Context: an optimization exercise on an open-source flow, tuned for small area. The choices shown serve that exercise and are no tape-out recipe. At most, simulation tests tie the RTL to the original design; equivalence was not proved. The series may have gaps, and a smaller design here may also do less where the tests do not look. For runs 9 and 10, only the layout was checked, not whether the RTL still works.

run_1/m1.png
Scale: 2 px per um.
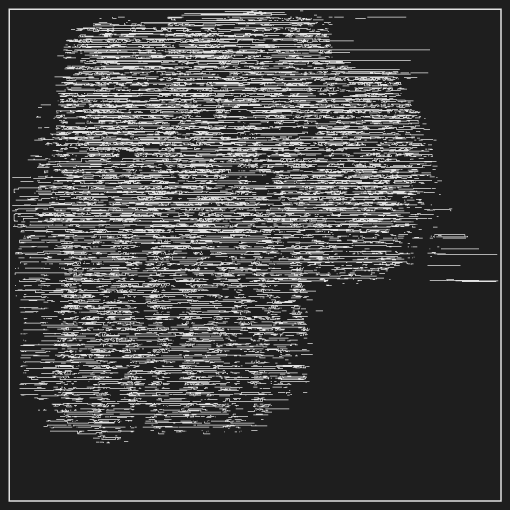
run_1/m2.png
Scale: 2 px per um. Cells faint in the background.
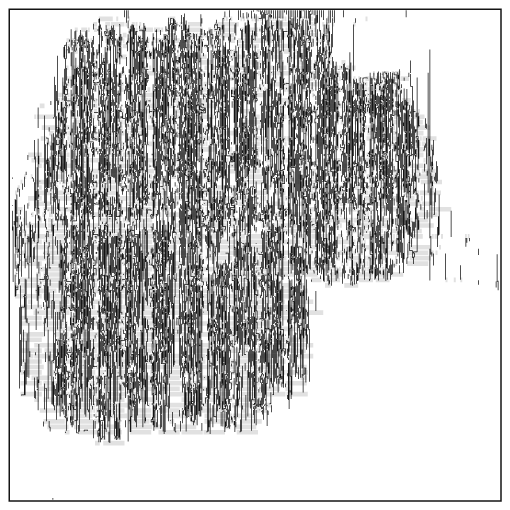
run_1/m3.png
Scale: 2 px per um.
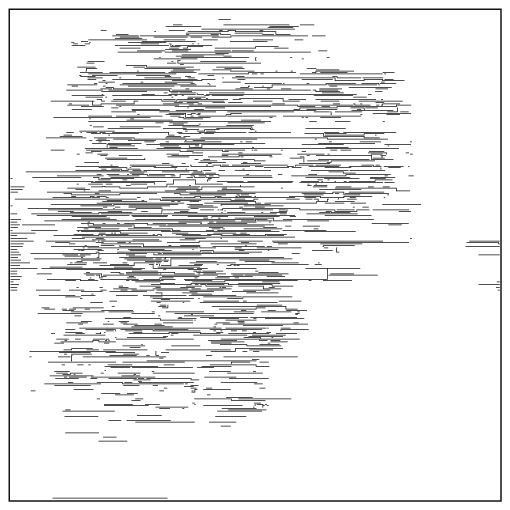
===== flow/flow/run.sh =====
#!/bin/bash
# Own layout flow: the standard flow (standard.sh) with
#  - synthesis mapped by an area-oriented ABC script (flow/synth_area.tcl),
#  - port buffers of the smallest buffer cell,
#  - clock tree from mid-size clock buffers in larger sink clusters, without
#    dummy loads.
# Each tool's full output goes to the ORFS logs under orfs/logs; make's own
# output goes to flow_make.log in the work folder.
set -euo pipefail
W=$(pwd)
bash "$W/standard.sh" \
  "SYNTH_SCRIPT=$W/flow/synth_area.tcl" \
  "BUFFER_PORTS_ARGS=-buffer_cell sky130_fd_sc_hd__buf_1" \
  "CTS_ARGS=-sink_clustering_enable -repair_clock_nets -dont_use_dummy_load -buf_list sky130_fd_sc_hd__clkbuf_4 -sink_clustering_size 10 -sink_clustering_max_diameter 35" \
  finish > "$W/flow_make.log" 2>&1

===== flow/flow/area.abc =====
&get -n
&st
&dch -f
&nf -R 1000 -F 8 -A 4 -p
&put

===== flow/flow/synth_area.tcl =====
# The standard synthesis (synth_recipe.tcl), with the technology mapping of
# the combinational logic done by an area-oriented ABC script (area.abc beside
# this file) in place of ORFS's delay-oriented one. Everything else, and so
# every register's name and cell type, is as in the standard synthesis.
set area_abc_script [file join [file dirname [file normalize [info script]]] area.abc]
proc synth {args} { yosys synth -nofsm -noshare {*}$args }
proc abc {args} {
  set i [lsearch -exact $args -script]
  if { $i >= 0 } {
    lset args [expr {$i + 1}] $::area_abc_script
  }
  yosys abc {*}$args
}
source $::env(SCRIPTS_DIR)/synth.tcl
# left out here: clear keep_hierarchy, flatten, clean up, hide names made inside functions, write 1_2_yosys.v

===== flow/standard.sh =====
#!/bin/bash
# synth_recipe.tcl (not shown) runs the flow's synth.tcl, then flattens the netlist and writes it again
# the make line also repeats each setting of config.mk as NAME=value (left out here)
make -C /OpenROAD-flow-scripts/flow DESIGN_CONFIG=/design/flow/config.mk WORK_HOME=/design/flow/orfs CLKGATE_MAP_FILE= SYNTH_SCRIPT=/design/flow/synth_recipe.tcl "${@:-finish}"

===== flow/config.mk =====
export PLATFORM = sky130hd
export DESIGN_NAME = avr_core
export DESIGN_NICKNAME = avr_core
export VERILOG_FILES = /design/flow/design.v
export SDC_FILE = /design/flow/constraint.sdc
export NUM_CORES = 4
export LEC_CHECK = 0
export CAP_MARGIN = 10
export CORE_MARGIN = 2
export CORE_UTILIZATION = 40
export GPL_TIMING_DRIVEN = 0
export PLACE_DENSITY = 0.85
export SLEW_MARGIN = 10

===== flow/constraint.sdc =====
create_clock -name core_clock -period 20.0 [get_ports {clk}]
set_input_delay 4.0000 -clock core_clock [delete_from_list [all_inputs] [get_ports {clk}]]
set_output_delay 4.0000 -clock core_clock [all_outputs]
set_load 0.01 [all_outputs]

===== flow/design.v =====
`timescale 1ns / 1ps
module mega_rca #(
	parameter W = 8
	)(
	input [W-1:0]a,
	input [W-1:0]b,
	input ci,
	output [W-1:0]s,
	output [W:0]c
	);
assign c[0] = ci;
genvar i;
generate
for (i = 0; i < W; i = i + 1)
begin : bit_
	assign s[i] = a[i] ^ b[i] ^ c[i];
	assign c[i + 1] = (a[i] & b[i]) | (c[i] & (a[i] ^ b[i]));
end
endgenerate
endmodule
module mega_alu (
	input [15:0]inst,
	input [15:0]rd,
	input [15:0]rr,
	output reg [15:0]R,
	input [7:0]sreg_in,
	output reg [7:0]sreg_out
);
wire [7:0]a = rd[7:0];
wire [7:0]b = rr[7:0];
wire [7:0]K = {inst[11:8], inst[3:0]};
wire i_movw   = inst[15:8] == 8'b00000001;
wire i_muls   = inst[15:8] == 8'b00000010;
wire i_mulx   = inst[15:8] == 8'b00000011;	 
wire i_mul    = inst[15:10] == 6'b100111;
wire i_cpc    = inst[15:10] == 6'b000001;
wire i_sbc    = inst[15:10] == 6'b000010;
wire i_add    = inst[15:10] == 6'b000011;
wire i_cp     = inst[15:10] == 6'b000101;
wire i_sub    = inst[15:10] == 6'b000110;
wire i_adc    = inst[15:10] == 6'b000111;
wire i_and    = inst[15:10] == 6'b001000;
wire i_eor    = inst[15:10] == 6'b001001;
wire i_or     = inst[15:10] == 6'b001010;
wire i_mov    = inst[15:10] == 6'b001011;
wire i_cpi    = inst[15:12] == 4'b0011;
wire i_sbci   = inst[15:12] == 4'b0100;
wire i_subi   = inst[15:12] == 4'b0101;
wire i_ori    = inst[15:12] == 4'b0110;
wire i_andi   = inst[15:12] == 4'b0111;
wire i_ldi    = inst[15:12] == 4'b1110;
wire g1op     = inst[15:9] == 7'b1001010;
wire i_com    = g1op & inst[3:0] == 4'b0000;
wire i_neg    = g1op & inst[3:0] == 4'b0001;
wire i_swap   = g1op & inst[3:0] == 4'b0010;
wire i_inc    = g1op & inst[3:0] == 4'b0011;
wire i_asr    = g1op & inst[3:0] == 4'b0101;
wire i_lsr    = g1op & inst[3:0] == 4'b0110;
wire i_ror    = g1op & inst[3:0] == 4'b0111;
wire i_dec    = g1op & inst[3:0] == 4'b1010;
wire i_sex    = inst[15:8] == 8'b10010100 & inst[3:0] == 4'b1000;
wire i_adiw   = inst[15:8] == 8'b10010110;
wire i_sbiw   = inst[15:8] == 8'b10010111;
wire i_bld    = inst[15:9] == 7'b1111100 & ~inst[3];
wire i_bst    = inst[15:9] == 7'b1111101 & ~inst[3];
wire i_mulall = i_muls | i_mulx | i_mul;
wire i_frac   = i_mulx & (inst[7] | inst[3]);
wire sgn_a    = i_muls | i_mulx & (inst[7] | ~inst[3]);
wire sgn_b    = i_muls | i_mulx & inst[7] & ~inst[3];
wire i_w      = i_adiw | i_sbiw;
wire [15:0]prod;
mega_mul mul (.a(a), .b(b), .sa(sgn_a), .sb(sgn_b), .p(prod));
wire [15:0]mres = i_frac ? {prod[14:0], 1'b0} : prod;
wire imm   = i_cpi | i_sbci | i_subi;
wire sub   = i_sub | i_sbc | i_cp | i_cpc | imm | i_neg | i_dec | i_sbiw;
wire usec  = i_adc | i_sbc | i_cpc | i_sbci;
wire cin   = usec & sreg_in[0];
wire [7:0]x = i_neg ? 8'h00 : a;
wire [7:0]y = imm ? K : i_w ? {2'b00, inst[7:6], inst[3:0]} : (i_inc | i_dec) ? 8'h01 : i_neg ? a : b;
wire [7:0]s8;
wire [8:0]c8;
mega_rca #(.W(8)) addsub (.a(x), .b(sub ? ~y : y), .ci(cin ^ sub), .s(s8), .c(c8));
wire aC = sub ^ c8[8];
wire aH = sub ^ c8[4];
wire aV = c8[8] ^ c8[7];
wire [7:0]wh;
wire [8:0]whc;
mega_rca #(.W(8)) addw (.a(rd[15:8]), .b({8{i_sbiw}}), .ci(c8[8]), .s(wh), .c(whc));
wire [15:0]w16 = {wh, s8};
wire [7:0]bmask = 8'h01 << inst[2:0];
wire arith = i_sub | i_sbc | i_cp | i_cpc | imm | i_add | i_adc | i_neg | i_inc | i_dec;
wire logic_op = i_and | i_eor | i_or | i_ori | i_andi;
wire shift = i_asr | i_lsr | i_ror;
always @ *
begin
	R = 16'h0000;
	if (arith) R[7:0] = s8;
	if (i_and) R[7:0] = a & b;
	if (i_eor) R[7:0] = a ^ b;
	if (i_or) R[7:0] = a | b;
	if (i_ori) R[7:0] = a | K;
	if (i_andi) R[7:0] = a & K;
	if (i_com) R[7:0] = ~a;
	if (i_mov) R[7:0] = b;
	if (i_movw) R = rr;
	if (i_ldi) R[7:0] = K;
	if (i_swap) R[7:0] = {a[3:0], a[7:4]};
	if (shift) R[7:0] = {i_asr ? a[7] : i_ror ? sreg_in[0] : 1'b0, a[7:1]};
	if (i_bld) R[7:0] = sreg_in[6] ? (a | bmask) : (a & ~bmask);
	if (i_mulall) R = mres;
	if (i_w) R = w16;
end
wire z8 = R[7:0] == 8'h00;
wire z16 = z8 & (R[15:8] == 8'h00);
always @ *
begin
	sreg_out = sreg_in;
	if (arith) begin
		sreg_out[2] = R[7];
		sreg_out[1] = z8 & (~(i_sbc | i_cpc | i_sbci) | sreg_in[1]);
		sreg_out[3] = aV;
		sreg_out[4] = R[7] ^ aV;
		if (~(i_inc | i_dec)) begin
			sreg_out[0] = aC;
			sreg_out[5] = i_neg ? (R[3] | ~a[3]) : aH;
		end
	end
	if (logic_op | i_com) begin
		sreg_out[3] = 1'b0;
		sreg_out[2] = R[7];
		sreg_out[4] = R[7];
		sreg_out[1] = z8;
		if (i_com) sreg_out[0] = 1'b1;
	end
	if (shift) begin
		sreg_out[0] = a[0];
		sreg_out[2] = R[7];
		sreg_out[3] = R[7] ^ a[0];
		sreg_out[4] = a[0];
		sreg_out[1] = z8;
	end
	if (i_mulall) begin
		sreg_out[0] = prod[15];
		sreg_out[1] = (a == 8'h00) | (b == 8'h00);
	end
	if (i_w) begin
		sreg_out[0] = i_sbiw ? (R[15] & ~rd[15]) : (~R[15] & rd[15]);
		sreg_out[3] = i_sbiw ? (~R[15] & rd[15]) : (R[15] & ~rd[15]);
		sreg_out[2] = R[15];
		sreg_out[4] = R[15] ^ (i_sbiw ? (~R[15] & rd[15]) : (R[15] & ~rd[15]));
		sreg_out[1] = z16;
	end
	if (i_sex) sreg_out[inst[6:4]] = ~inst[7];
	if (i_bst) sreg_out[6] = a[inst[2:0]];
end
endmodule
module mega_mul (
	input [7:0]a,
	input [7:0]b,
	input sa,
	input sb,
	output [15:0]p
	);
wire s1 = (a[6] & b[0]) ^ (a[5] & b[1]);
wire c2 = (a[6] & b[0]) & (a[5] & b[1]);
wire s3 = ((a[7] & b[0]) ^ sa) ^ (a[6] & b[1]) ^ (a[5] & b[2]);
wire c4 = (((a[7] & b[0]) ^ sa) & (a[6] & b[1])) | ((a[5] & b[2]) & (((a[7] & b[0]) ^ sa) ^ (a[6] & b[1])));
wire s5 = (a[4] & b[3]) ^ (a[3] & b[4]) ^ (a[2] & b[5]);
wire c6 = ((a[4] & b[3]) & (a[3] & b[4])) | ((a[2] & b[5]) & ((a[4] & b[3]) ^ (a[3] & b[4])));
wire s7 = ((a[7] & b[1]) ^ sa) ^ (a[6] & b[2]) ^ (a[5] & b[3]);
wire c8 = (((a[7] & b[1]) ^ sa) & (a[6] & b[2])) | ((a[5] & b[3]) & (((a[7] & b[1]) ^ sa) ^ (a[6] & b[2])));
wire s9 = (a[4] & b[4]) ^ (a[3] & b[5]) ^ (a[2] & b[6]);
wire c10 = ((a[4] & b[4]) & (a[3] & b[5])) | ((a[2] & b[6]) & ((a[4] & b[4]) ^ (a[3] & b[5])));
wire s11 = ((a[7] & b[2]) ^ sa) ^ (a[6] & b[3]) ^ (a[5] & b[4]);
wire c12 = (((a[7] & b[2]) ^ sa) & (a[6] & b[3])) | ((a[5] & b[4]) & (((a[7] & b[2]) ^ sa) ^ (a[6] & b[3])));
wire s13 = (a[4] & b[0]) ^ (a[3] & b[1]);
wire c14 = (a[4] & b[0]) & (a[3] & b[1]);
wire s15 = (a[5] & b[0]) ^ (a[4] & b[1]) ^ (a[3] & b[2]);
wire c16 = ((a[5] & b[0]) & (a[4] & b[1])) | ((a[3] & b[2]) & ((a[5] & b[0]) ^ (a[4] & b[1])));
wire s17 = (a[2] & b[3]) ^ (a[1] & b[4]);
wire c18 = (a[2] & b[3]) & (a[1] & b[4]);
wire s19 = (a[4] & b[2]) ^ (a[3] & b[3]) ^ (a[2] & b[4]);
wire c20 = ((a[4] & b[2]) & (a[3] & b[3])) | ((a[2] & b[4]) & ((a[4] & b[2]) ^ (a[3] & b[3])));
wire s21 = (a[1] & b[5]) ^ (a[0] & b[6]) ^ s1;
wire c22 = ((a[1] & b[5]) & (a[0] & b[6])) | (s1 & ((a[1] & b[5]) ^ (a[0] & b[6])));
wire s23 = (a[1] & b[6]) ^ ((a[0] & b[7]) ^ sb) ^ (sa & ~sb);
wire c24 = ((a[1] & b[6]) & ((a[0] & b[7]) ^ sb)) | ((sa & ~sb) & ((a[1] & b[6]) ^ ((a[0] & b[7]) ^ sb)));
wire s25 = s3 ^ s5 ^ c2;
wire c26 = (s3 & s5) | (c2 & (s3 ^ s5));
wire s27 = ((a[1] & b[7]) ^ sb) ^ (sa & sb) ^ s7;
wire c28 = (((a[1] & b[7]) ^ sb) & (sa & sb)) | (s7 & (((a[1] & b[7]) ^ sb) ^ (sa & sb)));
wire s29 = s9 ^ c4 ^ c6;
wire c30 = (s9 & c4) | (c6 & (s9 ^ c4));
wire s31 = (a[4] & b[5]) ^ (a[3] & b[6]) ^ ((a[2] & b[7]) ^ sb);
wire c32 = ((a[4] & b[5]) & (a[3] & b[6])) | (((a[2] & b[7]) ^ sb) & ((a[4] & b[5]) ^ (a[3] & b[6])));
wire s33 = s11 ^ c8 ^ c10;
wire c34 = (s11 & c8) | (c10 & (s11 ^ c8));
wire s35 = ((a[7] & b[3]) ^ sa) ^ (a[6] & b[4]) ^ (a[5] & b[5]);
wire c36 = (((a[7] & b[3]) ^ sa) & (a[6] & b[4])) | ((a[5] & b[5]) & (((a[7] & b[3]) ^ sa) ^ (a[6] & b[4])));
wire s37 = (a[4] & b[6]) ^ ((a[3] & b[7]) ^ sb) ^ c12;
wire c38 = ((a[4] & b[6]) & ((a[3] & b[7]) ^ sb)) | (c12 & ((a[4] & b[6]) ^ ((a[3] & b[7]) ^ sb)));
wire s39 = ((a[7] & b[4]) ^ sa) ^ (a[6] & b[5]) ^ (a[5] & b[6]);
wire c40 = (((a[7] & b[4]) ^ sa) & (a[6] & b[5])) | ((a[5] & b[6]) & (((a[7] & b[4]) ^ sa) ^ (a[6] & b[5])));
wire s41 = (a[3] & b[0]) ^ (a[2] & b[1]);
wire c42 = (a[3] & b[0]) & (a[2] & b[1]);
wire s43 = (a[2] & b[2]) ^ (a[1] & b[3]) ^ (a[0] & b[4]);
wire c44 = ((a[2] & b[2]) & (a[1] & b[3])) | ((a[0] & b[4]) & ((a[2] & b[2]) ^ (a[1] & b[3])));
wire s45 = (a[0] & b[5]) ^ s15 ^ s17;
wire c46 = ((a[0] & b[5]) & s15) | (s17 & ((a[0] & b[5]) ^ s15));
wire s47 = s19 ^ s21 ^ c16;
wire c48 = (s19 & s21) | (c16 & (s19 ^ s21));
wire s49 = s23 ^ s25 ^ c20;
wire c50 = (s23 & s25) | (c20 & (s23 ^ s25));
wire s51 = s27 ^ s29 ^ c24;
wire c52 = (s27 & s29) | (c24 & (s27 ^ s29));
wire s53 = s31 ^ s33 ^ c28;
wire c54 = (s31 & s33) | (c28 & (s31 ^ s33));
wire s55 = s35 ^ s37 ^ c32;
wire c56 = (s35 & s37) | (c32 & (s35 ^ s37));
wire s57 = ((a[4] & b[7]) ^ sb) ^ s39 ^ c36;
wire c58 = (((a[4] & b[7]) ^ sb) & s39) | (c36 & (((a[4] & b[7]) ^ sb) ^ s39));
wire s59 = ((a[7] & b[5]) ^ sa) ^ (a[6] & b[6]) ^ ((a[5] & b[7]) ^ sb);
wire c60 = (((a[7] & b[5]) ^ sa) & (a[6] & b[6])) | (((a[5] & b[7]) ^ sb) & (((a[7] & b[5]) ^ sa) ^ (a[6] & b[6])));
wire s61 = (a[2] & b[0]) ^ (a[1] & b[1]);
wire c62 = (a[2] & b[0]) & (a[1] & b[1]);
wire s63 = (a[1] & b[2]) ^ (a[0] & b[3]) ^ s41;
wire c64 = ((a[1] & b[2]) & (a[0] & b[3])) | (s41 & ((a[1] & b[2]) ^ (a[0] & b[3])));
wire s65 = s13 ^ s43 ^ c42;
wire c66 = (s13 & s43) | (c42 & (s13 ^ s43));
wire s67 = c14 ^ s45 ^ c44;
wire c68 = (c14 & s45) | (c44 & (c14 ^ s45));
wire s69 = c18 ^ s47 ^ c46;
wire c70 = (c18 & s47) | (c46 & (c18 ^ s47));
wire s71 = c22 ^ s49 ^ c48;
wire c72 = (c22 & s49) | (c48 & (c22 ^ s49));
wire s73 = c26 ^ s51 ^ c50;
wire c74 = (c26 & s51) | (c50 & (c26 ^ s51));
wire s75 = c30 ^ s53 ^ c52;
wire c76 = (c30 & s53) | (c52 & (c30 ^ s53));
wire s77 = c34 ^ s55 ^ c54;
wire c78 = (c34 & s55) | (c54 & (c34 ^ s55));
wire s79 = c38 ^ s57 ^ c56;
wire c80 = (c38 & s57) | (c56 & (c38 ^ s57));
wire s81 = c40 ^ s59 ^ c58;
wire c82 = (c40 & s59) | (c58 & (c40 ^ s59));
wire s83 = ((a[7] & b[6]) ^ sa) ^ ((a[6] & b[7]) ^ sb) ^ c60;
wire c84 = (((a[7] & b[6]) ^ sa) & ((a[6] & b[7]) ^ sb)) | (c60 & (((a[7] & b[6]) ^ sa) ^ ((a[6] & b[7]) ^ sb)));
wire s85 = (a[1] & b[0]) ^ (a[0] & b[1]);
wire c86 = (a[1] & b[0]) & (a[0] & b[1]);
wire s87 = (a[0] & b[2]) ^ s61 ^ c86;
wire c88 = ((a[0] & b[2]) & s61) | (c86 & ((a[0] & b[2]) ^ s61));
wire s89 = s63 ^ c62 ^ c88;
wire c90 = (s63 & c62) | (c88 & (s63 ^ c62));
wire s91 = s65 ^ c64 ^ c90;
wire c92 = (s65 & c64) | (c90 & (s65 ^ c64));
wire s93 = s67 ^ c66 ^ c92;
wire c94 = (s67 & c66) | (c92 & (s67 ^ c66));
wire s95 = s69 ^ c68 ^ c94;
wire c96 = (s69 & c68) | (c94 & (s69 ^ c68));
wire s97 = s71 ^ c70 ^ c96;
wire c98 = (s71 & c70) | (c96 & (s71 ^ c70));
wire s99 = s73 ^ c72 ^ c98;
wire c100 = (s73 & c72) | (c98 & (s73 ^ c72));
wire s101 = s75 ^ c74 ^ c100;
wire c102 = (s75 & c74) | (c100 & (s75 ^ c74));
wire s103 = s77 ^ c76 ^ c102;
wire c104 = (s77 & c76) | (c102 & (s77 ^ c76));
wire s105 = s79 ^ c78 ^ c104;
wire c106 = (s79 & c78) | (c104 & (s79 ^ c78));
wire s107 = s81 ^ c80 ^ c106;
wire c108 = (s81 & c80) | (c106 & (s81 ^ c80));
wire s109 = s83 ^ c82 ^ c108;
wire c110 = (s83 & c82) | (c108 & (s83 ^ c82));
wire s111 = ((a[7] & b[7]) ^ sa ^ sb) ^ c84 ^ c110;
wire c112 = (((a[7] & b[7]) ^ sa ^ sb) & c84) | (c110 & (((a[7] & b[7]) ^ sa ^ sb) ^ c84));
wire s113 = sa ^ c112;
assign p = {s113, s111, s109, s107, s105, s103, s101, s99, s97, s95, s93, s91, s89, s87, s85, (a[0] & b[0])};
endmodule
`timescale 1ns / 1ps
module mega_regs (
	input clk,
	input [3:0]rs1i,	 
	input rs1h,		 
	input rs1m,		 
	output [15:0]rs1,
	input [3:0]rs2i,
	input rs2h,
	input rs2m,
	output [15:0]rs2,
	input [3:0]rdi,		 
	input rdwl,		 
	input rdwh,		 
	input rdm,		 
	input [15:0]rd
	);
reg [7:0]REGL[0:15];
reg [7:0]REGH[0:15];
wire [7:0]dh = rdm ? rd[15:8] : rd[7:0];
genvar k;
generate
for (k = 0; k < 16; k = k + 1)
begin : pair
	always @ (posedge clk)
	begin
		if(rdwl && rdi == k) REGL[k] <= rd[7:0];
		if(rdwh && rdi == k) REGH[k] <= dh;
	end
end
endgenerate
reg [7:0]l1, h1, l2, h2;
integer i;
always @ *
begin
	l1 = 8'h00; h1 = 8'h00; l2 = 8'h00; h2 = 8'h00;
	for (i = 0; i < 16; i = i + 1)
	begin
		l1 = l1 | (REGL[i] & {8{rs1i == i}});
		h1 = h1 | (REGH[i] & {8{rs1i == i}});
		l2 = l2 | (REGL[i] & {8{rs2i == i}});
		h2 = h2 | (REGH[i] & {8{rs2i == i}});
	end
end
assign rs1 = {rs1m ? h1 : 8'h00, rs1h ? h1 : l1};
assign rs2 = {rs2m ? h2 : 8'h00, rs2h ? h2 : l2};
endmodule
`timescale 1ns / 1ps
module mega (
	input rst,
	input clk,
	output [15:0]pgm_addr,
	input [15:0]pgm_data,
	output [15:0]data_addr,
	output [7:0]data_out,
	output data_write,
	input [7:0]data_in,
	output data_read,
	output [5:0]io_addr,
	output [7:0]io_out,
	output io_write,
	input [7:0]io_in,
	output io_read
	);
reg cnt_rst;
reg [15:0]PC;
reg [1:0]state_cnt;
reg skip_next_clock;
reg [15:0]pgm_data_registered;
reg [3:0]rs1i;
reg rs1h;
reg reg_rs1m;
reg [3:0]rs2i;
reg rs2h;
reg reg_rs2m;
reg [3:0]rdi;
reg rdwl;
reg rdwh;
reg reg_rdm;
reg [15:0]data_addr_int;
reg [7:0]data_out_int;
reg data_write_int;
reg data_read_int;
reg io_write_int;
reg io_read_int;
reg [7:0]SREG;
reg [15:0]SP;
wire [15:0]reg_rs1;
wire [15:0]reg_rs2;
reg [15:0]reg_rd;
wire [15:0]alu_rd;
wire [7:0]sreg_out;
assign data_addr = data_addr_int;
assign data_out = data_out_int;
assign data_write = data_write_int;
assign data_read = data_read_int;
assign io_out = data_out_int;	 
assign io_write = io_write_int;
assign io_read = io_read_int;
wire [15:0]P = pgm_data_registered;
wire p_iobit = P[15:10] == 6'b100110;
wire [5:0]io_addr_int = p_iobit ? {1'b0, P[7:3]} : {P[10:9], P[3:0]};
assign io_addr = io_addr_int;
wire p_in = P[15:11] == 5'b10110;
wire [7:0]bus_ext = p_in ? io_in : data_in;
wire bus_spl = p_in ? (io_addr_int == 6'h3D) : (data_addr_int == 16'h005D);
wire bus_sph = p_in ? (io_addr_int == 6'h3E) : (data_addr_int == 16'h005E);
wire bus_sreg = p_in ? (io_addr_int == 6'h3F) : (data_addr_int == 16'h005F);
wire [7:0]bus_in = bus_spl ? SP[7:0] : bus_sph ? SP[15:8] : bus_sreg ? SREG : bus_ext;
wire execute = ~skip_next_clock & ~cnt_rst;
wire st0 = state_cnt == 2'd0;
wire st1 = state_cnt == 2'd1;
wire st2 = state_cnt == 2'd2;
wire st3 = state_cnt == 2'd3;
wire [15:0]I = (st0 & ~skip_next_clock) ? pgm_data : pgm_data_registered;
wire gld  = I[15:9] == 7'b1001000;
wire gst  = I[15:9] == 7'b1001001;
wire g1op = I[15:9] == 7'b1001010;
wire movw  = I[15:8] == 8'b00000001;
wire muls  = I[15:8] == 8'b00000010;
wire mulx  = I[15:8] == 8'b00000011;
wire mul   = I[15:10] == 6'b100111;
wire cpse  = I[15:10] == 6'b000100;
wire cpi   = I[15:12] == 4'b0011;
wire immop = (I[15:12] == 4'b0011) | (I[15:12] == 4'b0100) | (I[15:12] == 4'b0101) | (I[15:12] == 4'b0110) | (I[15:12] == 4'b0111);
wire ldi   = I[15:12] == 4'b1110;
wire ldd   = I[15:14] == 2'b10 & ~I[12] & ~I[9];
wire std   = I[15:14] == 2'b10 & ~I[12] & I[9];
wire lds   = gld & I[3:0] == 4'b0000;
wire sts   = gst & I[3:0] == 4'b0000;
wire ld_yzp = gld & I[2:0] == 3'b001;
wire st_yzp = gst & I[2:0] == 3'b001;
wire ld_yzn = gld & I[2:0] == 3'b010;
wire st_yzn = gst & I[2:0] == 3'b010;
wire lpm_r  = gld & I[3:2] == 2'b01 & ~I[0];
wire lpm_rp = gld & I[3:2] == 2'b01 & I[0];
wire ld_x   = gld & I[3:0] == 4'b1100;
wire st_x   = gst & I[3:0] == 4'b1100;
wire ld_xp  = gld & I[3:0] == 4'b1101;
wire st_xp  = gst & I[3:0] == 4'b1101;
wire ld_xn  = gld & I[3:0] == 4'b1110;
wire st_xn  = gst & I[3:0] == 4'b1110;
wire pop    = gld & I[3:0] == 4'b1111;
wire push   = gst & I[3:0] == 4'b1111;
wire alu1   = g1op & (I[3:0] == 4'b0000 | I[3:0] == 4'b0001 | I[3:0] == 4'b0010 | I[3:0] == 4'b0011 |
		I[3:0] == 4'b0101 | I[3:0] == 4'b0110 | I[3:0] == 4'b0111 | I[3:0] == 4'b1010);
wire ret    = I == 16'b1001010100001000;
wire reti   = I == 16'b1001010100011000;
wire lpm_e  = I[15:5] == 11'b10010101110 & I[3:0] == 4'b1000;
wire ijmp   = I[15:5] == 11'b10010100000 & I[3:0] == 4'b1001;
wire icall  = I[15:5] == 11'b10010101000 & I[3:0] == 4'b1001;
wire jmp    = g1op & I[3:1] == 3'b110;
wire call   = g1op & I[3:1] == 3'b111;
wire adiw   = I[15:9] == 7'b1001011;
wire cbi    = I[15:10] == 6'b100110 & ~I[8];
wire sbic   = I[15:10] == 6'b100110 & I[8];
wire in_    = I[15:11] == 5'b10110;
wire out_   = I[15:11] == 5'b10111;
wire rjmp   = I[15:12] == 4'b1100;
wire rcall  = I[15:12] == 4'b1101;
wire brch   = I[15:11] == 5'b11110;
wire bld    = I[15:9] == 7'b1111100 & ~I[3];
wire sbrc   = I[15:10] == 6'b111111 & ~I[3];
wire alu2   = I[15:10] == 6'b000010 | I[15:10] == 6'b000011 | I[15:10] == 6'b000110 |
		I[15:10] == 6'b000111 | I[15:12] == 4'b0010;	 
wire mulall = muls | mulx | mul;
wire lpm_any = lpm_r | lpm_rp | lpm_e;
wire ptr_yz = ld_yzp | st_yzp | ld_yzn | st_yzn;
wire ptr_x = ld_x | st_x | ld_xp | st_xp | ld_xn | st_xn;
wire ptr_n = ld_yzn | st_yzn | ld_xn | st_xn;
wire stack = rcall | call | icall | push | ret | reti | pop;
wire e0 = execute & st0;
wire e1 = execute & st1;
wire e2 = execute & st2;
wire e3 = execute & st3;
wire [5:0]io_a = {I[10:9], I[3:0]};
wire next2w = (pgm_data[15:10] == 6'b100100 & pgm_data[3:0] == 4'b0000) |
		(pgm_data[15:9] == 7'b1001010 & pgm_data[3:2] == 2'b11);
wire skip_cond = (cpse & (reg_rs1[7:0] == reg_rs2[7:0])) |
		(sbrc & (reg_rs1[I[2:0]] == I[9])) |
		(sbic & (io_in[I[2:0]] == I[9]));	 
wire br_take = sreg_out[I[2:0]] == ~I[10];
wire pc_abs = e1 & (jmp | call | ijmp | icall);
wire pc_ret = e3 & (ret | reti);
wire pc_rel12 = (e0 & rjmp) | (e1 & rcall);
wire pc_rel7 = e0 & brch & br_take;
wire pc_hold = (e0 & (rcall | push | ret | reti | cpse | sbrc | pop | ldd | std | ptr_yz | ptr_x |
		out_ | in_ | cbi | sbic | lpm_any)) |
	(e1 & (ret | reti | lds | ldd | ld_yzp | ld_yzn | st_yzn | ld_x | ld_xp | ld_xn | st_xn | lpm_any)) |
	(e2 & (ret | reti));
wire [15:0]pc_base = (e1 & (jmp | call)) ? pgm_data :
			(e1 & (ijmp | icall)) ? reg_rs1 :
			pc_ret ? {data_out_int, bus_in} : PC;
wire [15:0]pc_off = pc_rel12 ? {{4{I[11]}}, I[11:0]} :
			pc_rel7 ? {{9{I[9]}}, I[9:3]} :
			(pc_ret & reti) ? 16'hFFFF :
			(pc_abs | pc_ret | pc_hold) ? 16'h0000 : 16'h0001;
wire [15:0]pc_next;
wire [16:0]pc_c;
mega_rca #(.W(16)) pc_add (.a(pc_base), .b(pc_off), .ci(1'b0), .s(pc_next), .c(pc_c));
wire sp_dec = ((e0 | e1) & (rcall | call | icall)) | (e1 & push);
wire sp_inc = ((e0 | e1) & (ret | reti)) | (e0 & pop);
wire ptr_disp = st1 & (ldd | std);
wire ptr_dec = (st1 | st2) & ptr_n;
wire [15:0]ad_a = stack ? SP : reg_rs2;
wire [15:0]ad_off = stack ? (sp_dec ? 16'hFFFF : 16'h0001) :
			ptr_disp ? {10'h000, I[13], I[11:10], I[2:0]} :
			ptr_dec ? 16'hFFFF : 16'h0001;
wire [15:0]ad_sum;
wire [16:0]ad_c;
mega_rca #(.W(16)) ad_add (.a(ad_a), .b(ad_off), .ci(1'b0), .s(ad_sum), .c(ad_c));
wire p_gld = P[15:9] == 7'b1001000;
wire p_ldmem = (p_gld & (P[3:0] == 4'b0000 | P[2:0] == 3'b001 | P[2:0] == 3'b010 | P[3:0] == 4'b1100 |
		P[3:0] == 4'b1101 | P[3:0] == 4'b1110 | P[3:0] == 4'b1111)) |
		(P[15:14] == 2'b10 & ~P[12] & ~P[9]);
wire p_lpm = (p_gld & P[3:2] == 2'b01) | (P[15:5] == 11'b10010101110 & P[3:0] == 4'b1000);
wire p_lpm_p = p_gld & P[3:2] == 2'b01 & P[0];
wire [7:0]pgm_byte_sel = (p_lpm_p ? rs1h : reg_rs2[0]) ? pgm_data[15:8] : pgm_data[7:0];
always @ *
begin
	reg_rd = alu_rd;
	if (st0 & (p_ldmem | p_in)) reg_rd = {8'h00, bus_in};
	if (st1 | st2) reg_rd = ad_sum;
	if (st2 & p_lpm) reg_rd = {8'h00, pgm_byte_sel};
end
assign pgm_addr = (execute & st1 & p_lpm) ? {1'b0, reg_rs2[15:1]} : PC;
reg [4:0]n_rs1a, n_rs2a, n_rda;
reg n_reg_rs1m, n_reg_rs2m, n_reg_rdm, n_reg_rdw;
always @ *
begin
	n_rs1a = I[8:4];
	if (e0 & (muls | immop)) n_rs1a[4] = 1'b1;
	if (e0 & mulx) n_rs1a[4:3] = 2'b10;
	if (e0 & adiw) n_rs1a[4:2] = 3'b111;
	if (e0 & (ijmp | icall)) n_rs1a = 5'b01111;
	n_rs2a = {I[9], I[3:0]};
	if (e0 & muls) n_rs2a[4] = 1'b1;
	if (e0 & mulx) n_rs2a[4:3] = 2'b10;
	if ((e0 & (ldd | std)) | ((e0 | e1) & ptr_yz)) n_rs2a = {2'b01, 2'b11, ~I[3]};
	if ((e0 | e1) & ptr_x) n_rs2a = 5'b01101;
	if ((e0 | e1) & lpm_any) n_rs2a = 5'b01111;
	n_rda = I[8:4];
	if (e0 & (ldi | (immop & ~cpi))) n_rda[4] = 1'b1;
	if ((e0 & mulall) | (e1 & lpm_e)) n_rda = 5'h00;
	if (e0 & adiw) n_rda[4:2] = 3'b111;
	if ((e1 & (ld_yzp | ld_yzn | st_yzn)) | (e0 & st_yzp)) n_rda = {2'b01, 2'b11, ~I[3]};
	if ((e1 & (ld_xp | ld_xn | st_xn)) | (e0 & st_xp)) n_rda = 5'b01101;
	if (e0 & lpm_rp) n_rda = 5'b01111;
	n_reg_rs1m = e0 & (adiw | ijmp | icall);
	n_reg_rs2m = (e0 & (movw | ldd | std)) | ((e0 | e1) & (ptr_yz | ptr_x | lpm_any));
	n_reg_rdm = (e0 & (movw | mulall | adiw | st_yzp | st_xp | lpm_rp)) |
		(e1 & (ld_yzp | ld_yzn | st_yzn | ld_xp | ld_xn | st_xn));
	n_reg_rdw = (e0 & (ldi | movw | mulall | alu1 | alu2 | bld | (immop & ~cpi) | adiw | st_yzp | st_xp | lpm_rp)) |
		(e1 & (pop | ld_yzp | ld_yzn | st_yzn | ld_xp | ld_xn | st_xn | in_ | lpm_any)) |
		(e2 & (lds | ldd | ld_yzp | ld_yzn | ld_x | ld_xp | ld_xn));
end
always @ (posedge clk or posedge rst)
begin
	if(rst)
	begin
		cnt_rst <= 1'b1;
		PC <= 16'h0000;
		state_cnt <= 2'd0;
	end
	else
	begin
		cnt_rst <= 1'b0;
		PC <= pc_next;
		if (e0 & (jmp | ijmp | stack | cpse | sbrc | lds | sts | ldd | std | ptr_yz | ptr_x |
				out_ | in_ | cbi | sbic | lpm_any))
			state_cnt <= 2'd1;
		else if ((e1 & (ret | reti | lds | ldd | ld_yzp | ld_yzn | st_yzn | ld_x | ld_xp | ld_xn | st_xn |
				lpm_any)) |
			 (e1 & (cpse | sbrc | sbic) & skip_cond & next2w))
			state_cnt <= 2'd2;
		else if (e2 & (ret | reti | cpse | sbrc | sbic))
			state_cnt <= 2'd3;
		else
			state_cnt <= 2'd0;
	end
end
always @ (posedge clk)
begin
	pgm_data_registered <= I;
	skip_next_clock <= (e0 & brch & br_take) |
		(e1 & (cpse | sbrc | sbic) & skip_cond & ~next2w) |
		(e0 & rjmp) | (e1 & (jmp | ijmp | rcall | call | icall)) | (e3 & (ret | reti));
	rs1i <= n_reg_rs1m ? n_rs1a[3:0] : n_rs1a[4:1];
	rs1h <= (e1 & lpm_rp) ? reg_rs2[0] : ~n_reg_rs1m & n_rs1a[0];
	reg_rs1m <= n_reg_rs1m;
	rs2i <= (e0 & icall) ? PC[11:8] : n_reg_rs2m ? n_rs2a[3:0] : n_rs2a[4:1];
	rs2h <= ~n_reg_rs2m & n_rs2a[0];
	reg_rs2m <= n_reg_rs2m;
	rdi <= (e0 & icall) ? PC[15:12] : n_reg_rdm ? n_rda[3:0] : n_rda[4:1];
	rdwl <= n_reg_rdw & (n_reg_rdm | ~n_rda[0]);
	rdwh <= n_reg_rdw & (n_reg_rdm | n_rda[0]);
	reg_rdm <= n_reg_rdm;
	data_write_int <= sp_dec | (e1 & (std | st_yzp | st_x | st_xp | sts)) | (e2 & (st_yzn | st_xn));
	data_read_int <= ((e1 | e2) & (ret | reti)) | (e1 & pop) |
		(e2 & (ldd | ld_yzp | ld_yzn | ld_x | ld_xp | ld_xn | lds));
	io_write_int <= e1 & (out_ | cbi);
	io_read_int <= (e1 & in_) | (e0 & cbi) | ((e0 | e1) & sbic);
	if ((e0 & (rcall | icall)))
		data_out_int <= PC[7:0];
	else if (e1 & (rcall | call))
		data_out_int <= PC[15:8];	 
	else if (e0 & call)
		data_out_int <= pc_next[7:0];
	else if (e1 & icall)
		data_out_int <= {rdi, rs2i};
	else if (ret | reti)
		data_out_int <= bus_in;
	else if (cbi)
		data_out_int <= I[9] ? (io_in | (8'h01 << I[2:0])) : (io_in & ~(8'h01 << I[2:0]));
	else
		data_out_int <= reg_rs1[7:0];
end
always @ (posedge clk)
begin
	if (sp_dec | (e1 & pop) | (e2 & (ret | reti)) | (e1 & (ld_yzp | st_yzp | ld_x | st_x | ld_xp | st_xp)))
		data_addr_int <= ad_a;
	else if (sp_inc | (e1 & (ldd | std | ld_yzn | st_yzn | ld_xn | st_xn)))
		data_addr_int <= ad_sum;
	else if (e1 & (lds | sts))
		data_addr_int <= pgm_data;
	if ((e1 & sts & (data_addr_int == 16'h005F)) | (e1 & out_ & (io_a == 6'h3F)))
		SREG <= reg_rs1[7:0];
	else if (e3 & reti)
		SREG <= {1'b1, sreg_out[6:0]};
	else
		SREG <= sreg_out;
	if (sp_dec | sp_inc)
		SP <= ad_sum;
	else if ((e1 & sts & (pgm_data == 16'h005D)) | (e1 & out_ & (io_a == 6'h3D)))
		SP[7:0] <= reg_rs1[7:0];
	else if ((e1 & sts & (pgm_data == 16'h005E)) | (e1 & out_ & (io_a == 6'h3E)))
		SP[15:8] <= reg_rs1[7:0];
end
mega_alu alu (
	.inst(pgm_data_registered),
	.rd(reg_rs1),
	.rr(reg_rs2),
	.R(alu_rd),
	.sreg_in(SREG),
	.sreg_out(sreg_out)
);
mega_regs regs (
	.clk(clk),
	.rs1i(rs1i),
	.rs1h(rs1h),
	.rs1(reg_rs1),
	.rs1m(reg_rs1m),
	.rs2i(rs2i),
	.rs2h(rs2h),
	.rs2(reg_rs2),
	.rs2m(reg_rs2m),
	.rdi(rdi),
	.rdwl(rdwl),
	.rdwh(rdwh),
	.rd(reg_rd),
	.rdm(reg_rdm)
);
endmodule
`timescale 1ns / 1ps
module avr_core (
	input clk,
	input rst,
	output [15:0]pgm_addr,
	input [15:0]pgm_data,
	output [15:0]data_addr,
	output [7:0]data_out,
	output data_write,
	input [7:0]data_in,
	output data_read,
	output [5:0]io_addr,
	output [7:0]io_out,
	output io_write,
	input [7:0]io_in,
	output io_read
	);
mega core(
	.rst(rst),
	.clk(clk),
	.pgm_addr(pgm_addr),
	.pgm_data(pgm_data),
	.data_addr(data_addr),
	.data_out(data_out),
	.data_write(data_write),
	.data_in(data_in),
	.data_read(data_read),
	.io_addr(io_addr),
	.io_out(io_out),
	.io_write(io_write),
	.io_in(io_in),
	.io_read(io_read)
	);
endmodule

==> results.toml, run 1 <==
[layout]
post-route-util_pct = 44.9
drive_above_1_share_pct = 7.56
multi_input_cells = 1843
clock_area_share_pct = 1.92

[clock_network]
cts.path.max_buffers = 3
ctsResizeCount = 0
hold_buffers = 0

[die]
dieWidth_um = 245
dieArea_sq_um = 60100
initial_core_util_pct = 40.4
num_rows = 88
core_area_sq_um = 57600

[grt]
groute.usage.overall_pct = 29.8

[synth]
synth.most_common_cell = "nand2_1"
synth_compound_area_share_pct = 21.8
seq_area_frac_synth_pct = 44.1

[outcome]
status = "no timing/DRC/antenna violations"

[job]
drv_cap = 0

[place]
dp_hpwl_um = 68200
dpl.cell_count = 3251

[routing]
route.detailed.drc = 0

[worst_setup_path]
crit_fanout = 10

[sta]
slew_viol_final = 0
Notes on m1.png above:
share of all routed wire	34%
wire length on this layer	31.8 mm
longest straight run	68.1 um

Notes on m2.png above:
longest straight run	94.2 um
wire length on this layer	38.7 mm
share of all routed wire	42%

Notes on m3.png above:
main direction	horizontal
longest straight run	139 um
nets with wire on the layer	679
wire length on this layer	16,000 um
share of all routed wire	17%

run 1: layout by cell type, fill, tap and decap left out, types with 20 or more instances in the layout:
cell	instances
a221o_1	35
clkbuf_4	66
mux2i_1	59
dfxtp_1	56
nor3_1	49
nand3_1	48
buf_4	36
nor2_1	199
a221oi_1	41
and3_1	41
nor4_1	28
a21oi_1	133
buf_1	92
nand2_1	316
xnor2_1	28
o21ai_0	187
clkinv_1	131
nand2b_1	30
a31oi_1	20
a222oi_1	89
a22oi_1	42
ha_1	31
nor2b_1	20
nand4_1	35
edfxtp_1	288
o211ai_1	37
fa_1	93
run 1: routing by layer:
layer,global-route usage [%],part of all wire [%],vias up
li1,-,-,9585
met5,0,0.15,-
met3,11.5,17,466
met1,38.4,34,10870
met4,14.6,6.0,16
met2,43.8,42,2268
run 1: sequential cells by signal, indices dropped and copies added (netlist names), 2 cells and up:
signal,count
core.rs1i,4
core.rs2i,4
core.SP,16
core.SREG,8
core.pgm_data_registered,16
core.state_cnt,2
core.regs.REGH,128
core.data_out_int,8
core.data_addr_int,16
core.rdi,4
core.PC,16
core.regs.REGL,128
==> run 2: changes to the inputs <==
--- a/flow/config.mk
+++ b/flow/config.mk
@@ -6,8 +6,8 @@
 export NUM_CORES = 4
 export LEC_CHECK = 0
-export CAP_MARGIN = 10
+export CAP_MARGIN = 15
 export CORE_MARGIN = 2
 export CORE_UTILIZATION = 40
 export GPL_TIMING_DRIVEN = 0
-export PLACE_DENSITY = 0.85
+export PLACE_DENSITY = 0.75
 export SLEW_MARGIN = 10
run_2/m1.png
Scale: 2 px per um.
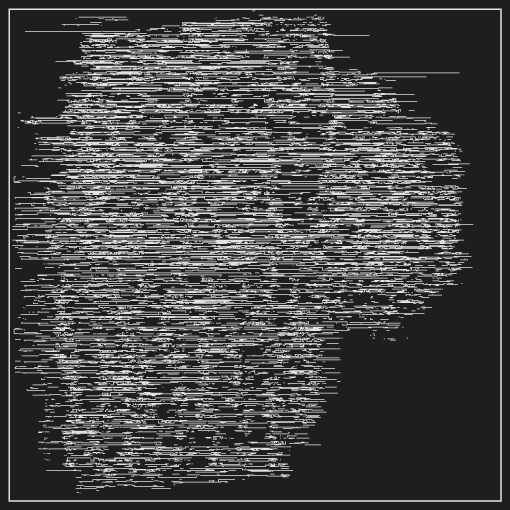
main direction	horizontal
nets with wire on the layer	2,519
share of all routed wire	37%
longest straight run	84.2 um

run_2/m3.png
Scale: 2 px per um.
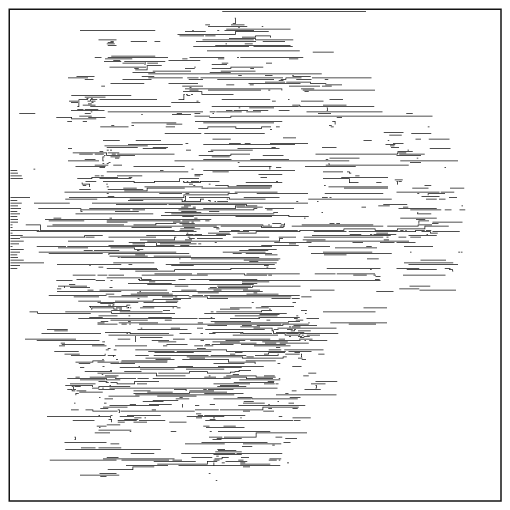
nets with wire on the layer	577
longest straight run	108 um
share of all routed wire	14%
wire length on this layer	13,500 um

==> results.toml, run 2 <==
[grt]
antenna_found_initial = 2
groute.usage.overall_pct = 31.5

[worst_setup_path]
crit_fanout = 11
slowest_delay_ns = 0.63
crit_slowest_cell = "dfxtp_1"
cp_data_required_time_ns = 20.70
r2r-start = "core.rs2i[1]$_DFF_P_"

[clock_network]
cts-root-buf = "clkbuf_4"
hold_buffers = 0
cts_tree = "yes"
ctsResizeCount = 0
cts.path.max_buffers = 3
cts_buffers = 57

[layout]
area.sequential_sq_um = 10200
layout_common_cells = "316 x nand2_1, 288 x edfxtp_1, 199 x nor2_1"
post-route-util_pct = 45.0
drive_above_1_share_pct = 7.70
clock_area_share_pct = 1.65
multi_input_cells = 1843
top_regs = "core.regs.REGH x128, core.regs.REGL x128"
mostFrequentLayoutCell = "nand2_1"

[sta]
slew_viol_final = 0
tightest_slew_ns = 1.35
clock_skew_ns = 0.105
max_freq_mhz = 51.6
post-route-period-util_pct = 97.0
min_period_ns = 19.39

[routing]
route.met3.wl_um = 13500
highest_layer = "met5"
dr.first_iter.drc_count = 4271
dr_wl_met2_um = 42900
route.detailed.drc = 0
wl_met1_um = 35900

[die]
initial_core_util_pct = 40.4
dieWidth_um = 245
core_area_sq_um = 57600
dieArea_sq_um = 60100
num_rows = 88

[worst_hold_path]
holdPathEnd = "core.rs2i[0]$_DFF_P_"
hold_depth = 1

[synth]
ys_ff_latch = 363
synth_nets = 2504
seq_area_frac_synth_pct = 44.1
synth.most_common_cell = "nand2_1"
yosysTopAreaCellShare_pct = 37.2

[job]
drv_cap = 0

[outcome]
status = "no timing/DRC/antenna violations"

[place]
dpl.cell_count = 3258
dp_hpwl_um = 72700
-- run 2: cell counts after synthesis --
Identical to the previous run, type by type.
-- run 2: critical path, delay by kind of cell (launching register included) --
family / cells / cell delay, ns
flops: 1 / 0.63
simple gates: 11 / 1.71
fa+ha+maj: 28 / 10.53
compound gates: 16 / 4.66
xor+xnor: 3 / 0.54
buf+inv: 7 / 1.09
-- run 2: per-stage QoR --
step	worst slack, ns	area [sq um]
6_report	0.609	25900
5_1_grt	0.0480	25900
4_1_cts	0.701	25900
3_5_place_dp	0.763	25400
3_3_place_gp	-2.77	24600
2_1_floorplan	3.26	23300
-- run 2: per-layer routing --
layer	global-route usage (%)	vias up
met4	15.1	2
met5	0	-
met2	47.9	1930
li1	-	9579
met1	42.3	11048
met3	7.49	344
-- run 2: logic make-up after synthesis --
kind of cell | synth area share, %
AO/OA/AOI/OAI | 21.8
XOR/XNOR | 1.43
adder cells (fa/ha/maj) | 9.67
buffers and inverters | 2.39
flip-flops | 44.1
multiplexers | 3.30
other | 0.0161
AND/OR/NAND/NOR | 17.3
==> run 3: changes to the inputs <==
--- a/flow/design.v
+++ b/flow/design.v
@@ -23,4 +23,5 @@
 	input [15:0]rd,
 	input [15:0]rr,
+	input [7:0]io_in,
 	output reg [15:0]R,
 	input [7:0]sreg_in,
@@ -64,4 +65,7 @@
 wire i_bld    = inst[15:9] == 7'b1111100 & ~inst[3];
 wire i_bst    = inst[15:9] == 7'b1111101 & ~inst[3];
+wire i_cbi    = inst[15:10] == 6'b100110 & ~inst[8];
+wire i_pass   = (inst[15:9] == 7'b1001001) | (inst[15:14] == 2'b10 & ~inst[12] & inst[9]) |
+		(inst[15:11] == 5'b10111);
 wire i_mulall = i_muls | i_mulx | i_mul;
 wire i_frac   = i_mulx & (inst[7] | inst[3]);
@@ -89,4 +93,6 @@
 wire [15:0]w16 = {wh, s8};
 wire [7:0]bmask = 8'h01 << inst[2:0];
+wire [7:0]bit_src = i_cbi ? io_in : a;
+wire bit_t = i_cbi ? inst[9] : sreg_in[6];
 wire arith = i_sub | i_sbc | i_cp | i_cpc | imm | i_add | i_adc | i_neg | i_inc | i_dec;
 wire logic_op = i_and | i_eor | i_or | i_ori | i_andi;
@@ -107,5 +113,6 @@
 	if (i_swap) R[7:0] = {a[3:0], a[7:4]};
 	if (shift) R[7:0] = {i_asr ? a[7] : i_ror ? sreg_in[0] : 1'b0, a[7:1]};
-	if (i_bld) R[7:0] = sreg_in[6] ? (a | bmask) : (a & ~bmask);
+	if (i_bld | i_cbi) R[7:0] = bit_t ? (bit_src | bmask) : (bit_src & ~bmask);
+	if (i_pass) R[7:0] = a;
 	if (i_mulall) R = mres;
 	if (i_w) R = w16;
@@ -282,9 +289,7 @@
 	input [3:0]rs1i,	 
 	input rs1h,		 
-	input rs1m,		 
 	output [15:0]rs1,
 	input [3:0]rs2i,
 	input rs2h,
-	input rs2m,
 	output [15:0]rs2,
 	input [3:0]rdi,		 
@@ -321,6 +326,6 @@
 	end
 end
-assign rs1 = {rs1m ? h1 : 8'h00, rs1h ? h1 : l1};
-assign rs2 = {rs2m ? h2 : 8'h00, rs2h ? h2 : l2};
+assign rs1 = {h1, rs1h ? h1 : l1};
+assign rs2 = {h2, rs2h ? h2 : l2};
 endmodule
 `timescale 1ns / 1ps
@@ -341,5 +346,4 @@
 	output io_read
 	);
-reg cnt_rst;
 reg [15:0]PC;
 reg [1:0]state_cnt;
@@ -348,8 +352,6 @@
 reg [3:0]rs1i;
 reg rs1h;
-reg reg_rs1m;
 reg [3:0]rs2i;
 reg rs2h;
-reg reg_rs2m;
 reg [3:0]rdi;
 reg rdwl;
@@ -386,5 +388,5 @@
 wire bus_sreg = p_in ? (io_addr_int == 6'h3F) : (data_addr_int == 16'h005F);
 wire [7:0]bus_in = bus_spl ? SP[7:0] : bus_sph ? SP[15:8] : bus_sreg ? SREG : bus_ext;
-wire execute = ~skip_next_clock & ~cnt_rst;
+wire execute = ~skip_next_clock;
 wire st0 = state_cnt == 2'd0;
 wire st1 = state_cnt == 2'd1;
@@ -537,37 +539,33 @@
 	if(rst)
 	begin
-		cnt_rst <= 1'b1;
 		PC <= 16'h0000;
-		state_cnt <= 2'd0;
+		skip_next_clock <= 1'b1;
 	end
 	else
 	begin
-		cnt_rst <= 1'b0;
 		PC <= pc_next;
-		if (e0 & (jmp | ijmp | stack | cpse | sbrc | lds | sts | ldd | std | ptr_yz | ptr_x |
-				out_ | in_ | cbi | sbic | lpm_any))
-			state_cnt <= 2'd1;
-		else if ((e1 & (ret | reti | lds | ldd | ld_yzp | ld_yzn | st_yzn | ld_x | ld_xp | ld_xn | st_xn |
-				lpm_any)) |
-			 (e1 & (cpse | sbrc | sbic) & skip_cond & next2w))
-			state_cnt <= 2'd2;
-		else if (e2 & (ret | reti | cpse | sbrc | sbic))
-			state_cnt <= 2'd3;
-		else
-			state_cnt <= 2'd0;
+		skip_next_clock <= (e0 & brch & br_take) |
+			(e1 & (cpse | sbrc | sbic) & skip_cond & ~next2w) |
+			(e0 & rjmp) | (e1 & (jmp | ijmp | rcall | call | icall)) | (e3 & (ret | reti));
 	end
 end
 always @ (posedge clk)
 begin
+	if (e0 & (jmp | ijmp | stack | cpse | sbrc | lds | sts | ldd | std | ptr_yz | ptr_x |
+			out_ | in_ | cbi | sbic | lpm_any))
+		state_cnt <= 2'd1;
+	else if ((e1 & (ret | reti | lds | ldd | ld_yzp | ld_yzn | st_yzn | ld_x | ld_xp | ld_xn | st_xn |
+			lpm_any)) |
+		 (e1 & (cpse | sbrc | sbic) & skip_cond & next2w))
+		state_cnt <= 2'd2;
+	else if (e2 & (ret | reti | cpse | sbrc | sbic))
+		state_cnt <= 2'd3;
+	else
+		state_cnt <= 2'd0;
 	pgm_data_registered <= I;
-	skip_next_clock <= (e0 & brch & br_take) |
-		(e1 & (cpse | sbrc | sbic) & skip_cond & ~next2w) |
-		(e0 & rjmp) | (e1 & (jmp | ijmp | rcall | call | icall)) | (e3 & (ret | reti));
 	rs1i <= n_reg_rs1m ? n_rs1a[3:0] : n_rs1a[4:1];
 	rs1h <= (e1 & lpm_rp) ? reg_rs2[0] : ~n_reg_rs1m & n_rs1a[0];
-	reg_rs1m <= n_reg_rs1m;
 	rs2i <= (e0 & icall) ? PC[11:8] : n_reg_rs2m ? n_rs2a[3:0] : n_rs2a[4:1];
 	rs2h <= ~n_reg_rs2m & n_rs2a[0];
-	reg_rs2m <= n_reg_rs2m;
 	rdi <= (e0 & icall) ? PC[15:12] : n_reg_rdm ? n_rda[3:0] : n_rda[4:1];
 	rdwl <= n_reg_rdw & (n_reg_rdm | ~n_rda[0]);
@@ -589,8 +587,6 @@
 	else if (ret | reti)
 		data_out_int <= bus_in;
-	else if (cbi)
-		data_out_int <= I[9] ? (io_in | (8'h01 << I[2:0])) : (io_in & ~(8'h01 << I[2:0]));
 	else
-		data_out_int <= reg_rs1[7:0];
+		data_out_int <= alu_rd[7:0];	 
 end
 always @ (posedge clk)
@@ -619,4 +615,5 @@
 	.rd(reg_rs1),
 	.rr(reg_rs2),
+	.io_in(io_in),
 	.R(alu_rd),
 	.sreg_in(SREG),
@@ -628,9 +625,7 @@
 	.rs1h(rs1h),
 	.rs1(reg_rs1),
-	.rs1m(reg_rs1m),
 	.rs2i(rs2i),
 	.rs2h(rs2h),
 	.rs2(reg_rs2),
-	.rs2m(reg_rs2m),
 	.rdi(rdi),
 	.rdwl(rdwl),
run_3/m2.png
Scale: 2 px per um. Cells faint in the background.
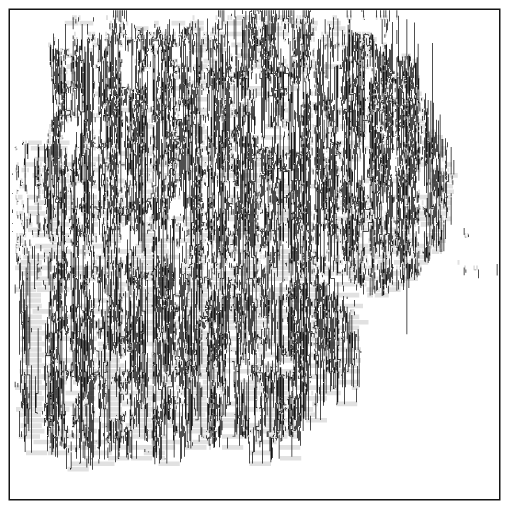
nets with wire on the layer	2,356
share of all routed wire	43%

run_3/m1.png
Scale: 2 px per um.
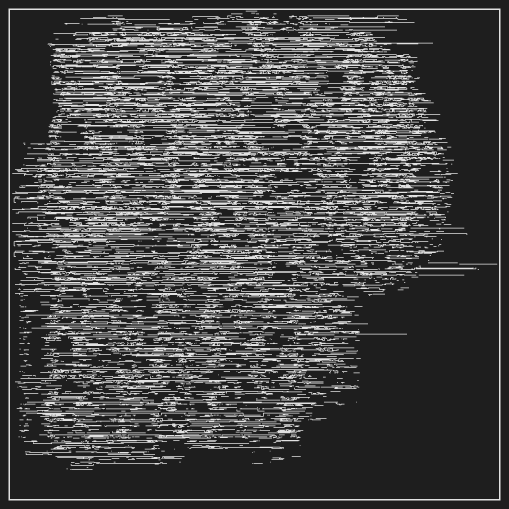
main direction	horizontal
longest straight run	113 um
nets with wire on the layer	2,519
wire length on this layer	35.2 mm
share of all routed wire	36%

==> results.toml, run 3 <==
[sta]
finalSetupViolations = 0
worst_slack_ns = 0.812
slew_viol_final = 0
post-route-period-util_pct = 95.9
min_period_ns = 19.19
max_freq_mhz = 52.1

[place]
dp_hpwl_um = 71700
dpl.cell_count = 3259
place_area_sq_um = 25400
dpl_worst_slack_ns = 1.20

[grt]
grtUsageMet2_pct = 47.1
use_met1_pct = 41.3
busiest_layer = "met2"
antenna_found_initial = 2

[synth]
synth_area_leaders = "edfxtp_1 37%, fa_1 8.0%, dfxtp_1 4.8%, nand2_1 4.3%, nor2_1 4.2%"
synthArstFlopShare_pct = 4.72
yosysTopAreaCellShare_pct = 37.4
synth.most_common_cell = "edfxtp_1"

[routing]
highest_layer = "met5"
route.detailed.drc = 0
route.met3.wl_um = 14300
dr_wl_met2_um = 41700
wl_met1_um = 35200

[layout]
post-route-util_pct = 45.1
syn_to_final_growth_pct = 12.0
top_regs = "core.regs.REGH x128, core.regs.REGL x128"
layout_common_cells = "288 x edfxtp_1, 263 x nand2_1, 236 x nor2_1"
drive_above_1_share_pct = 7.78

[die]
core_area_sq_um = 57500
dieArea_sq_um = 59800
dieWidth_um = 245
initial_core_util_pct = 40.3

[clock_network]
ctsResizeCount = 0
cts.path.max_buffers = 3
cts_buffers = 58
cts_tree = "yes"
cts-root-buf = "clkbuf_4"
hold_buffers = 0

[worst_setup_path]
r2r-start = "core.rs2i[1]$_DFF_P_"
slowest_delay_ns = 1.07
crit_fanout = 11
crit_slowest_cell = "a221oi_1"
cp_data_required_time_ns = 20.67

[worst_hold_path]
hold_depth = 1
holdPathEnd = "core.rdi[0]$_DFF_P_"

[outcome]
status = "no timing/DRC/antenna violations"

[job]
drv_cap = 0
[run 3: worst max-delay path: cells and delay by family (launching register included)]
kind            cells  cell delay [ns]
buf+inv             4             0.89
simple gates        6             1.36
compound gates     15             5.03
xor+xnor            4             0.66
fa+ha+maj          28            10.17
mux                 2             0.28
flops               1             0.64
[run 3: layout make-up]
class	instances	area (sq um)	share of cell area (%)
inverter	141	529	2.04
sequential	360	10200	39.3
multi-input combinational	1827	12600	48.8
buffer	9	63.8	0.246
clock buffer	58	435	1.68
tap	765	957	3.69
antenna	2	5.00	0.0193
timing repair buffer	164	1110	4.30
[run 3: cell families (layout without fill, tap and decap cells)]
family,count (synthesis),after routing,share of synthesized area [%]
compound gates,761,761,22.5
mux,77,77,3.40
simple gates,829,829,16.5
xor+xnor,36,36,1.36
other cells,0,2,0
buf+inv,150,372,2.56
flops,360,360,44.0
fa+ha+maj,124,124,9.72
[run 3: metrics by stage]
stage / setup TNS, ns / hold slack [ns]
finish: 0 / 0.514
global route: 0 / 0.498
CTS: 0 / 0.505
detailed placement: 0 / 0.528
global placement: -5.19 / 0.516
floorplan: 0 / 0.476
==> run 4: changes to the inputs <==
--- a/flow/flow/run.sh
+++ b/flow/flow/run.sh
@@ -3,8 +3,4 @@
 #  - synthesis mapped by an area-oriented ABC script (flow/synth_area.tcl),
 #  - port buffers of the smallest buffer cell,
-#  - clock tree from mid-size clock buffers in larger sink clusters, without
-#    dummy loads.
-# Each tool's full output goes to the ORFS logs under orfs/logs; make's own
-# output goes to flow_make.log in the work folder.
 set -euo pipefail
 W=$(pwd)
run_4/congestion_map.png
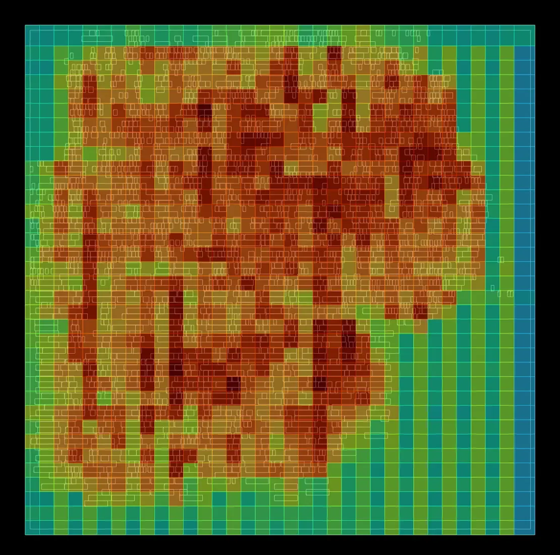
Top Usage Layer GRT: met2
utilization after layout: 45.1%

run_4/m3.png
Scale: 2 px per um.
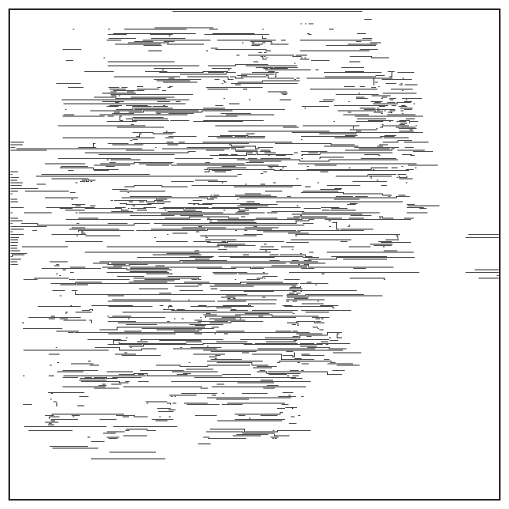
longest straight run	117 um
wire length on this layer	14,300 um
main direction	horizontal
share of all routed wire	15%

==> results.toml, run 4 <==
[synth]
seq_area_frac_synth_pct = 44.0
synth-xor-area-share_pct = 1.36
synthAdderAreaFrac_pct = 9.72
synth_area_leaders = "edfxtp_1 37%, fa_1 8.0%, dfxtp_1 4.8%, nand2_1 4.3%, nor2_1 4.2%"
muxShareOfSynthArea_pct = 3.40
synth_nets = 2495
synth.most_common_cell = "edfxtp_1"
yosysTopAreaCellShare_pct = 37.4
synthArstFlopShare_pct = 4.72
ys_ff_latch = 360
synth-simple-area-share_pct = 16.5
synth_ff_type = "edfxtp_1"
synth_compound_area_share_pct = 22.5
synth_top_family_by_area = "compound AO/OA/AOI/OAI gates"

[clock_network]
cts.path.max_buffers = 3
ctsResizeCount = 0
cts-root-buf = "clkbuf_4"
cts_tree = "yes"
cts_buffers = 58

[die]
num_rows = 88
dieWidth_um = 245
initial_core_util_pct = 40.3
core_area_sq_um = 57500
dieArea_sq_um = 59800

[worst_hold_path]
hold_depth = 1

[routing]
route.detailed.drc = 0
vias = 22990
dr_wl_met2_um = 41700
dr.first_iter.drc_count = 4076
route.met3.wl_um = 14300

[worst_setup_path]
critPathCaptureType = "flip-flop"
crit_buf_inv = 4
slowest_delay_ns = 1.07
critPathTopFamily = "adder cells"
crit_cells = 59
r2r-start = "core.rs2i[1]$_DFF_P_"

[layout]
drive_above_1_share_pct = 7.78
top_regs = "core.regs.REGH x128, core.regs.REGL x128"
mostFrequentLayoutCell = "edfxtp_1"
final_area_sq_um = 25900
area.sequential_sq_um = 10200
layout_common_cells = "288 x edfxtp_1, 263 x nand2_1, 236 x nor2_1"
syn_to_final_growth_pct = 12.0
multi_input_area_sq_um = 12600

[job]
drv_cap = 0

[sta]
min_period_ns = 19.19
finalSetupTns_ns = 0
hold_slack_ns = 0.514
finalSetupViolations = 0
max_freq_mhz = 52.1
worst_slack_ns = 0.812
tightest_slew_ns = 1.39
clock_skew_ns = 0.128
post-route-period-util_pct = 95.9

[grt]
groute.usage.overall_pct = 31.5
antenna_found_initial = 2

[outcome]
status = "no timing/DRC/antenna violations"

[place]
dpl_worst_slack_ns = 1.20
-- run 4: cell counts in the layout (fill, tap and decap cells not counted) --
No cell type changed its count.
-- run 4: final timing paths --
path / to / slack [ns]
hold / removal: core.rdi[0]$_DFF_P_ / 0.51
hold reg to reg: core.rdi[0]$_DFF_P_ / 0.51
max in group asynchronous: core.PC[1]$_DFF_PP0_ / 16.34
setup reg to reg: core.PC[15]$_DFF_PP0_ / 0.81
setup / recovery: core.PC[15]$_DFF_PP0_ / 0.81
min in group asynchronous: core.PC[4]$_DFF_PP0_ / 3.14
-- run 4: area by class of cell --
class / count / area share (%)
antenna: 2 / 0.0193
buffer: 9 / 0.246
clock buffer: 58 / 1.68
inverter: 141 / 2.04
multi-input combinational: 1827 / 48.8
sequential: 360 / 39.3
tap: 765 / 3.69
timing repair buffer: 164 / 4.30
-- run 4: metal layers --
metal / GRT usage, % / vias to the layer above
met5: 1.31 / -
met4: 16.0 / 5
met3: 9.51 / 380
met2: 47.1 / 1992
met1: 41.3 / 11065
li1: - / 9548
==> run 5: changes to the inputs <==
--- a/flow/design.v
+++ b/flow/design.v
@@ -88,7 +88,14 @@
 wire aH = sub ^ c8[4];
 wire aV = c8[8] ^ c8[7];
-wire [7:0]wh;
-wire [8:0]whc;
-mega_rca #(.W(8)) addw (.a(rd[15:8]), .b({8{i_sbiw}}), .ci(c8[8]), .s(wh), .c(whc));
+wire [8:0]wt;
+assign wt[0] = c8[8] ^ i_sbiw;
+genvar j;
+generate
+for (j = 0; j < 8; j = j + 1)
+begin : incdec
+	assign wt[j + 1] = wt[j] & (rd[8 + j] ^ i_sbiw);
+end
+endgenerate
+wire [7:0]wh = rd[15:8] ^ wt[7:0];
 wire [15:0]w16 = {wh, s8};
 wire [7:0]bmask = 8'h01 << inst[2:0];
@@ -500,7 +507,7 @@
 begin
 	reg_rd = alu_rd;
-	if (st0 & (p_ldmem | p_in)) reg_rd = {8'h00, bus_in};
+	if (st0 & (p_ldmem | p_in)) reg_rd[7:0] = bus_in;
 	if (st1 | st2) reg_rd = ad_sum;
-	if (st2 & p_lpm) reg_rd = {8'h00, pgm_byte_sel};
+	if (st2 & p_lpm) reg_rd[7:0] = pgm_byte_sel;
 end
 assign pgm_addr = (execute & st1 & p_lpm) ? {1'b0, reg_rs2[15:1]} : PC;
run_5/m2.png
Scale: 2 px per um. Cells faint in the background.
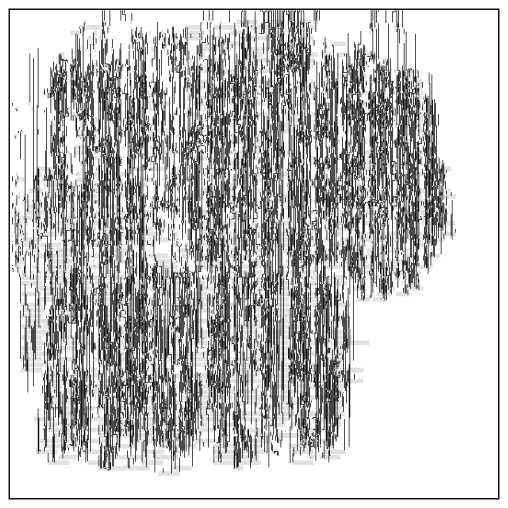
nets with wire on the layer	2,360
longest straight run	84.3 um
wire length on this layer	41.6 mm
main direction	vertical

run_5/m3.png
Scale: 2 px per um.
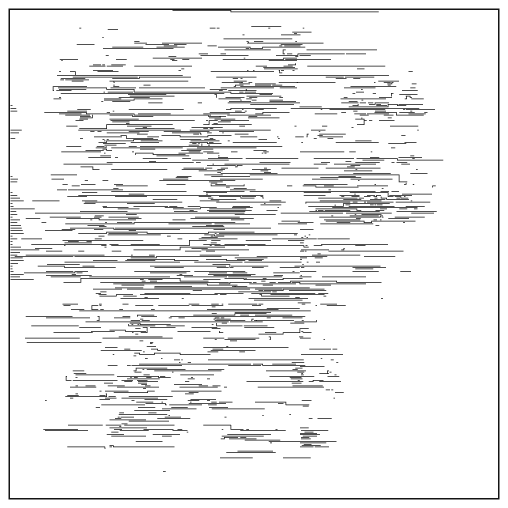
main direction	horizontal
wire length on this layer	13,200 um
nets with wire on the layer	599

==> results.toml, run 5 <==
[sta]
finalSetupViolations = 0
post-route-period-util_pct = 96.4
max_freq_mhz = 51.9
finalSetupTns_ns = 0
worst_slack_ns = 0.726
tightest_slew_ns = 1.39
slew_viol_final = 0

[worst_setup_path]
crit_buf_inv = 5
critPathTopFamily = "adder cells"
slowest_delay_ns = 0.57
endpoint = "core.PC[15]$_DFF_PP0_"
crit_slowest_cell = "dfxtp_1"
crit_fanout = 14
critPathCaptureType = "flip-flop"
reg2reg_to = "core.PC[15]$_DFF_PP0_"
r2r-start = "core.rs1i[1]$_DFF_P_"

[routing]
route.detailed.drc = 0
dr.first_iter.drc_count = 4429
dr_wl_met2_um = 41600
highest_layer = "met5"
vias = 23002

[synth]
synth-xor-area-share_pct = 1.98
synthAdderAreaFrac_pct = 9.16
synth.most_common_cell = "nand2_1"
synthArstFlopShare_pct = 4.72
muxShareOfSynthArea_pct = 2.44
synth_nets = 2492
ys_ff_latch = 360

[die]
dieWidth_um = 244
dieArea_sq_um = 59500
num_rows = 87

[grt]
antenna_found_initial = 4

[place]
dp_hpwl_um = 71200
dpl.cell_count = 3248
dpl_worst_slack_ns = 0.892

[layout]
drive_above_1_share_pct = 7.30
layout_common_cells = "301 x nand2_1, 288 x edfxtp_1, 244 x nor2_1"
mostFrequentLayoutCell = "nand2_1"
syn_to_final_growth_pct = 11.5

[clock_network]
cts-root-buf = "clkbuf_4"
cts_tree = "yes"
cts_buffers = 54
hold_buffers = 0

[job]
drv_cap = 0

[worst_hold_path]
holdPathEnd = "core.rdi[2]$_DFF_P_"
hold_depth = 1

[outcome]
status = "no timing/DRC/antenna violations"
## run 5: per-layer routing
layer | global-route usage, % | vias to the layer above
li1 | - | 9554
met1 | 42.0 | 10983
met2 | 47.7 | 2030
met3 | 7.42 | 431
met4 | 15.2 | 4
met5 | 0 | -
## run 5: final cells by class
class | count | area, sq um | area share, %
well taps | 756 | 946 | 3.68
inverters | 95 | 357 | 1.39
multi-input cells | 1877 | 12700 | 49.5
repair buffers | 154 | 1020 | 3.96
plain buffers | 9 | 63.8 | 0.248
diodes | 1 | 2.50 | 0.00974
flip-flops and latches | 360 | 10200 | 39.6
clock buffers | 54 | 405 | 1.58
## run 5: through the flow
| step | util [%] | hold WS (ns) |
|---|---|---|
| final | 45.3 | 0.521 |
| after global routing | 45.3 | 0.543 |
| after CTS | 45.2 | 0.518 |
| after detailed placement | 44.5 | 0.523 |
| after global placement | 42.9 | 0.515 |
| after floorplan | - | 0.477 |
==> run 6: changes to the inputs <==
--- a/flow/config.mk
+++ b/flow/config.mk
@@ -8,6 +8,6 @@
 export CAP_MARGIN = 15
 export CORE_MARGIN = 2
-export CORE_UTILIZATION = 40
+export CORE_UTILIZATION = 60
 export GPL_TIMING_DRIVEN = 0
-export PLACE_DENSITY = 0.75
+export PLACE_DENSITY = 0.8
 export SLEW_MARGIN = 10
run_6/m3.png
Scale: 2 px per um.
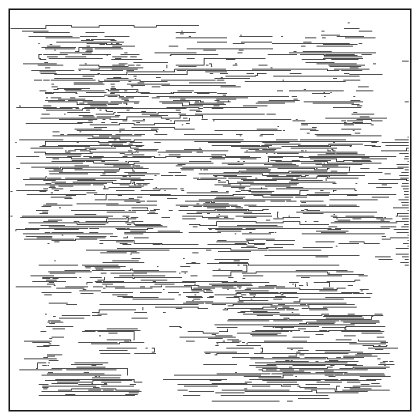
wire length on this layer	15,600 um
longest straight run	92.0 um
main direction	horizontal

run_6/m4.png
Scale: 2 px per um. Cells faint in the background.
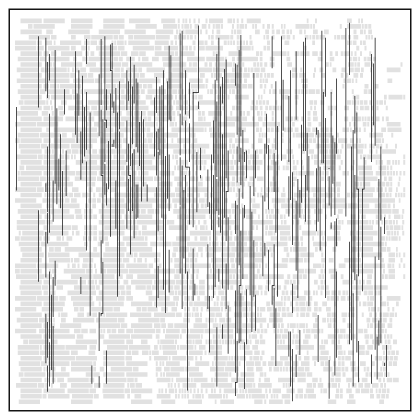
nets with wire on the layer	175
share of all routed wire	8.7%
longest straight run	110 um
wire length on this layer	8,440 um

==> results.toml, run 6 <==
[sta]
max_freq_mhz = 52.0
slew_viol_final = 0
clock_skew_ns = 0.138
min_period_ns = 19.22
tightest_slew_ns = 1.29

[synth]
synthAdderAreaFrac_pct = 9.16
synth_top_family_by_area = "compound AO/OA/AOI/OAI gates"
synth.most_common_cell = "nand2_1"
muxShareOfSynthArea_pct = 2.44
synth_nets = 2492
seq_area_frac_synth_pct = 44.2
synth-simple-area-share_pct = 17.7

[grt]
grtUsageMet2_pct = 71.1
groute.usage.overall_pct = 48.4
antenna_found_initial = 4

[clock_network]
cts-root-buf = "clkbuf_4"
cts.path.max_buffers = 3
hold_buffers = 0
cts_buffers = 66

[routing]
dr.first_iter.drc_count = 4374
vias = 23324
route.detailed.drc = 0
highest_layer = "met5"
route.met3.wl_um = 15600
wl_met1_um = 32300

[worst_setup_path]
slowest_delay_ns = 0.82
crit_fanout = 9
crit_slowest_cell = "o22ai_2"
critPathCaptureType = "flip-flop"

[layout]
layout_common_cells = "301 x nand2_1, 288 x edfxtp_1, 247 x nor2_1"
drive_above_1_share_pct = 7.69
post-route-util_pct = 67.7
mostFrequentLayoutCell = "nand2_1"
syn_to_final_growth_pct = 10.9

[place]
dp_hpwl_um = 70300

[outcome]
status = "no timing/DRC/antenna violations"

[job]
drv_cap = 0
-- run 6: area by class of cell --
cell class	instances	area share (%)
clock buffer	66	1.94
buffer	9	0.250
tap	511	2.50
sequential	360	39.8
antenna	5	0.0490
multi-input combinational	1877	49.9
timing repair buffer	155	4.09
inverter	95	1.40
-- run 6: through the flow --
stage	hold WS (ns)	cell area, sq um	worst slack, ns	instances
final	0.543	25500	0.778	3078
after global routing	0.549	25500	0.464	3076
after CTS	0.533	25500	0.924	3070
after detailed placement	0.526	25000	1.03	3004
after global placement	0.524	24000	-2.27	2943
after floorplan	0.477	23000	2.92	2341
-- run 6: worst paths after layout --
path / from / to / slack (ns) / cells after the start
min reg2reg: core.PC[11]$_DFF_PP0_ / core.rs2i[3]$_DFF_P_ / 0.54 / 1
min: core.PC[11]$_DFF_PP0_ / core.rs2i[3]$_DFF_P_ / 0.54 / 1
max: core.rs2i[3]$_DFF_P_ / core.PC[15]$_DFF_PP0_ / 0.78 / 64
min in group asynchronous: rst / core.PC[9]$_DFF_PP0_ / 3.21 / 2
max reg2reg: core.rs2i[3]$_DFF_P_ / core.PC[15]$_DFF_PP0_ / 0.78 / 64
max in group asynchronous: rst / core.PC[13]$_DFF_PP0_ / 16.37 / 2
==> run 7: changes to the inputs <==
--- a/flow/config.mk
+++ b/flow/config.mk
@@ -8,6 +8,7 @@
 export CAP_MARGIN = 15
 export CORE_MARGIN = 2
-export CORE_UTILIZATION = 60
+export CORE_UTILIZATION = 50
+export GPL_ROUTABILITY_DRIVEN = 0
 export GPL_TIMING_DRIVEN = 0
-export PLACE_DENSITY = 0.8
+export PLACE_DENSITY = 0.75
 export SLEW_MARGIN = 10
run_7/m2.png
Scale: 2 px per um. Cells faint in the background.
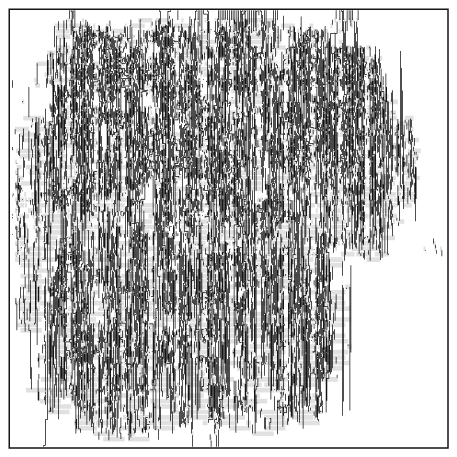
main direction	vertical
longest straight run	68.0 um
wire length on this layer	38.1 mm
share of all routed wire	42%
nets with wire on the layer	2,376

run_7/m3.png
Scale: 2 px per um.
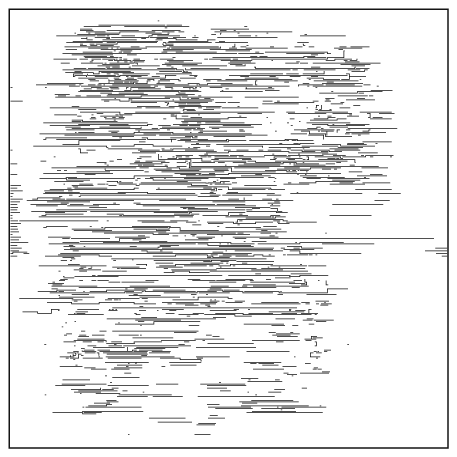
main direction	horizontal
nets with wire on the layer	692
wire length on this layer	15,000 um

==> results.toml, run 7 <==
[die]
dieArea_sq_um = 47800

[grt]
grtUsageMet2_pct = 53.4
antenna_found_initial = 3
busiest_layer = "met2"

[layout]
final_cells = 3153
syn_to_final_growth_pct = 10.5
layout.non_clock_buffers = 163
final_area_sq_um = 25500
num-nonclk-inverters = 95

[sta]
worst_slack_ns = 0.884
finalSetupTns_ns = 0
post-route-period-util_pct = 95.6
tightest_slew_ns = 1.33

[worst_setup_path]
crit_fanout = 8
slowest_delay_ns = 0.94
critPathCaptureType = "flip-flop"
cp_data_required_time_ns = 20.63

[routing]
dr.first_iter.drc_count = 5294
highest_layer = "met4"
dr_wl_met2_um = 38100

[place]
dpl_worst_slack_ns = 1.35
place_area_sq_um = 25000

[synth]
ys_ff_latch = 360
synth_nets = 2492
yosysTopAreaCellShare_pct = 37.5
synth_ff_type = "edfxtp_1"

[outcome]
status = "no timing/DRC/antenna violations"
## run 7: logic make-up (layout without fill, tap and decap cells)
group           Yosys count  count (layout)  synth area share (%)
xor+xnor                 52              52                  1.98
simple gates            889             889                  17.7
buf+inv                 104             313                  1.82
flops                   360             360                  44.2
mux                      55              55                  2.44
other cells               0               3                     0
compound gates          764             764                  22.7
fa+ha+maj               117             117                  9.16
## run 7: path summary, 6_finish.rpt
check	to	cells past startpoint	slack, ns	startpoint
max	core.PC[15]$_DFF_PP0_	62	0.88	core.rs2i[1]$_DFF_P_
min	core.data_out_int[0]$_DFF_P_	2	0.59	core.PC[0]$_DFF_PP0_
max reg2reg	core.PC[15]$_DFF_PP0_	62	0.88	core.rs2i[1]$_DFF_P_
min reg2reg	core.data_out_int[0]$_DFF_P_	2	0.59	core.PC[0]$_DFF_PP0_
max in group asynchronous	core.PC[0]$_DFF_PP0_	2	16.34	rst
min in group asynchronous	core.PC[14]$_DFF_PP0_	2	3.24	rst
## run 7: critical path, delay by kind of cell, from the launching register on
kind            cells  cell delay, ns
fa+ha+maj          27           10.10
compound gates     19            5.06
simple gates       10            1.84
xor+xnor            3            0.79
flops               1            0.61
buf+inv             3            0.57
==> run 8: changes to the inputs <==
--- a/flow/config.mk
+++ b/flow/config.mk
@@ -9,5 +9,4 @@
 export CORE_MARGIN = 2
 export CORE_UTILIZATION = 50
-export GPL_ROUTABILITY_DRIVEN = 0
 export GPL_TIMING_DRIVEN = 0
 export PLACE_DENSITY = 0.75
run_8/m4.png
Scale: 1.5 px per um. Cells faint in the background.
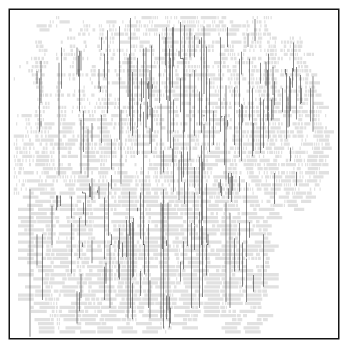
longest straight run	97.9 um
wire length on this layer	5,710 um

run_8/m3.png
Scale: 2 px per um.
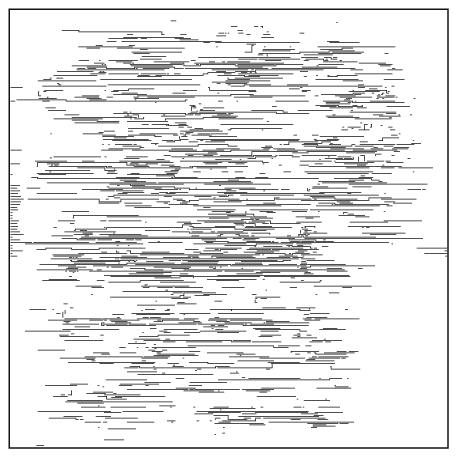
nets with wire on the layer	621
longest straight run	141 um
main direction	horizontal

==> results.toml, run 8 <==
[die]
dieWidth_um = 219
core_area_sq_um = 45400
num_rows = 78
initial_core_util_pct = 50.8

[sta]
max_freq_mhz = 52.2
clock_skew_ns = 0.191
min_period_ns = 19.14
worst_slack_ns = 0.857
tightest_slew_ns = 1.39
post-route-period-util_pct = 95.7

[synth]
yosysTopAreaCellShare_pct = 37.5
synthAdderAreaFrac_pct = 9.16
synth-simple-area-share_pct = 17.7
muxShareOfSynthArea_pct = 2.44
ys_ff_latch = 360
synth_ff_type = "edfxtp_1"
synthArstFlopShare_pct = 4.72
synth_nets = 2492
synth_area_leaders = "edfxtp_1 38%, fa_1 7.5%, nand2_1 4.9%, dfxtp_1 4.8%, nor2_1 4.3%"
synth_compound_area_share_pct = 22.7

[place]
dpl.cell_count = 3085
dp_hpwl_um = 69100

[worst_setup_path]
slowest_delay_ns = 0.83
crit_fanout = 20
critPathTopFamily = "adder cells"
critPathCaptureType = "flip-flop"
cp_data_required_time_ns = 20.68

[outcome]
status = "no timing/DRC/antenna violations"

[layout]
top_regs = "core.regs.REGH x128, core.regs.REGL x128"
mostFrequentLayoutCell = "nand2_1"
final_area_sq_um = 25400
post-route-util_pct = 56.0
final_cells = 3146
drive_above_1_share_pct = 7.07

[clock_network]
cts_buffers = 54
ctsResizeCount = 0
cts.path.max_buffers = 3
cts_tree = "yes"
hold_buffers = 0

[routing]
dr.first_iter.drc_count = 4398

[job]
drv_cap = 0

[grt]
antenna_found_initial = 2
run 8: cell counts after synthesis:
Identical to the previous run, type by type.
run 8: path summary, 6_finish.rpt:
path                                             from                              to  slack [ns]  cells past startpoint
worst max-delay path             core.rs1i[1]$_DFF_P_           core.PC[15]$_DFF_PP0_        0.86                     64
min in group asynchronous                         rst           core.PC[10]$_DFF_PP0_        3.22                      2
worst min-delay path            core.PC[13]$_DFF_PP0_             core.rdi[1]$_DFF_P_        0.55                      1
max in group asynchronous                         rst  core.skip_next_clock$_DFF_PP1_       16.35                      2
worst max register to register   core.rs1i[1]$_DFF_P_           core.PC[15]$_DFF_PP0_        0.86                     64
worst min register to register  core.PC[13]$_DFF_PP0_             core.rdi[1]$_DFF_P_        0.55                      1
run 8: metal layers:
metal | track usage [%] | vias to the layer above | routed length (um)
met3 | 10.1 | 460 | 14100
met4 | 20.3 | 2 | 5710
met5 | 0 | - | 12
met2 | 57.2 | 2159 | 40300
li1 | - | 9561 | -
met1 | 52.4 | 10981 | 34100
run 8: final cells by class:
cell class	instances	area, sq um
tap	600	751
inverter	95	357
buffer	9	63.8
multi-input combinational	1877	12700
antenna	1	2.50
timing repair buffer	150	917
clock buffer	54	405
fill	3969	20000
sequential	360	10200
--- run 9: outline of the changes from run 8 ---
flow/design.v: 677 -> 535 lines; modules unchanged: 1
  mega_alu: edited, 150 -> 134 lines
  mega_regs: edited, 44 -> 48 lines
  mega: edited, 305 -> 316 lines
  removed: mega_rca, mega_mul
==> module mega_regs as of run 9 <==
module mega_regs (
	input clk,
	input [4:0]rs1a,
	output [15:0]rs1,
	input rs1m,
	input [4:0]rs2a,
	output [15:0]rs2,
	input rs2m,
	input [4:0]rda,
	input [15:0]rd,
	input rdw,
	input rdm
	);
reg [7:0]REGL[0:15];
reg [7:0]REGH[0:15];
wire [3:0]rda_int = rdm ? rda[3:0] : rda[4:1];
wire [3:0]rs1a_int = rs1m ? rs1a[3:0] : rs1a[4:1];
wire [3:0]rs2a_int = rs2m ? rs2a[3:0] : rs2a[4:1];
wire wl = rdw & (rdm | ~rda[0]);
wire wh = rdw & (rdm | rda[0]);
wire [7:0]dh = rdm ? rd[15:8] : rd[7:0];
genvar k;
generate
for (k = 0; k < 16; k = k + 1)
begin : pair
	always @ (posedge clk)
	begin
		if(wl && rda_int == k) REGL[k] <= rd[7:0];
		if(wh && rda_int == k) REGH[k] <= dh;
	end
end
endgenerate
reg [7:0]l1, h1, l2, h2;
integer i;
always @ *
begin
	l1 = 8'h00; h1 = 8'h00; l2 = 8'h00; h2 = 8'h00;
	for (i = 0; i < 16; i = i + 1)
	begin
		l1 = l1 | (REGL[i] & {8{rs1a_int == i}});
		h1 = h1 | (REGH[i] & {8{rs1a_int == i}});
		l2 = l2 | (REGL[i] & {8{rs2a_int == i}});
		h2 = h2 | (REGH[i] & {8{rs2a_int == i}});
	end
end
assign rs1 = {rs1m ? h1 : 8'h00, (rs1m | ~rs1a[0]) ? l1 : h1};
assign rs2 = {rs2m ? h2 : 8'h00, (rs2m | ~rs2a[0]) ? l2 : h2};
endmodule
==> module mega_alu as of run 9 <==
module mega_alu (
	input [15:0]inst,
	input [15:0]rd,
	input [15:0]rr,
	output reg [15:0]R,
	input [7:0]sreg_in,
	output reg [7:0]sreg_out
);
wire [7:0]a = rd[7:0];
wire [7:0]b = rr[7:0];
wire [7:0]K = {inst[11:8], inst[3:0]};
wire g00 = inst[15:10] == 6'b000000;
wire i_movw   = inst[15:8] == 8'b00000001;
wire i_muls   = inst[15:8] == 8'b00000010;
wire i_mulx   = inst[15:8] == 8'b00000011;	 
wire i_mul    = inst[15:10] == 6'b100111;
wire i_cpc    = inst[15:10] == 6'b000001;
wire i_sbc    = inst[15:10] == 6'b000010;
wire i_add    = inst[15:10] == 6'b000011;
wire i_cp     = inst[15:10] == 6'b000101;
wire i_sub    = inst[15:10] == 6'b000110;
wire i_adc    = inst[15:10] == 6'b000111;
wire i_and    = inst[15:10] == 6'b001000;
wire i_eor    = inst[15:10] == 6'b001001;
wire i_or     = inst[15:10] == 6'b001010;
wire i_mov    = inst[15:10] == 6'b001011;
wire i_cpi    = inst[15:12] == 4'b0011;
wire i_sbci   = inst[15:12] == 4'b0100;
wire i_subi   = inst[15:12] == 4'b0101;
wire i_ori    = inst[15:12] == 4'b0110;
wire i_andi   = inst[15:12] == 4'b0111;
wire i_ldi    = inst[15:12] == 4'b1110;
wire g1op     = inst[15:9] == 7'b1001010;
wire i_com    = g1op & inst[3:0] == 4'b0000;
wire i_neg    = g1op & inst[3:0] == 4'b0001;
wire i_swap   = g1op & inst[3:0] == 4'b0010;
wire i_inc    = g1op & inst[3:0] == 4'b0011;
wire i_asr    = g1op & inst[3:0] == 4'b0101;
wire i_lsr    = g1op & inst[3:0] == 4'b0110;
wire i_ror    = g1op & inst[3:0] == 4'b0111;
wire i_dec    = g1op & inst[3:0] == 4'b1010;
wire i_sex    = inst[15:8] == 8'b10010100 & inst[3:0] == 4'b1000;
wire i_adiw   = inst[15:8] == 8'b10010110;
wire i_sbiw   = inst[15:8] == 8'b10010111;
wire i_bld    = inst[15:9] == 7'b1111100 & ~inst[3];
wire i_bst    = inst[15:9] == 7'b1111101 & ~inst[3];
wire i_mulall = i_muls | i_mulx | i_mul;
wire i_frac   = i_mulx & (inst[7] | inst[3]);
wire sgn_a    = i_muls | i_mulx & (inst[7] | ~inst[3]);
wire sgn_b    = i_muls | i_mulx & inst[7] & ~inst[3];
wire signed [8:0]ma = {sgn_a & a[7], a};
wire signed [8:0]mb = {sgn_b & b[7], b};
wire signed [17:0]mp = ma * mb;
wire [15:0]prod = mp[15:0];
wire [15:0]mres = i_frac ? {prod[14:0], 1'b0} : prod;
wire imm   = i_cpi | i_sbci | i_subi;
wire sub   = i_sub | i_sbc | i_cp | i_cpc | imm | i_neg | i_dec;
wire usec  = i_adc | i_sbc | i_cpc | i_sbci;
wire cin   = usec & sreg_in[0];
wire [7:0]x = i_neg ? 8'h00 : a;
wire [7:0]y = imm ? K : (i_inc | i_dec) ? 8'h01 : i_neg ? a : b;
wire [7:0]yy = sub ? ~y : y;
wire [7:0]s8 = x + yy + {7'h0, cin ^ sub};
wire aC = sub ^ ((x[7] & yy[7]) | (x[7] & ~s8[7]) | (yy[7] & ~s8[7]));
wire aH = sub ^ ((x[3] & yy[3]) | (x[3] & ~s8[3]) | (yy[3] & ~s8[3]));
wire aV = (x[7] ~^ yy[7]) & (s8[7] ^ x[7]);
wire [15:0]w16 = i_sbiw ? rd - {inst[7:6], inst[3:0]} : rd + {inst[7:6], inst[3:0]};
wire [7:0]bmask = 8'h01 << inst[2:0];
wire arith = i_sub | i_sbc | i_cp | i_cpc | imm | i_add | i_adc | i_neg | i_inc | i_dec;
wire logic_op = i_and | i_eor | i_or | i_ori | i_andi;
wire shift = i_asr | i_lsr | i_ror;
always @ *
begin
	R = 16'h0000;
	if (arith) R[7:0] = s8;
	if (i_and) R[7:0] = a & b;
	if (i_eor) R[7:0] = a ^ b;
	if (i_or) R[7:0] = a | b;
	if (i_ori) R[7:0] = a | K;
	if (i_andi) R[7:0] = a & K;
	if (i_com) R[7:0] = ~a;
	if (i_mov) R[7:0] = b;
	if (i_movw) R = rr;
	if (i_ldi) R[7:0] = K;
	if (i_swap) R[7:0] = {a[3:0], a[7:4]};
	if (shift) R[7:0] = {i_asr ? a[7] : i_ror ? sreg_in[0] : 1'b0, a[7:1]};
	if (i_bld) R[7:0] = sreg_in[6] ? (a | bmask) : (a & ~bmask);
	if (i_mulall) R = mres;
	if (i_adiw | i_sbiw) R = w16;
end
wire z8 = R[7:0] == 8'h00;
wire z16 = z8 & (R[15:8] == 8'h00);
always @ *
begin
	sreg_out = sreg_in;
	if (arith) begin
		sreg_out[2] = R[7];
		sreg_out[1] = z8 & (~usec | ~(i_sbc | i_cpc | i_sbci) | sreg_in[1]);
		sreg_out[3] = aV;
		sreg_out[4] = R[7] ^ aV;
		if (~(i_inc | i_dec)) begin
			sreg_out[0] = aC;
			sreg_out[5] = i_neg ? (R[3] | ~a[3]) : aH;
		end
	end
	if (logic_op | i_com) begin
		sreg_out[3] = 1'b0;
		sreg_out[2] = R[7];
		sreg_out[4] = R[7];
		sreg_out[1] = z8;
		if (i_com) sreg_out[0] = 1'b1;
	end
	if (shift) begin
		sreg_out[0] = a[0];
		sreg_out[2] = R[7];
		sreg_out[3] = R[7] ^ a[0];
		sreg_out[4] = a[0];
		sreg_out[1] = z8;
	end
	if (i_mulall) begin
		sreg_out[0] = prod[15];
		sreg_out[1] = z16;
	end
	if (i_adiw | i_sbiw) begin
		sreg_out[0] = i_sbiw ? (R[15] & ~rd[15]) : (~R[15] & rd[15]);
		sreg_out[3] = i_sbiw ? (~R[15] & rd[15]) : (R[15] & ~rd[15]);
		sreg_out[2] = R[15];
		sreg_out[4] = R[15] ^ (i_sbiw ? (~R[15] & rd[15]) : (R[15] & ~rd[15]));
		sreg_out[1] = z16;
	end
	if (i_sex) sreg_out[inst[6:4]] = ~inst[7];
	if (i_bst) sreg_out[6] = a[inst[2:0]];
end
endmodule
==> flow/run.sh (new file) <==
#!/bin/bash
# synth_recipe.tcl (not shown) runs the flow's synth.tcl, then flattens the netlist and writes it again
# the make line also repeats each setting of config.mk as NAME=value (left out here)
make -C /OpenROAD-flow-scripts/flow DESIGN_CONFIG=/design/flow/config.mk WORK_HOME=/design/flow/orfs CLKGATE_MAP_FILE= SYNTH_SCRIPT=/design/flow/synth_recipe.tcl finish
==> flow/config.mk (replaced) <==
export PLATFORM = sky130hd
export DESIGN_NAME = avr_core
export DESIGN_NICKNAME = avr_core
export VERILOG_FILES = /design/flow/design.v
export SDC_FILE = /design/flow/constraint.sdc
export NUM_CORES = 4
export LEC_CHECK = 0
export ABC_AREA = 1
export CAP_MARGIN = 20
export CORE_MARGIN = 2
export CORE_UTILIZATION = 40
export SLEW_MARGIN = 20
removed: flow/flow/run.sh
removed: flow/flow/area.abc
removed: flow/flow/synth_area.tcl
removed: flow/standard.sh
run_9/m4.png
Scale: 1 px per um. Cells faint in the background.
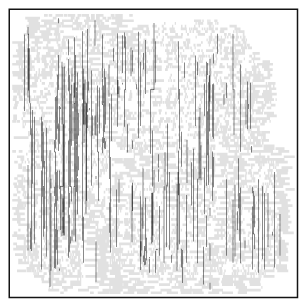
wire length on this layer	10,600 um
longest straight run	186 um
share of all routed wire	6.7%

run_9/m3.png
Scale: 1.5 px per um.
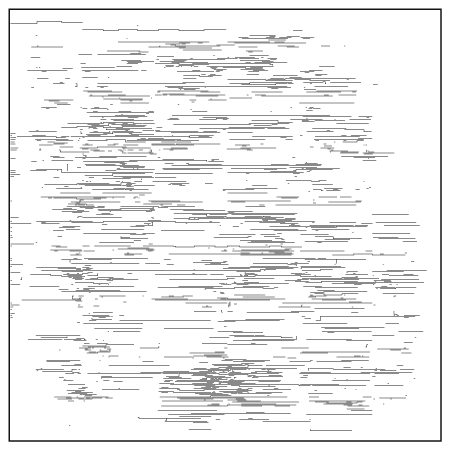
longest straight run	146 um
wire length on this layer	16,500 um

==> results.toml, run 9 <==
[layout]
area.sequential_sq_um = 11500
mostFrequentLayoutCell = "nand2_1"
layout.non_clock_buffers = 159
dominant-cell-class = "multi-input gates"
buffer_area_share_pct = 4.01
multi_input_area_sq_um = 17900

[worst_setup_path]
crit_buf_inv = 7
critPathCaptureType = "flip-flop"
r2r_slack_ns = 6.48
crit_slowest_cell = "nand2_1"
ff2ff_path_depth = 60
r2r-start = "core.reg_rs2m$_DFFE_PN_"
setup.worst_path.start = "core.reg_rs2m$_DFFE_PN_"

[synth]
synth_nets = 4492
synth-simple-area-share_pct = 30.2
synth.most_common_cell = "nand2_1"
synth-xor-area-share_pct = 2.44
ys_ff_latch = 386

[clock_network]
cts_tree = "yes"
cts-root-buf = "clkbuf_16"

[worst_hold_path]
min_from = "core.PC[0]$_DFFE_PP0P_"

[grt]
grtUsageMet2_pct = 56.2
groute.usage.overall_pct = 37.5
use_met3_pct = 6.66

[sta]
min_period_ns = 13.52

[die]
core_area_sq_um = 79100

[place]
dpl.cell_count = 5342

[outcome]
status = "no timing/DRC/antenna violations"
[run 9: cell count changes in the layout (fill, tap and decap cells not counted), moves of 77 or more]
cell and change:
nand3_1 +129, o21ai_0 +136, buf_1 -92, edfxtp_1 +79, nor2_1 +243, nand2_1 +932
a222oi_1 -79, clkdlybuf4s50_1 +91, inv_1 +465, clkinv_1 -77, ha_1 +102
[run 9: through the flow]
step,cell area (sq um),setup slack (ns),util (%)
floorplan,32000,9.73,-
global placement,34000,6.87,43.0
detailed placement,34000,6.80,43.0
CTS,35600,6.76,44.9
global route,35600,5.68,45.0
finish,35600,6.48,45.0
[run 9: routing by layer]
metal / share of wire, % / up-vias
li1: - / 14387
met1: 40 / 15567
met2: 43 / 2217
met3: 10 / 478
met4: 6.7 / 8
met5: 0.072 / -
[run 9: worst reg2reg max path: cells and delay by family (launching register included)]
| family | cells | cell delay [ns] |
|---|---|---|
| compound gates | 20 | 3.33 |
| fa+ha+maj | 8 | 3.50 |
| xor+xnor | 2 | 0.41 |
| flops | 1 | 0.61 |
| buf+inv | 7 | 1.25 |
| simple gates | 23 | 4.28 |
==> run 10: too many edits to list; what changed since run 9 <==
flow/design.v: 535 -> 1616 lines; modules unchanged: 0
  mega_alu: edited, 134 -> 326 lines
  mega_regs: edited, 48 -> 80 lines
  watchdog: new, 67 lines
  int_encoder: new, 33 lines
  mega: edited, 316 -> 1059 lines
  avr_core: edited, 33 -> 47 lines
==> module int_encoder as of run 10 <==
module int_encoder # (
		parameter VECTOR_INT_TABLE_SIZE = 0
		)(
		input rst,
		input clk,
		input [((VECTOR_INT_TABLE_SIZE == 0) ? 0 : VECTOR_INT_TABLE_SIZE-1):0]int_sig_in,
		output int_request,
		output reg[((VECTOR_INT_TABLE_SIZE > 127) ? 7 :
					(VECTOR_INT_TABLE_SIZE > 63) ? 6 :
					(VECTOR_INT_TABLE_SIZE > 31) ? 5 :
					(VECTOR_INT_TABLE_SIZE > 15) ? 4 :
					(VECTOR_INT_TABLE_SIZE > 7) ? 3 :
					(VECTOR_INT_TABLE_SIZE > 3) ? 2 :
					(VECTOR_INT_TABLE_SIZE > 1) ? 1 : 0) : 0]int_vect
		);
integer j;
always @ (posedge rst or posedge clk)
begin
	if(VECTOR_INT_TABLE_SIZE != 0)
	begin
		if(rst)
			int_vect <= 0;
		else
		begin
			int_vect <= 0;
			for (j=VECTOR_INT_TABLE_SIZE-1; j>=0; j=j-1)
			if (int_sig_in[j]) 
				int_vect <= j+1;
		end
	end
end
assign int_request = (int_vect != 0 && VECTOR_INT_TABLE_SIZE != 'h0);
endmodule
==> module mega_regs as of run 10 <==
module mega_regs #
	(
	parameter PLATFORM = "XILINX",
	parameter REGISTERED_OUTPUTS = "FALSE"
	)(
	input rst,
	input clk,
	input [4:0]rs1a,
	output reg[15:0]rs1,
	input rs1m,
	input [4:0]rs2a,
	output reg[15:0]rs2,
	input rs2m,
	input [4:0]rda,
	input [15:0]rd,
	input rdw,
	input rdm
	);
generate
if(PLATFORM == "XILINX")
begin
reg [7:0]REGL[0:15];
reg [7:0]REGH[0:15];
wire [3:0]rda_int = rdm ? rda[3:0] : rda[4:1];
wire [3:0]rs1a_int = rs1m ? rs1a[3:0] : rs1a[4:1];
wire [3:0]rs2a_int = rs2m ? rs2a[3:0] : rs2a[4:1];
wire rd_rw_l_int = rdw & ~rdm & ~rda[0];
wire rd_rw_h_int = rdw & ~rdm & rda[0];
always @ (posedge clk)
begin
	case({rdw, rdm, rda[0]})
	3'b100, 3'b110, 3'b111: REGL[rda_int] <= rd[7:0];
	endcase
	case({rdw, rdm, rda[0]})
	3'b101: REGH[rda_int] <= rd[7:0];
	3'b110, 3'b111: REGH[rda_int] <= rd[15:8];
	endcase
end
reg [15:0]REG_1_REG;
reg [15:0]REG_2_REG;
always @ (posedge clk)
begin
	if(REGISTERED_OUTPUTS == "TRUE")
	begin
		REG_1_REG = {REGH[rs1a_int], REGL[rs1a_int]};
		REG_2_REG = {REGH[rs2a_int], REGL[rs2a_int]};
	end
end
always @ *
begin
	if(REGISTERED_OUTPUTS == "TRUE")
	begin
		casex({rs1m, rs1a[0]})
		2'b00: rs1 = {8'h00, REG_1_REG[7:0]};
		2'b01: rs1 = {8'h00, REG_1_REG[15:8]};
		2'b1x: rs1 = REG_1_REG;
		endcase
		casex({rs2m, rs2a[0]})
		2'b00: rs2 = {8'h00, REG_2_REG[7:0]};
		2'b01: rs2 = {8'h00, REG_2_REG[15:8]};
		2'b1x: rs2 = REG_2_REG;
		endcase
	end
	else
	begin
		casex({rs1m, rs1a[0]})
		2'b00: rs1 = {8'h00, REGL[rs1a_int]};
		2'b01: rs1 = {8'h00, REGH[rs1a_int]};
		2'b1x: rs1 = {REGH[rs1a_int], REGL[rs1a_int]};
		endcase
		casex({rs2m, rs2a[0]})
		2'b00: rs2 = {8'h00, REGL[rs2a_int]};
		2'b01: rs2 = {8'h00, REGH[rs2a_int]};
		2'b1x: rs2 = {REGH[rs2a_int], REGL[rs2a_int]};
		endcase
	end
end
end
endgenerate
endmodule
==> module avr_core as of run 10 <==
module avr_core (
	input clk,
	input rst,
	output [15:0]pgm_addr,
	input [15:0]pgm_data,
	output [15:0]data_addr,
	output [7:0]data_out,
	output data_write,
	input [7:0]data_in,
	output data_read,
	output [5:0]io_addr,
	output [7:0]io_out,
	output io_write,
	input [7:0]io_in,
	output io_read
	);
wire sys_rst_out;
wire [0:0]int_rst;
mega # (
	.PLATFORM("XILINX"),
	.CORE_TYPE(10'b0001111111),
	.ROM_ADDR_WIDTH(16),
	.RAM_ADDR_WIDTH(16),
	.WATCHDOG_CNT_WIDTH(0),
	.VECTOR_INT_TABLE_SIZE(0)
	)core(
	.rst(rst),
	.sys_rst_out(sys_rst_out),
	.clk(clk),
	.clk_wdt(clk),
	.hold(1'b0),
	.pgm_addr(pgm_addr),
	.pgm_data(pgm_data),
	.data_addr(data_addr),
	.data_out(data_out),
	.data_write(data_write),
	.data_in(data_in),
	.data_read(data_read),
	.io_addr(io_addr),
	.io_out(io_out),
	.io_write(io_write),
	.io_in(io_in),
	.io_read(io_read),
	.int_sig(1'b0),
	.int_rst(int_rst)
	);
endmodule
==> module watchdog as of run 10 <==
module watchdog # (
		parameter CNT_WIDTH = 0
		)(
		input rst,
		input clk,
		input wdt_clk,
		input wdt_rst_in,
		output wdt_rst_out);
reg [CNT_WIDTH:0]wdt_cnt;
reg reset;
reg reset_n;
reg wdt_reset;
reg wdt_reset_n;
reg wdt_rst_out_int;
assign wdt_rst_out = CNT_WIDTH != 0 ? (rst | wdt_rst_out_int) : rst;
always @ (posedge rst or posedge wdt_rst_in)
begin
	if(CNT_WIDTH != 0)
	begin
		if(rst)
			reset <= 1'b0;
		else
			reset <= ~reset_n;
	end
end
always @ (posedge rst or posedge wdt_clk)
begin
	if(CNT_WIDTH != 0)
	begin
		if(rst)
		begin
			reset_n <= 1'b0;
			wdt_reset <=1'b0;
			wdt_cnt <= 'h0000;
		end
		else if(reset != reset_n)
		begin
			reset_n <= reset;
			wdt_cnt <= 'h0000;
		end
		else if(wdt_clk)
		begin
			if(wdt_cnt[CNT_WIDTH])
			begin
				wdt_reset <= ~wdt_reset_n;
				wdt_cnt <= 'h0000;
			end
			else
				wdt_cnt <= wdt_cnt + 1;
		end
	end
end
always @ (posedge rst or posedge clk)
begin
	if(CNT_WIDTH != 0)
	begin
		wdt_rst_out_int <= 1'b0;
		if(rst)
			wdt_reset_n <= 1'b1;
		else if(wdt_reset != wdt_reset_n)
		begin
			wdt_reset_n <= wdt_reset;
			wdt_rst_out_int <= 1'b1;
		end
	end
end
endmodule
--- a/flow/config.mk
+++ b/flow/config.mk
@@ -6,5 +6,4 @@
 export NUM_CORES = 4
 export LEC_CHECK = 0
-export ABC_AREA = 1
 export CAP_MARGIN = 20
 export CORE_MARGIN = 2
run_10/congestion_map.png
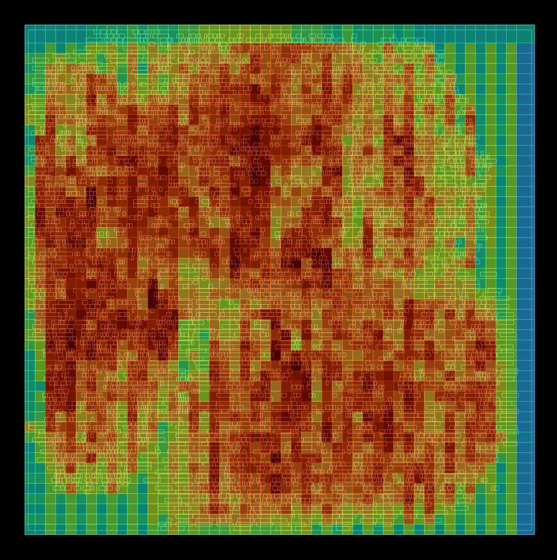
utilization after layout: 43.9%
met3 usage: 11.1%
met1 Usage GRT: 52.2%

run_10/m4.png
Scale: 1 px per um. Cells faint in the background.
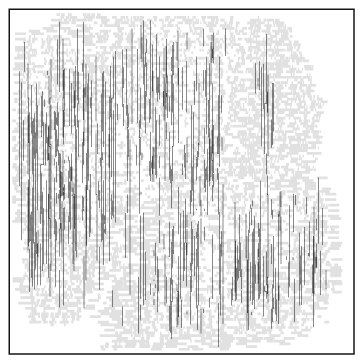
wire length on this layer	18,100 um
main direction	vertical
share of all routed wire	7.5%
longest straight run	171 um

==> results.toml, run 10 <==
[layout]
final_cells = 6892
mostFrequentLayoutCell = "nand2_1"
multi_input_area_share_pct = 62.5
layout.non_clock_buffers = 265
final_area_sq_um = 50200
multi_input_cells = 4208
layout_common_cells = "446 x nand2_1, 433 x nor2_1, 404 x inv_1"
num-nonclk-inverters = 425

[routing]
wl_met1_um = 92700
vias = 48232
route.met3.wl_um = 31000
route.detailed.drc = 0

[synth]
synthArstFlopShare_pct = 4.92
synth.most_common_cell = "nand2_1"
synth_nets = 5854
seq_area_frac_synth_pct = 25.0
synth_ff_type = "edfxtp_1"
muxShareOfSynthArea_pct = 6.99
synth_compound_area_share_pct = 24.0
synth-xor-area-share_pct = 4.37
synth_area_leaders = "edfxtp_1 24%, fa_1 8.4%, ha_1 6.2%, mux2i_1 4.9%, nand2_1 3.6%"

[clock_network]
cts.path.max_buffers = 3
cts-root-buf = "clkbuf_16"
ctsResizeCount = 0

[sta]
slew_viol_final = 0
worst_slack_ns = 7.08
hold_slack_ns = 0.717
tightest_slew_ns = 1.28
post-route-period-util_pct = 64.6

[worst_setup_path]
setup.worst_path.start = "core.reg_rs2m$_SDFFCE_PP0N_"
critPathTopFamily = "compound AO/OA/AOI/OAI gates"
r2r_slack_ns = 7.08
slowest_delay_ns = 0.82
reg2reg_to = "core.PC[0]$_DFFE_PP0P_"
cp_data_required_time_ns = 20.55

[worst_hold_path]
holdPathEnd = "core.SP[10]$_DFFE_PP_"

[grt]
groute.usage.overall_pct = 39.8
busiest_layer = "met2"

[outcome]
status = "no timing/DRC/antenna violations"

[place]
dpl_worst_slack_ns = 7.56

[job]
drv_cap = 0

[die]
dieWidth_um = 343
n_tap_cell = 1512
==> run 10: cell types whose count changed after synthesis, sizes merged, moves of 57 or more <==
cell    previous run  this run
nand2b             0        57
ha               133       227
xnor2             20       149
nor2             547       444
inv              498       412
o221ai            14        95
clkbuf            55       250
mux2i              0       227
o22ai             36       113
fa                71       194
nand2           1296       446
buf               64       130
nor3              76       151
a21oi            178       323
==> run 10: cell families (layout without fill, tap and decap cells) <==
family                   count (synthesis)  count (layout)
AND/OR/NAND/NOR                       1672            1672
flip-flops                             386             386
AO/OA/AOI/OAI                         1596            1596
XOR/XNOR                               219             219
adder cells (fa/ha/maj)                423             423
buffers and inverters                  805             781
other                                    1               6
multiplexers                           297             297
==> run 10: tightest hold or removal path, cell delays in order (launching register included) <==
cell and delay [ns]:
edfxtp_1 0.36, a21oi_1 0.16, nand2_1 0.08

==> gallery <==
Metal 4.
Scale: 1.5 px per um. Cells faint in the background.
shot_01.png
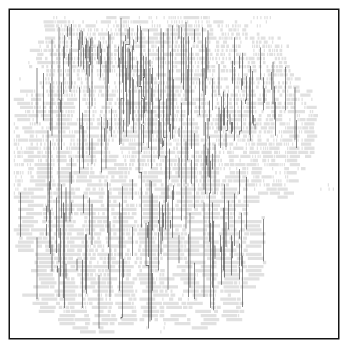
shot_02.png
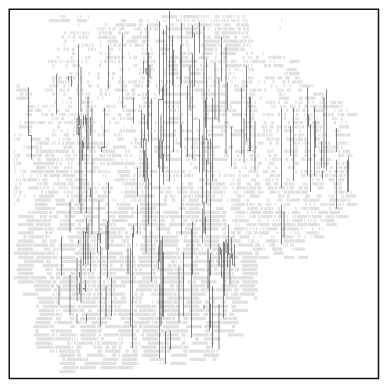
Of these, largest die: shot_02.png
shot_02.png: run 2
shot_01.png: run 7

Key to shot_01.png:
wire length on this layer	7,160 um
share of all routed wire	7.8%
nets with wire on the layer	212

## re-timing with driven ports
How much do the figures lean on ideal ports? The routed layouts below were timed once more, with nothing changed but the port constraints.
Step 1 sets driving cells, clkbuf_16 on the clock port and buf_2 on the other inputs (assumed; they add their load-dependent delay and slew).
Step 2 adds t to the input delays and takes it off the output delays; t is the mean of the earliest and latest rising clock arrival at the registers after step 1. Input paths then give back, and output paths get back, about the clock's delay inside the block.
a / b / c = ideal / step 1 / step 2; a / b = the first two.
run | t (ns) | slack for setup (ns) | worst hold slack (ns)
run 1 | 0.841 | 0.491 / 0.491 / 0.491 | 0.544 / 0.544 / 0.544
run 2 | 0.869 | 0.609 / 0.609 / 0.609 | 0.513 / 0.513 / 0.513
run 3 | 0.885 | 0.812 / 0.812 / 0.812 | 0.514 / 0.514 / 0.514
run 4 | 0.885 | 0.812 / 0.812 / 0.812 | 0.514 / 0.514 / 0.514
run 5 | 0.799 | 0.726 / 0.726 / 0.726 | 0.521 / 0.521 / 0.521
run 6 | 0.817 | 0.778 / 0.778 / 0.778 | 0.543 / 0.543 / 0.543
run 7 | 0.809 | 0.884 / 0.884 / 0.884 | 0.586 / 0.586 / 0.586
run 8 | 0.800 | 0.857 / 0.857 / 0.857 | 0.548 / 0.548 / 0.548
run 9 | 0.687 | 6.477 / 6.477 / 6.477 | 0.583 / 0.583 / 0.583
run 10 | 0.740 | 7.082 / 7.082 / 7.082 | 0.717 / 0.717 / 0.717
After both steps every run listed still meets setup and hold.
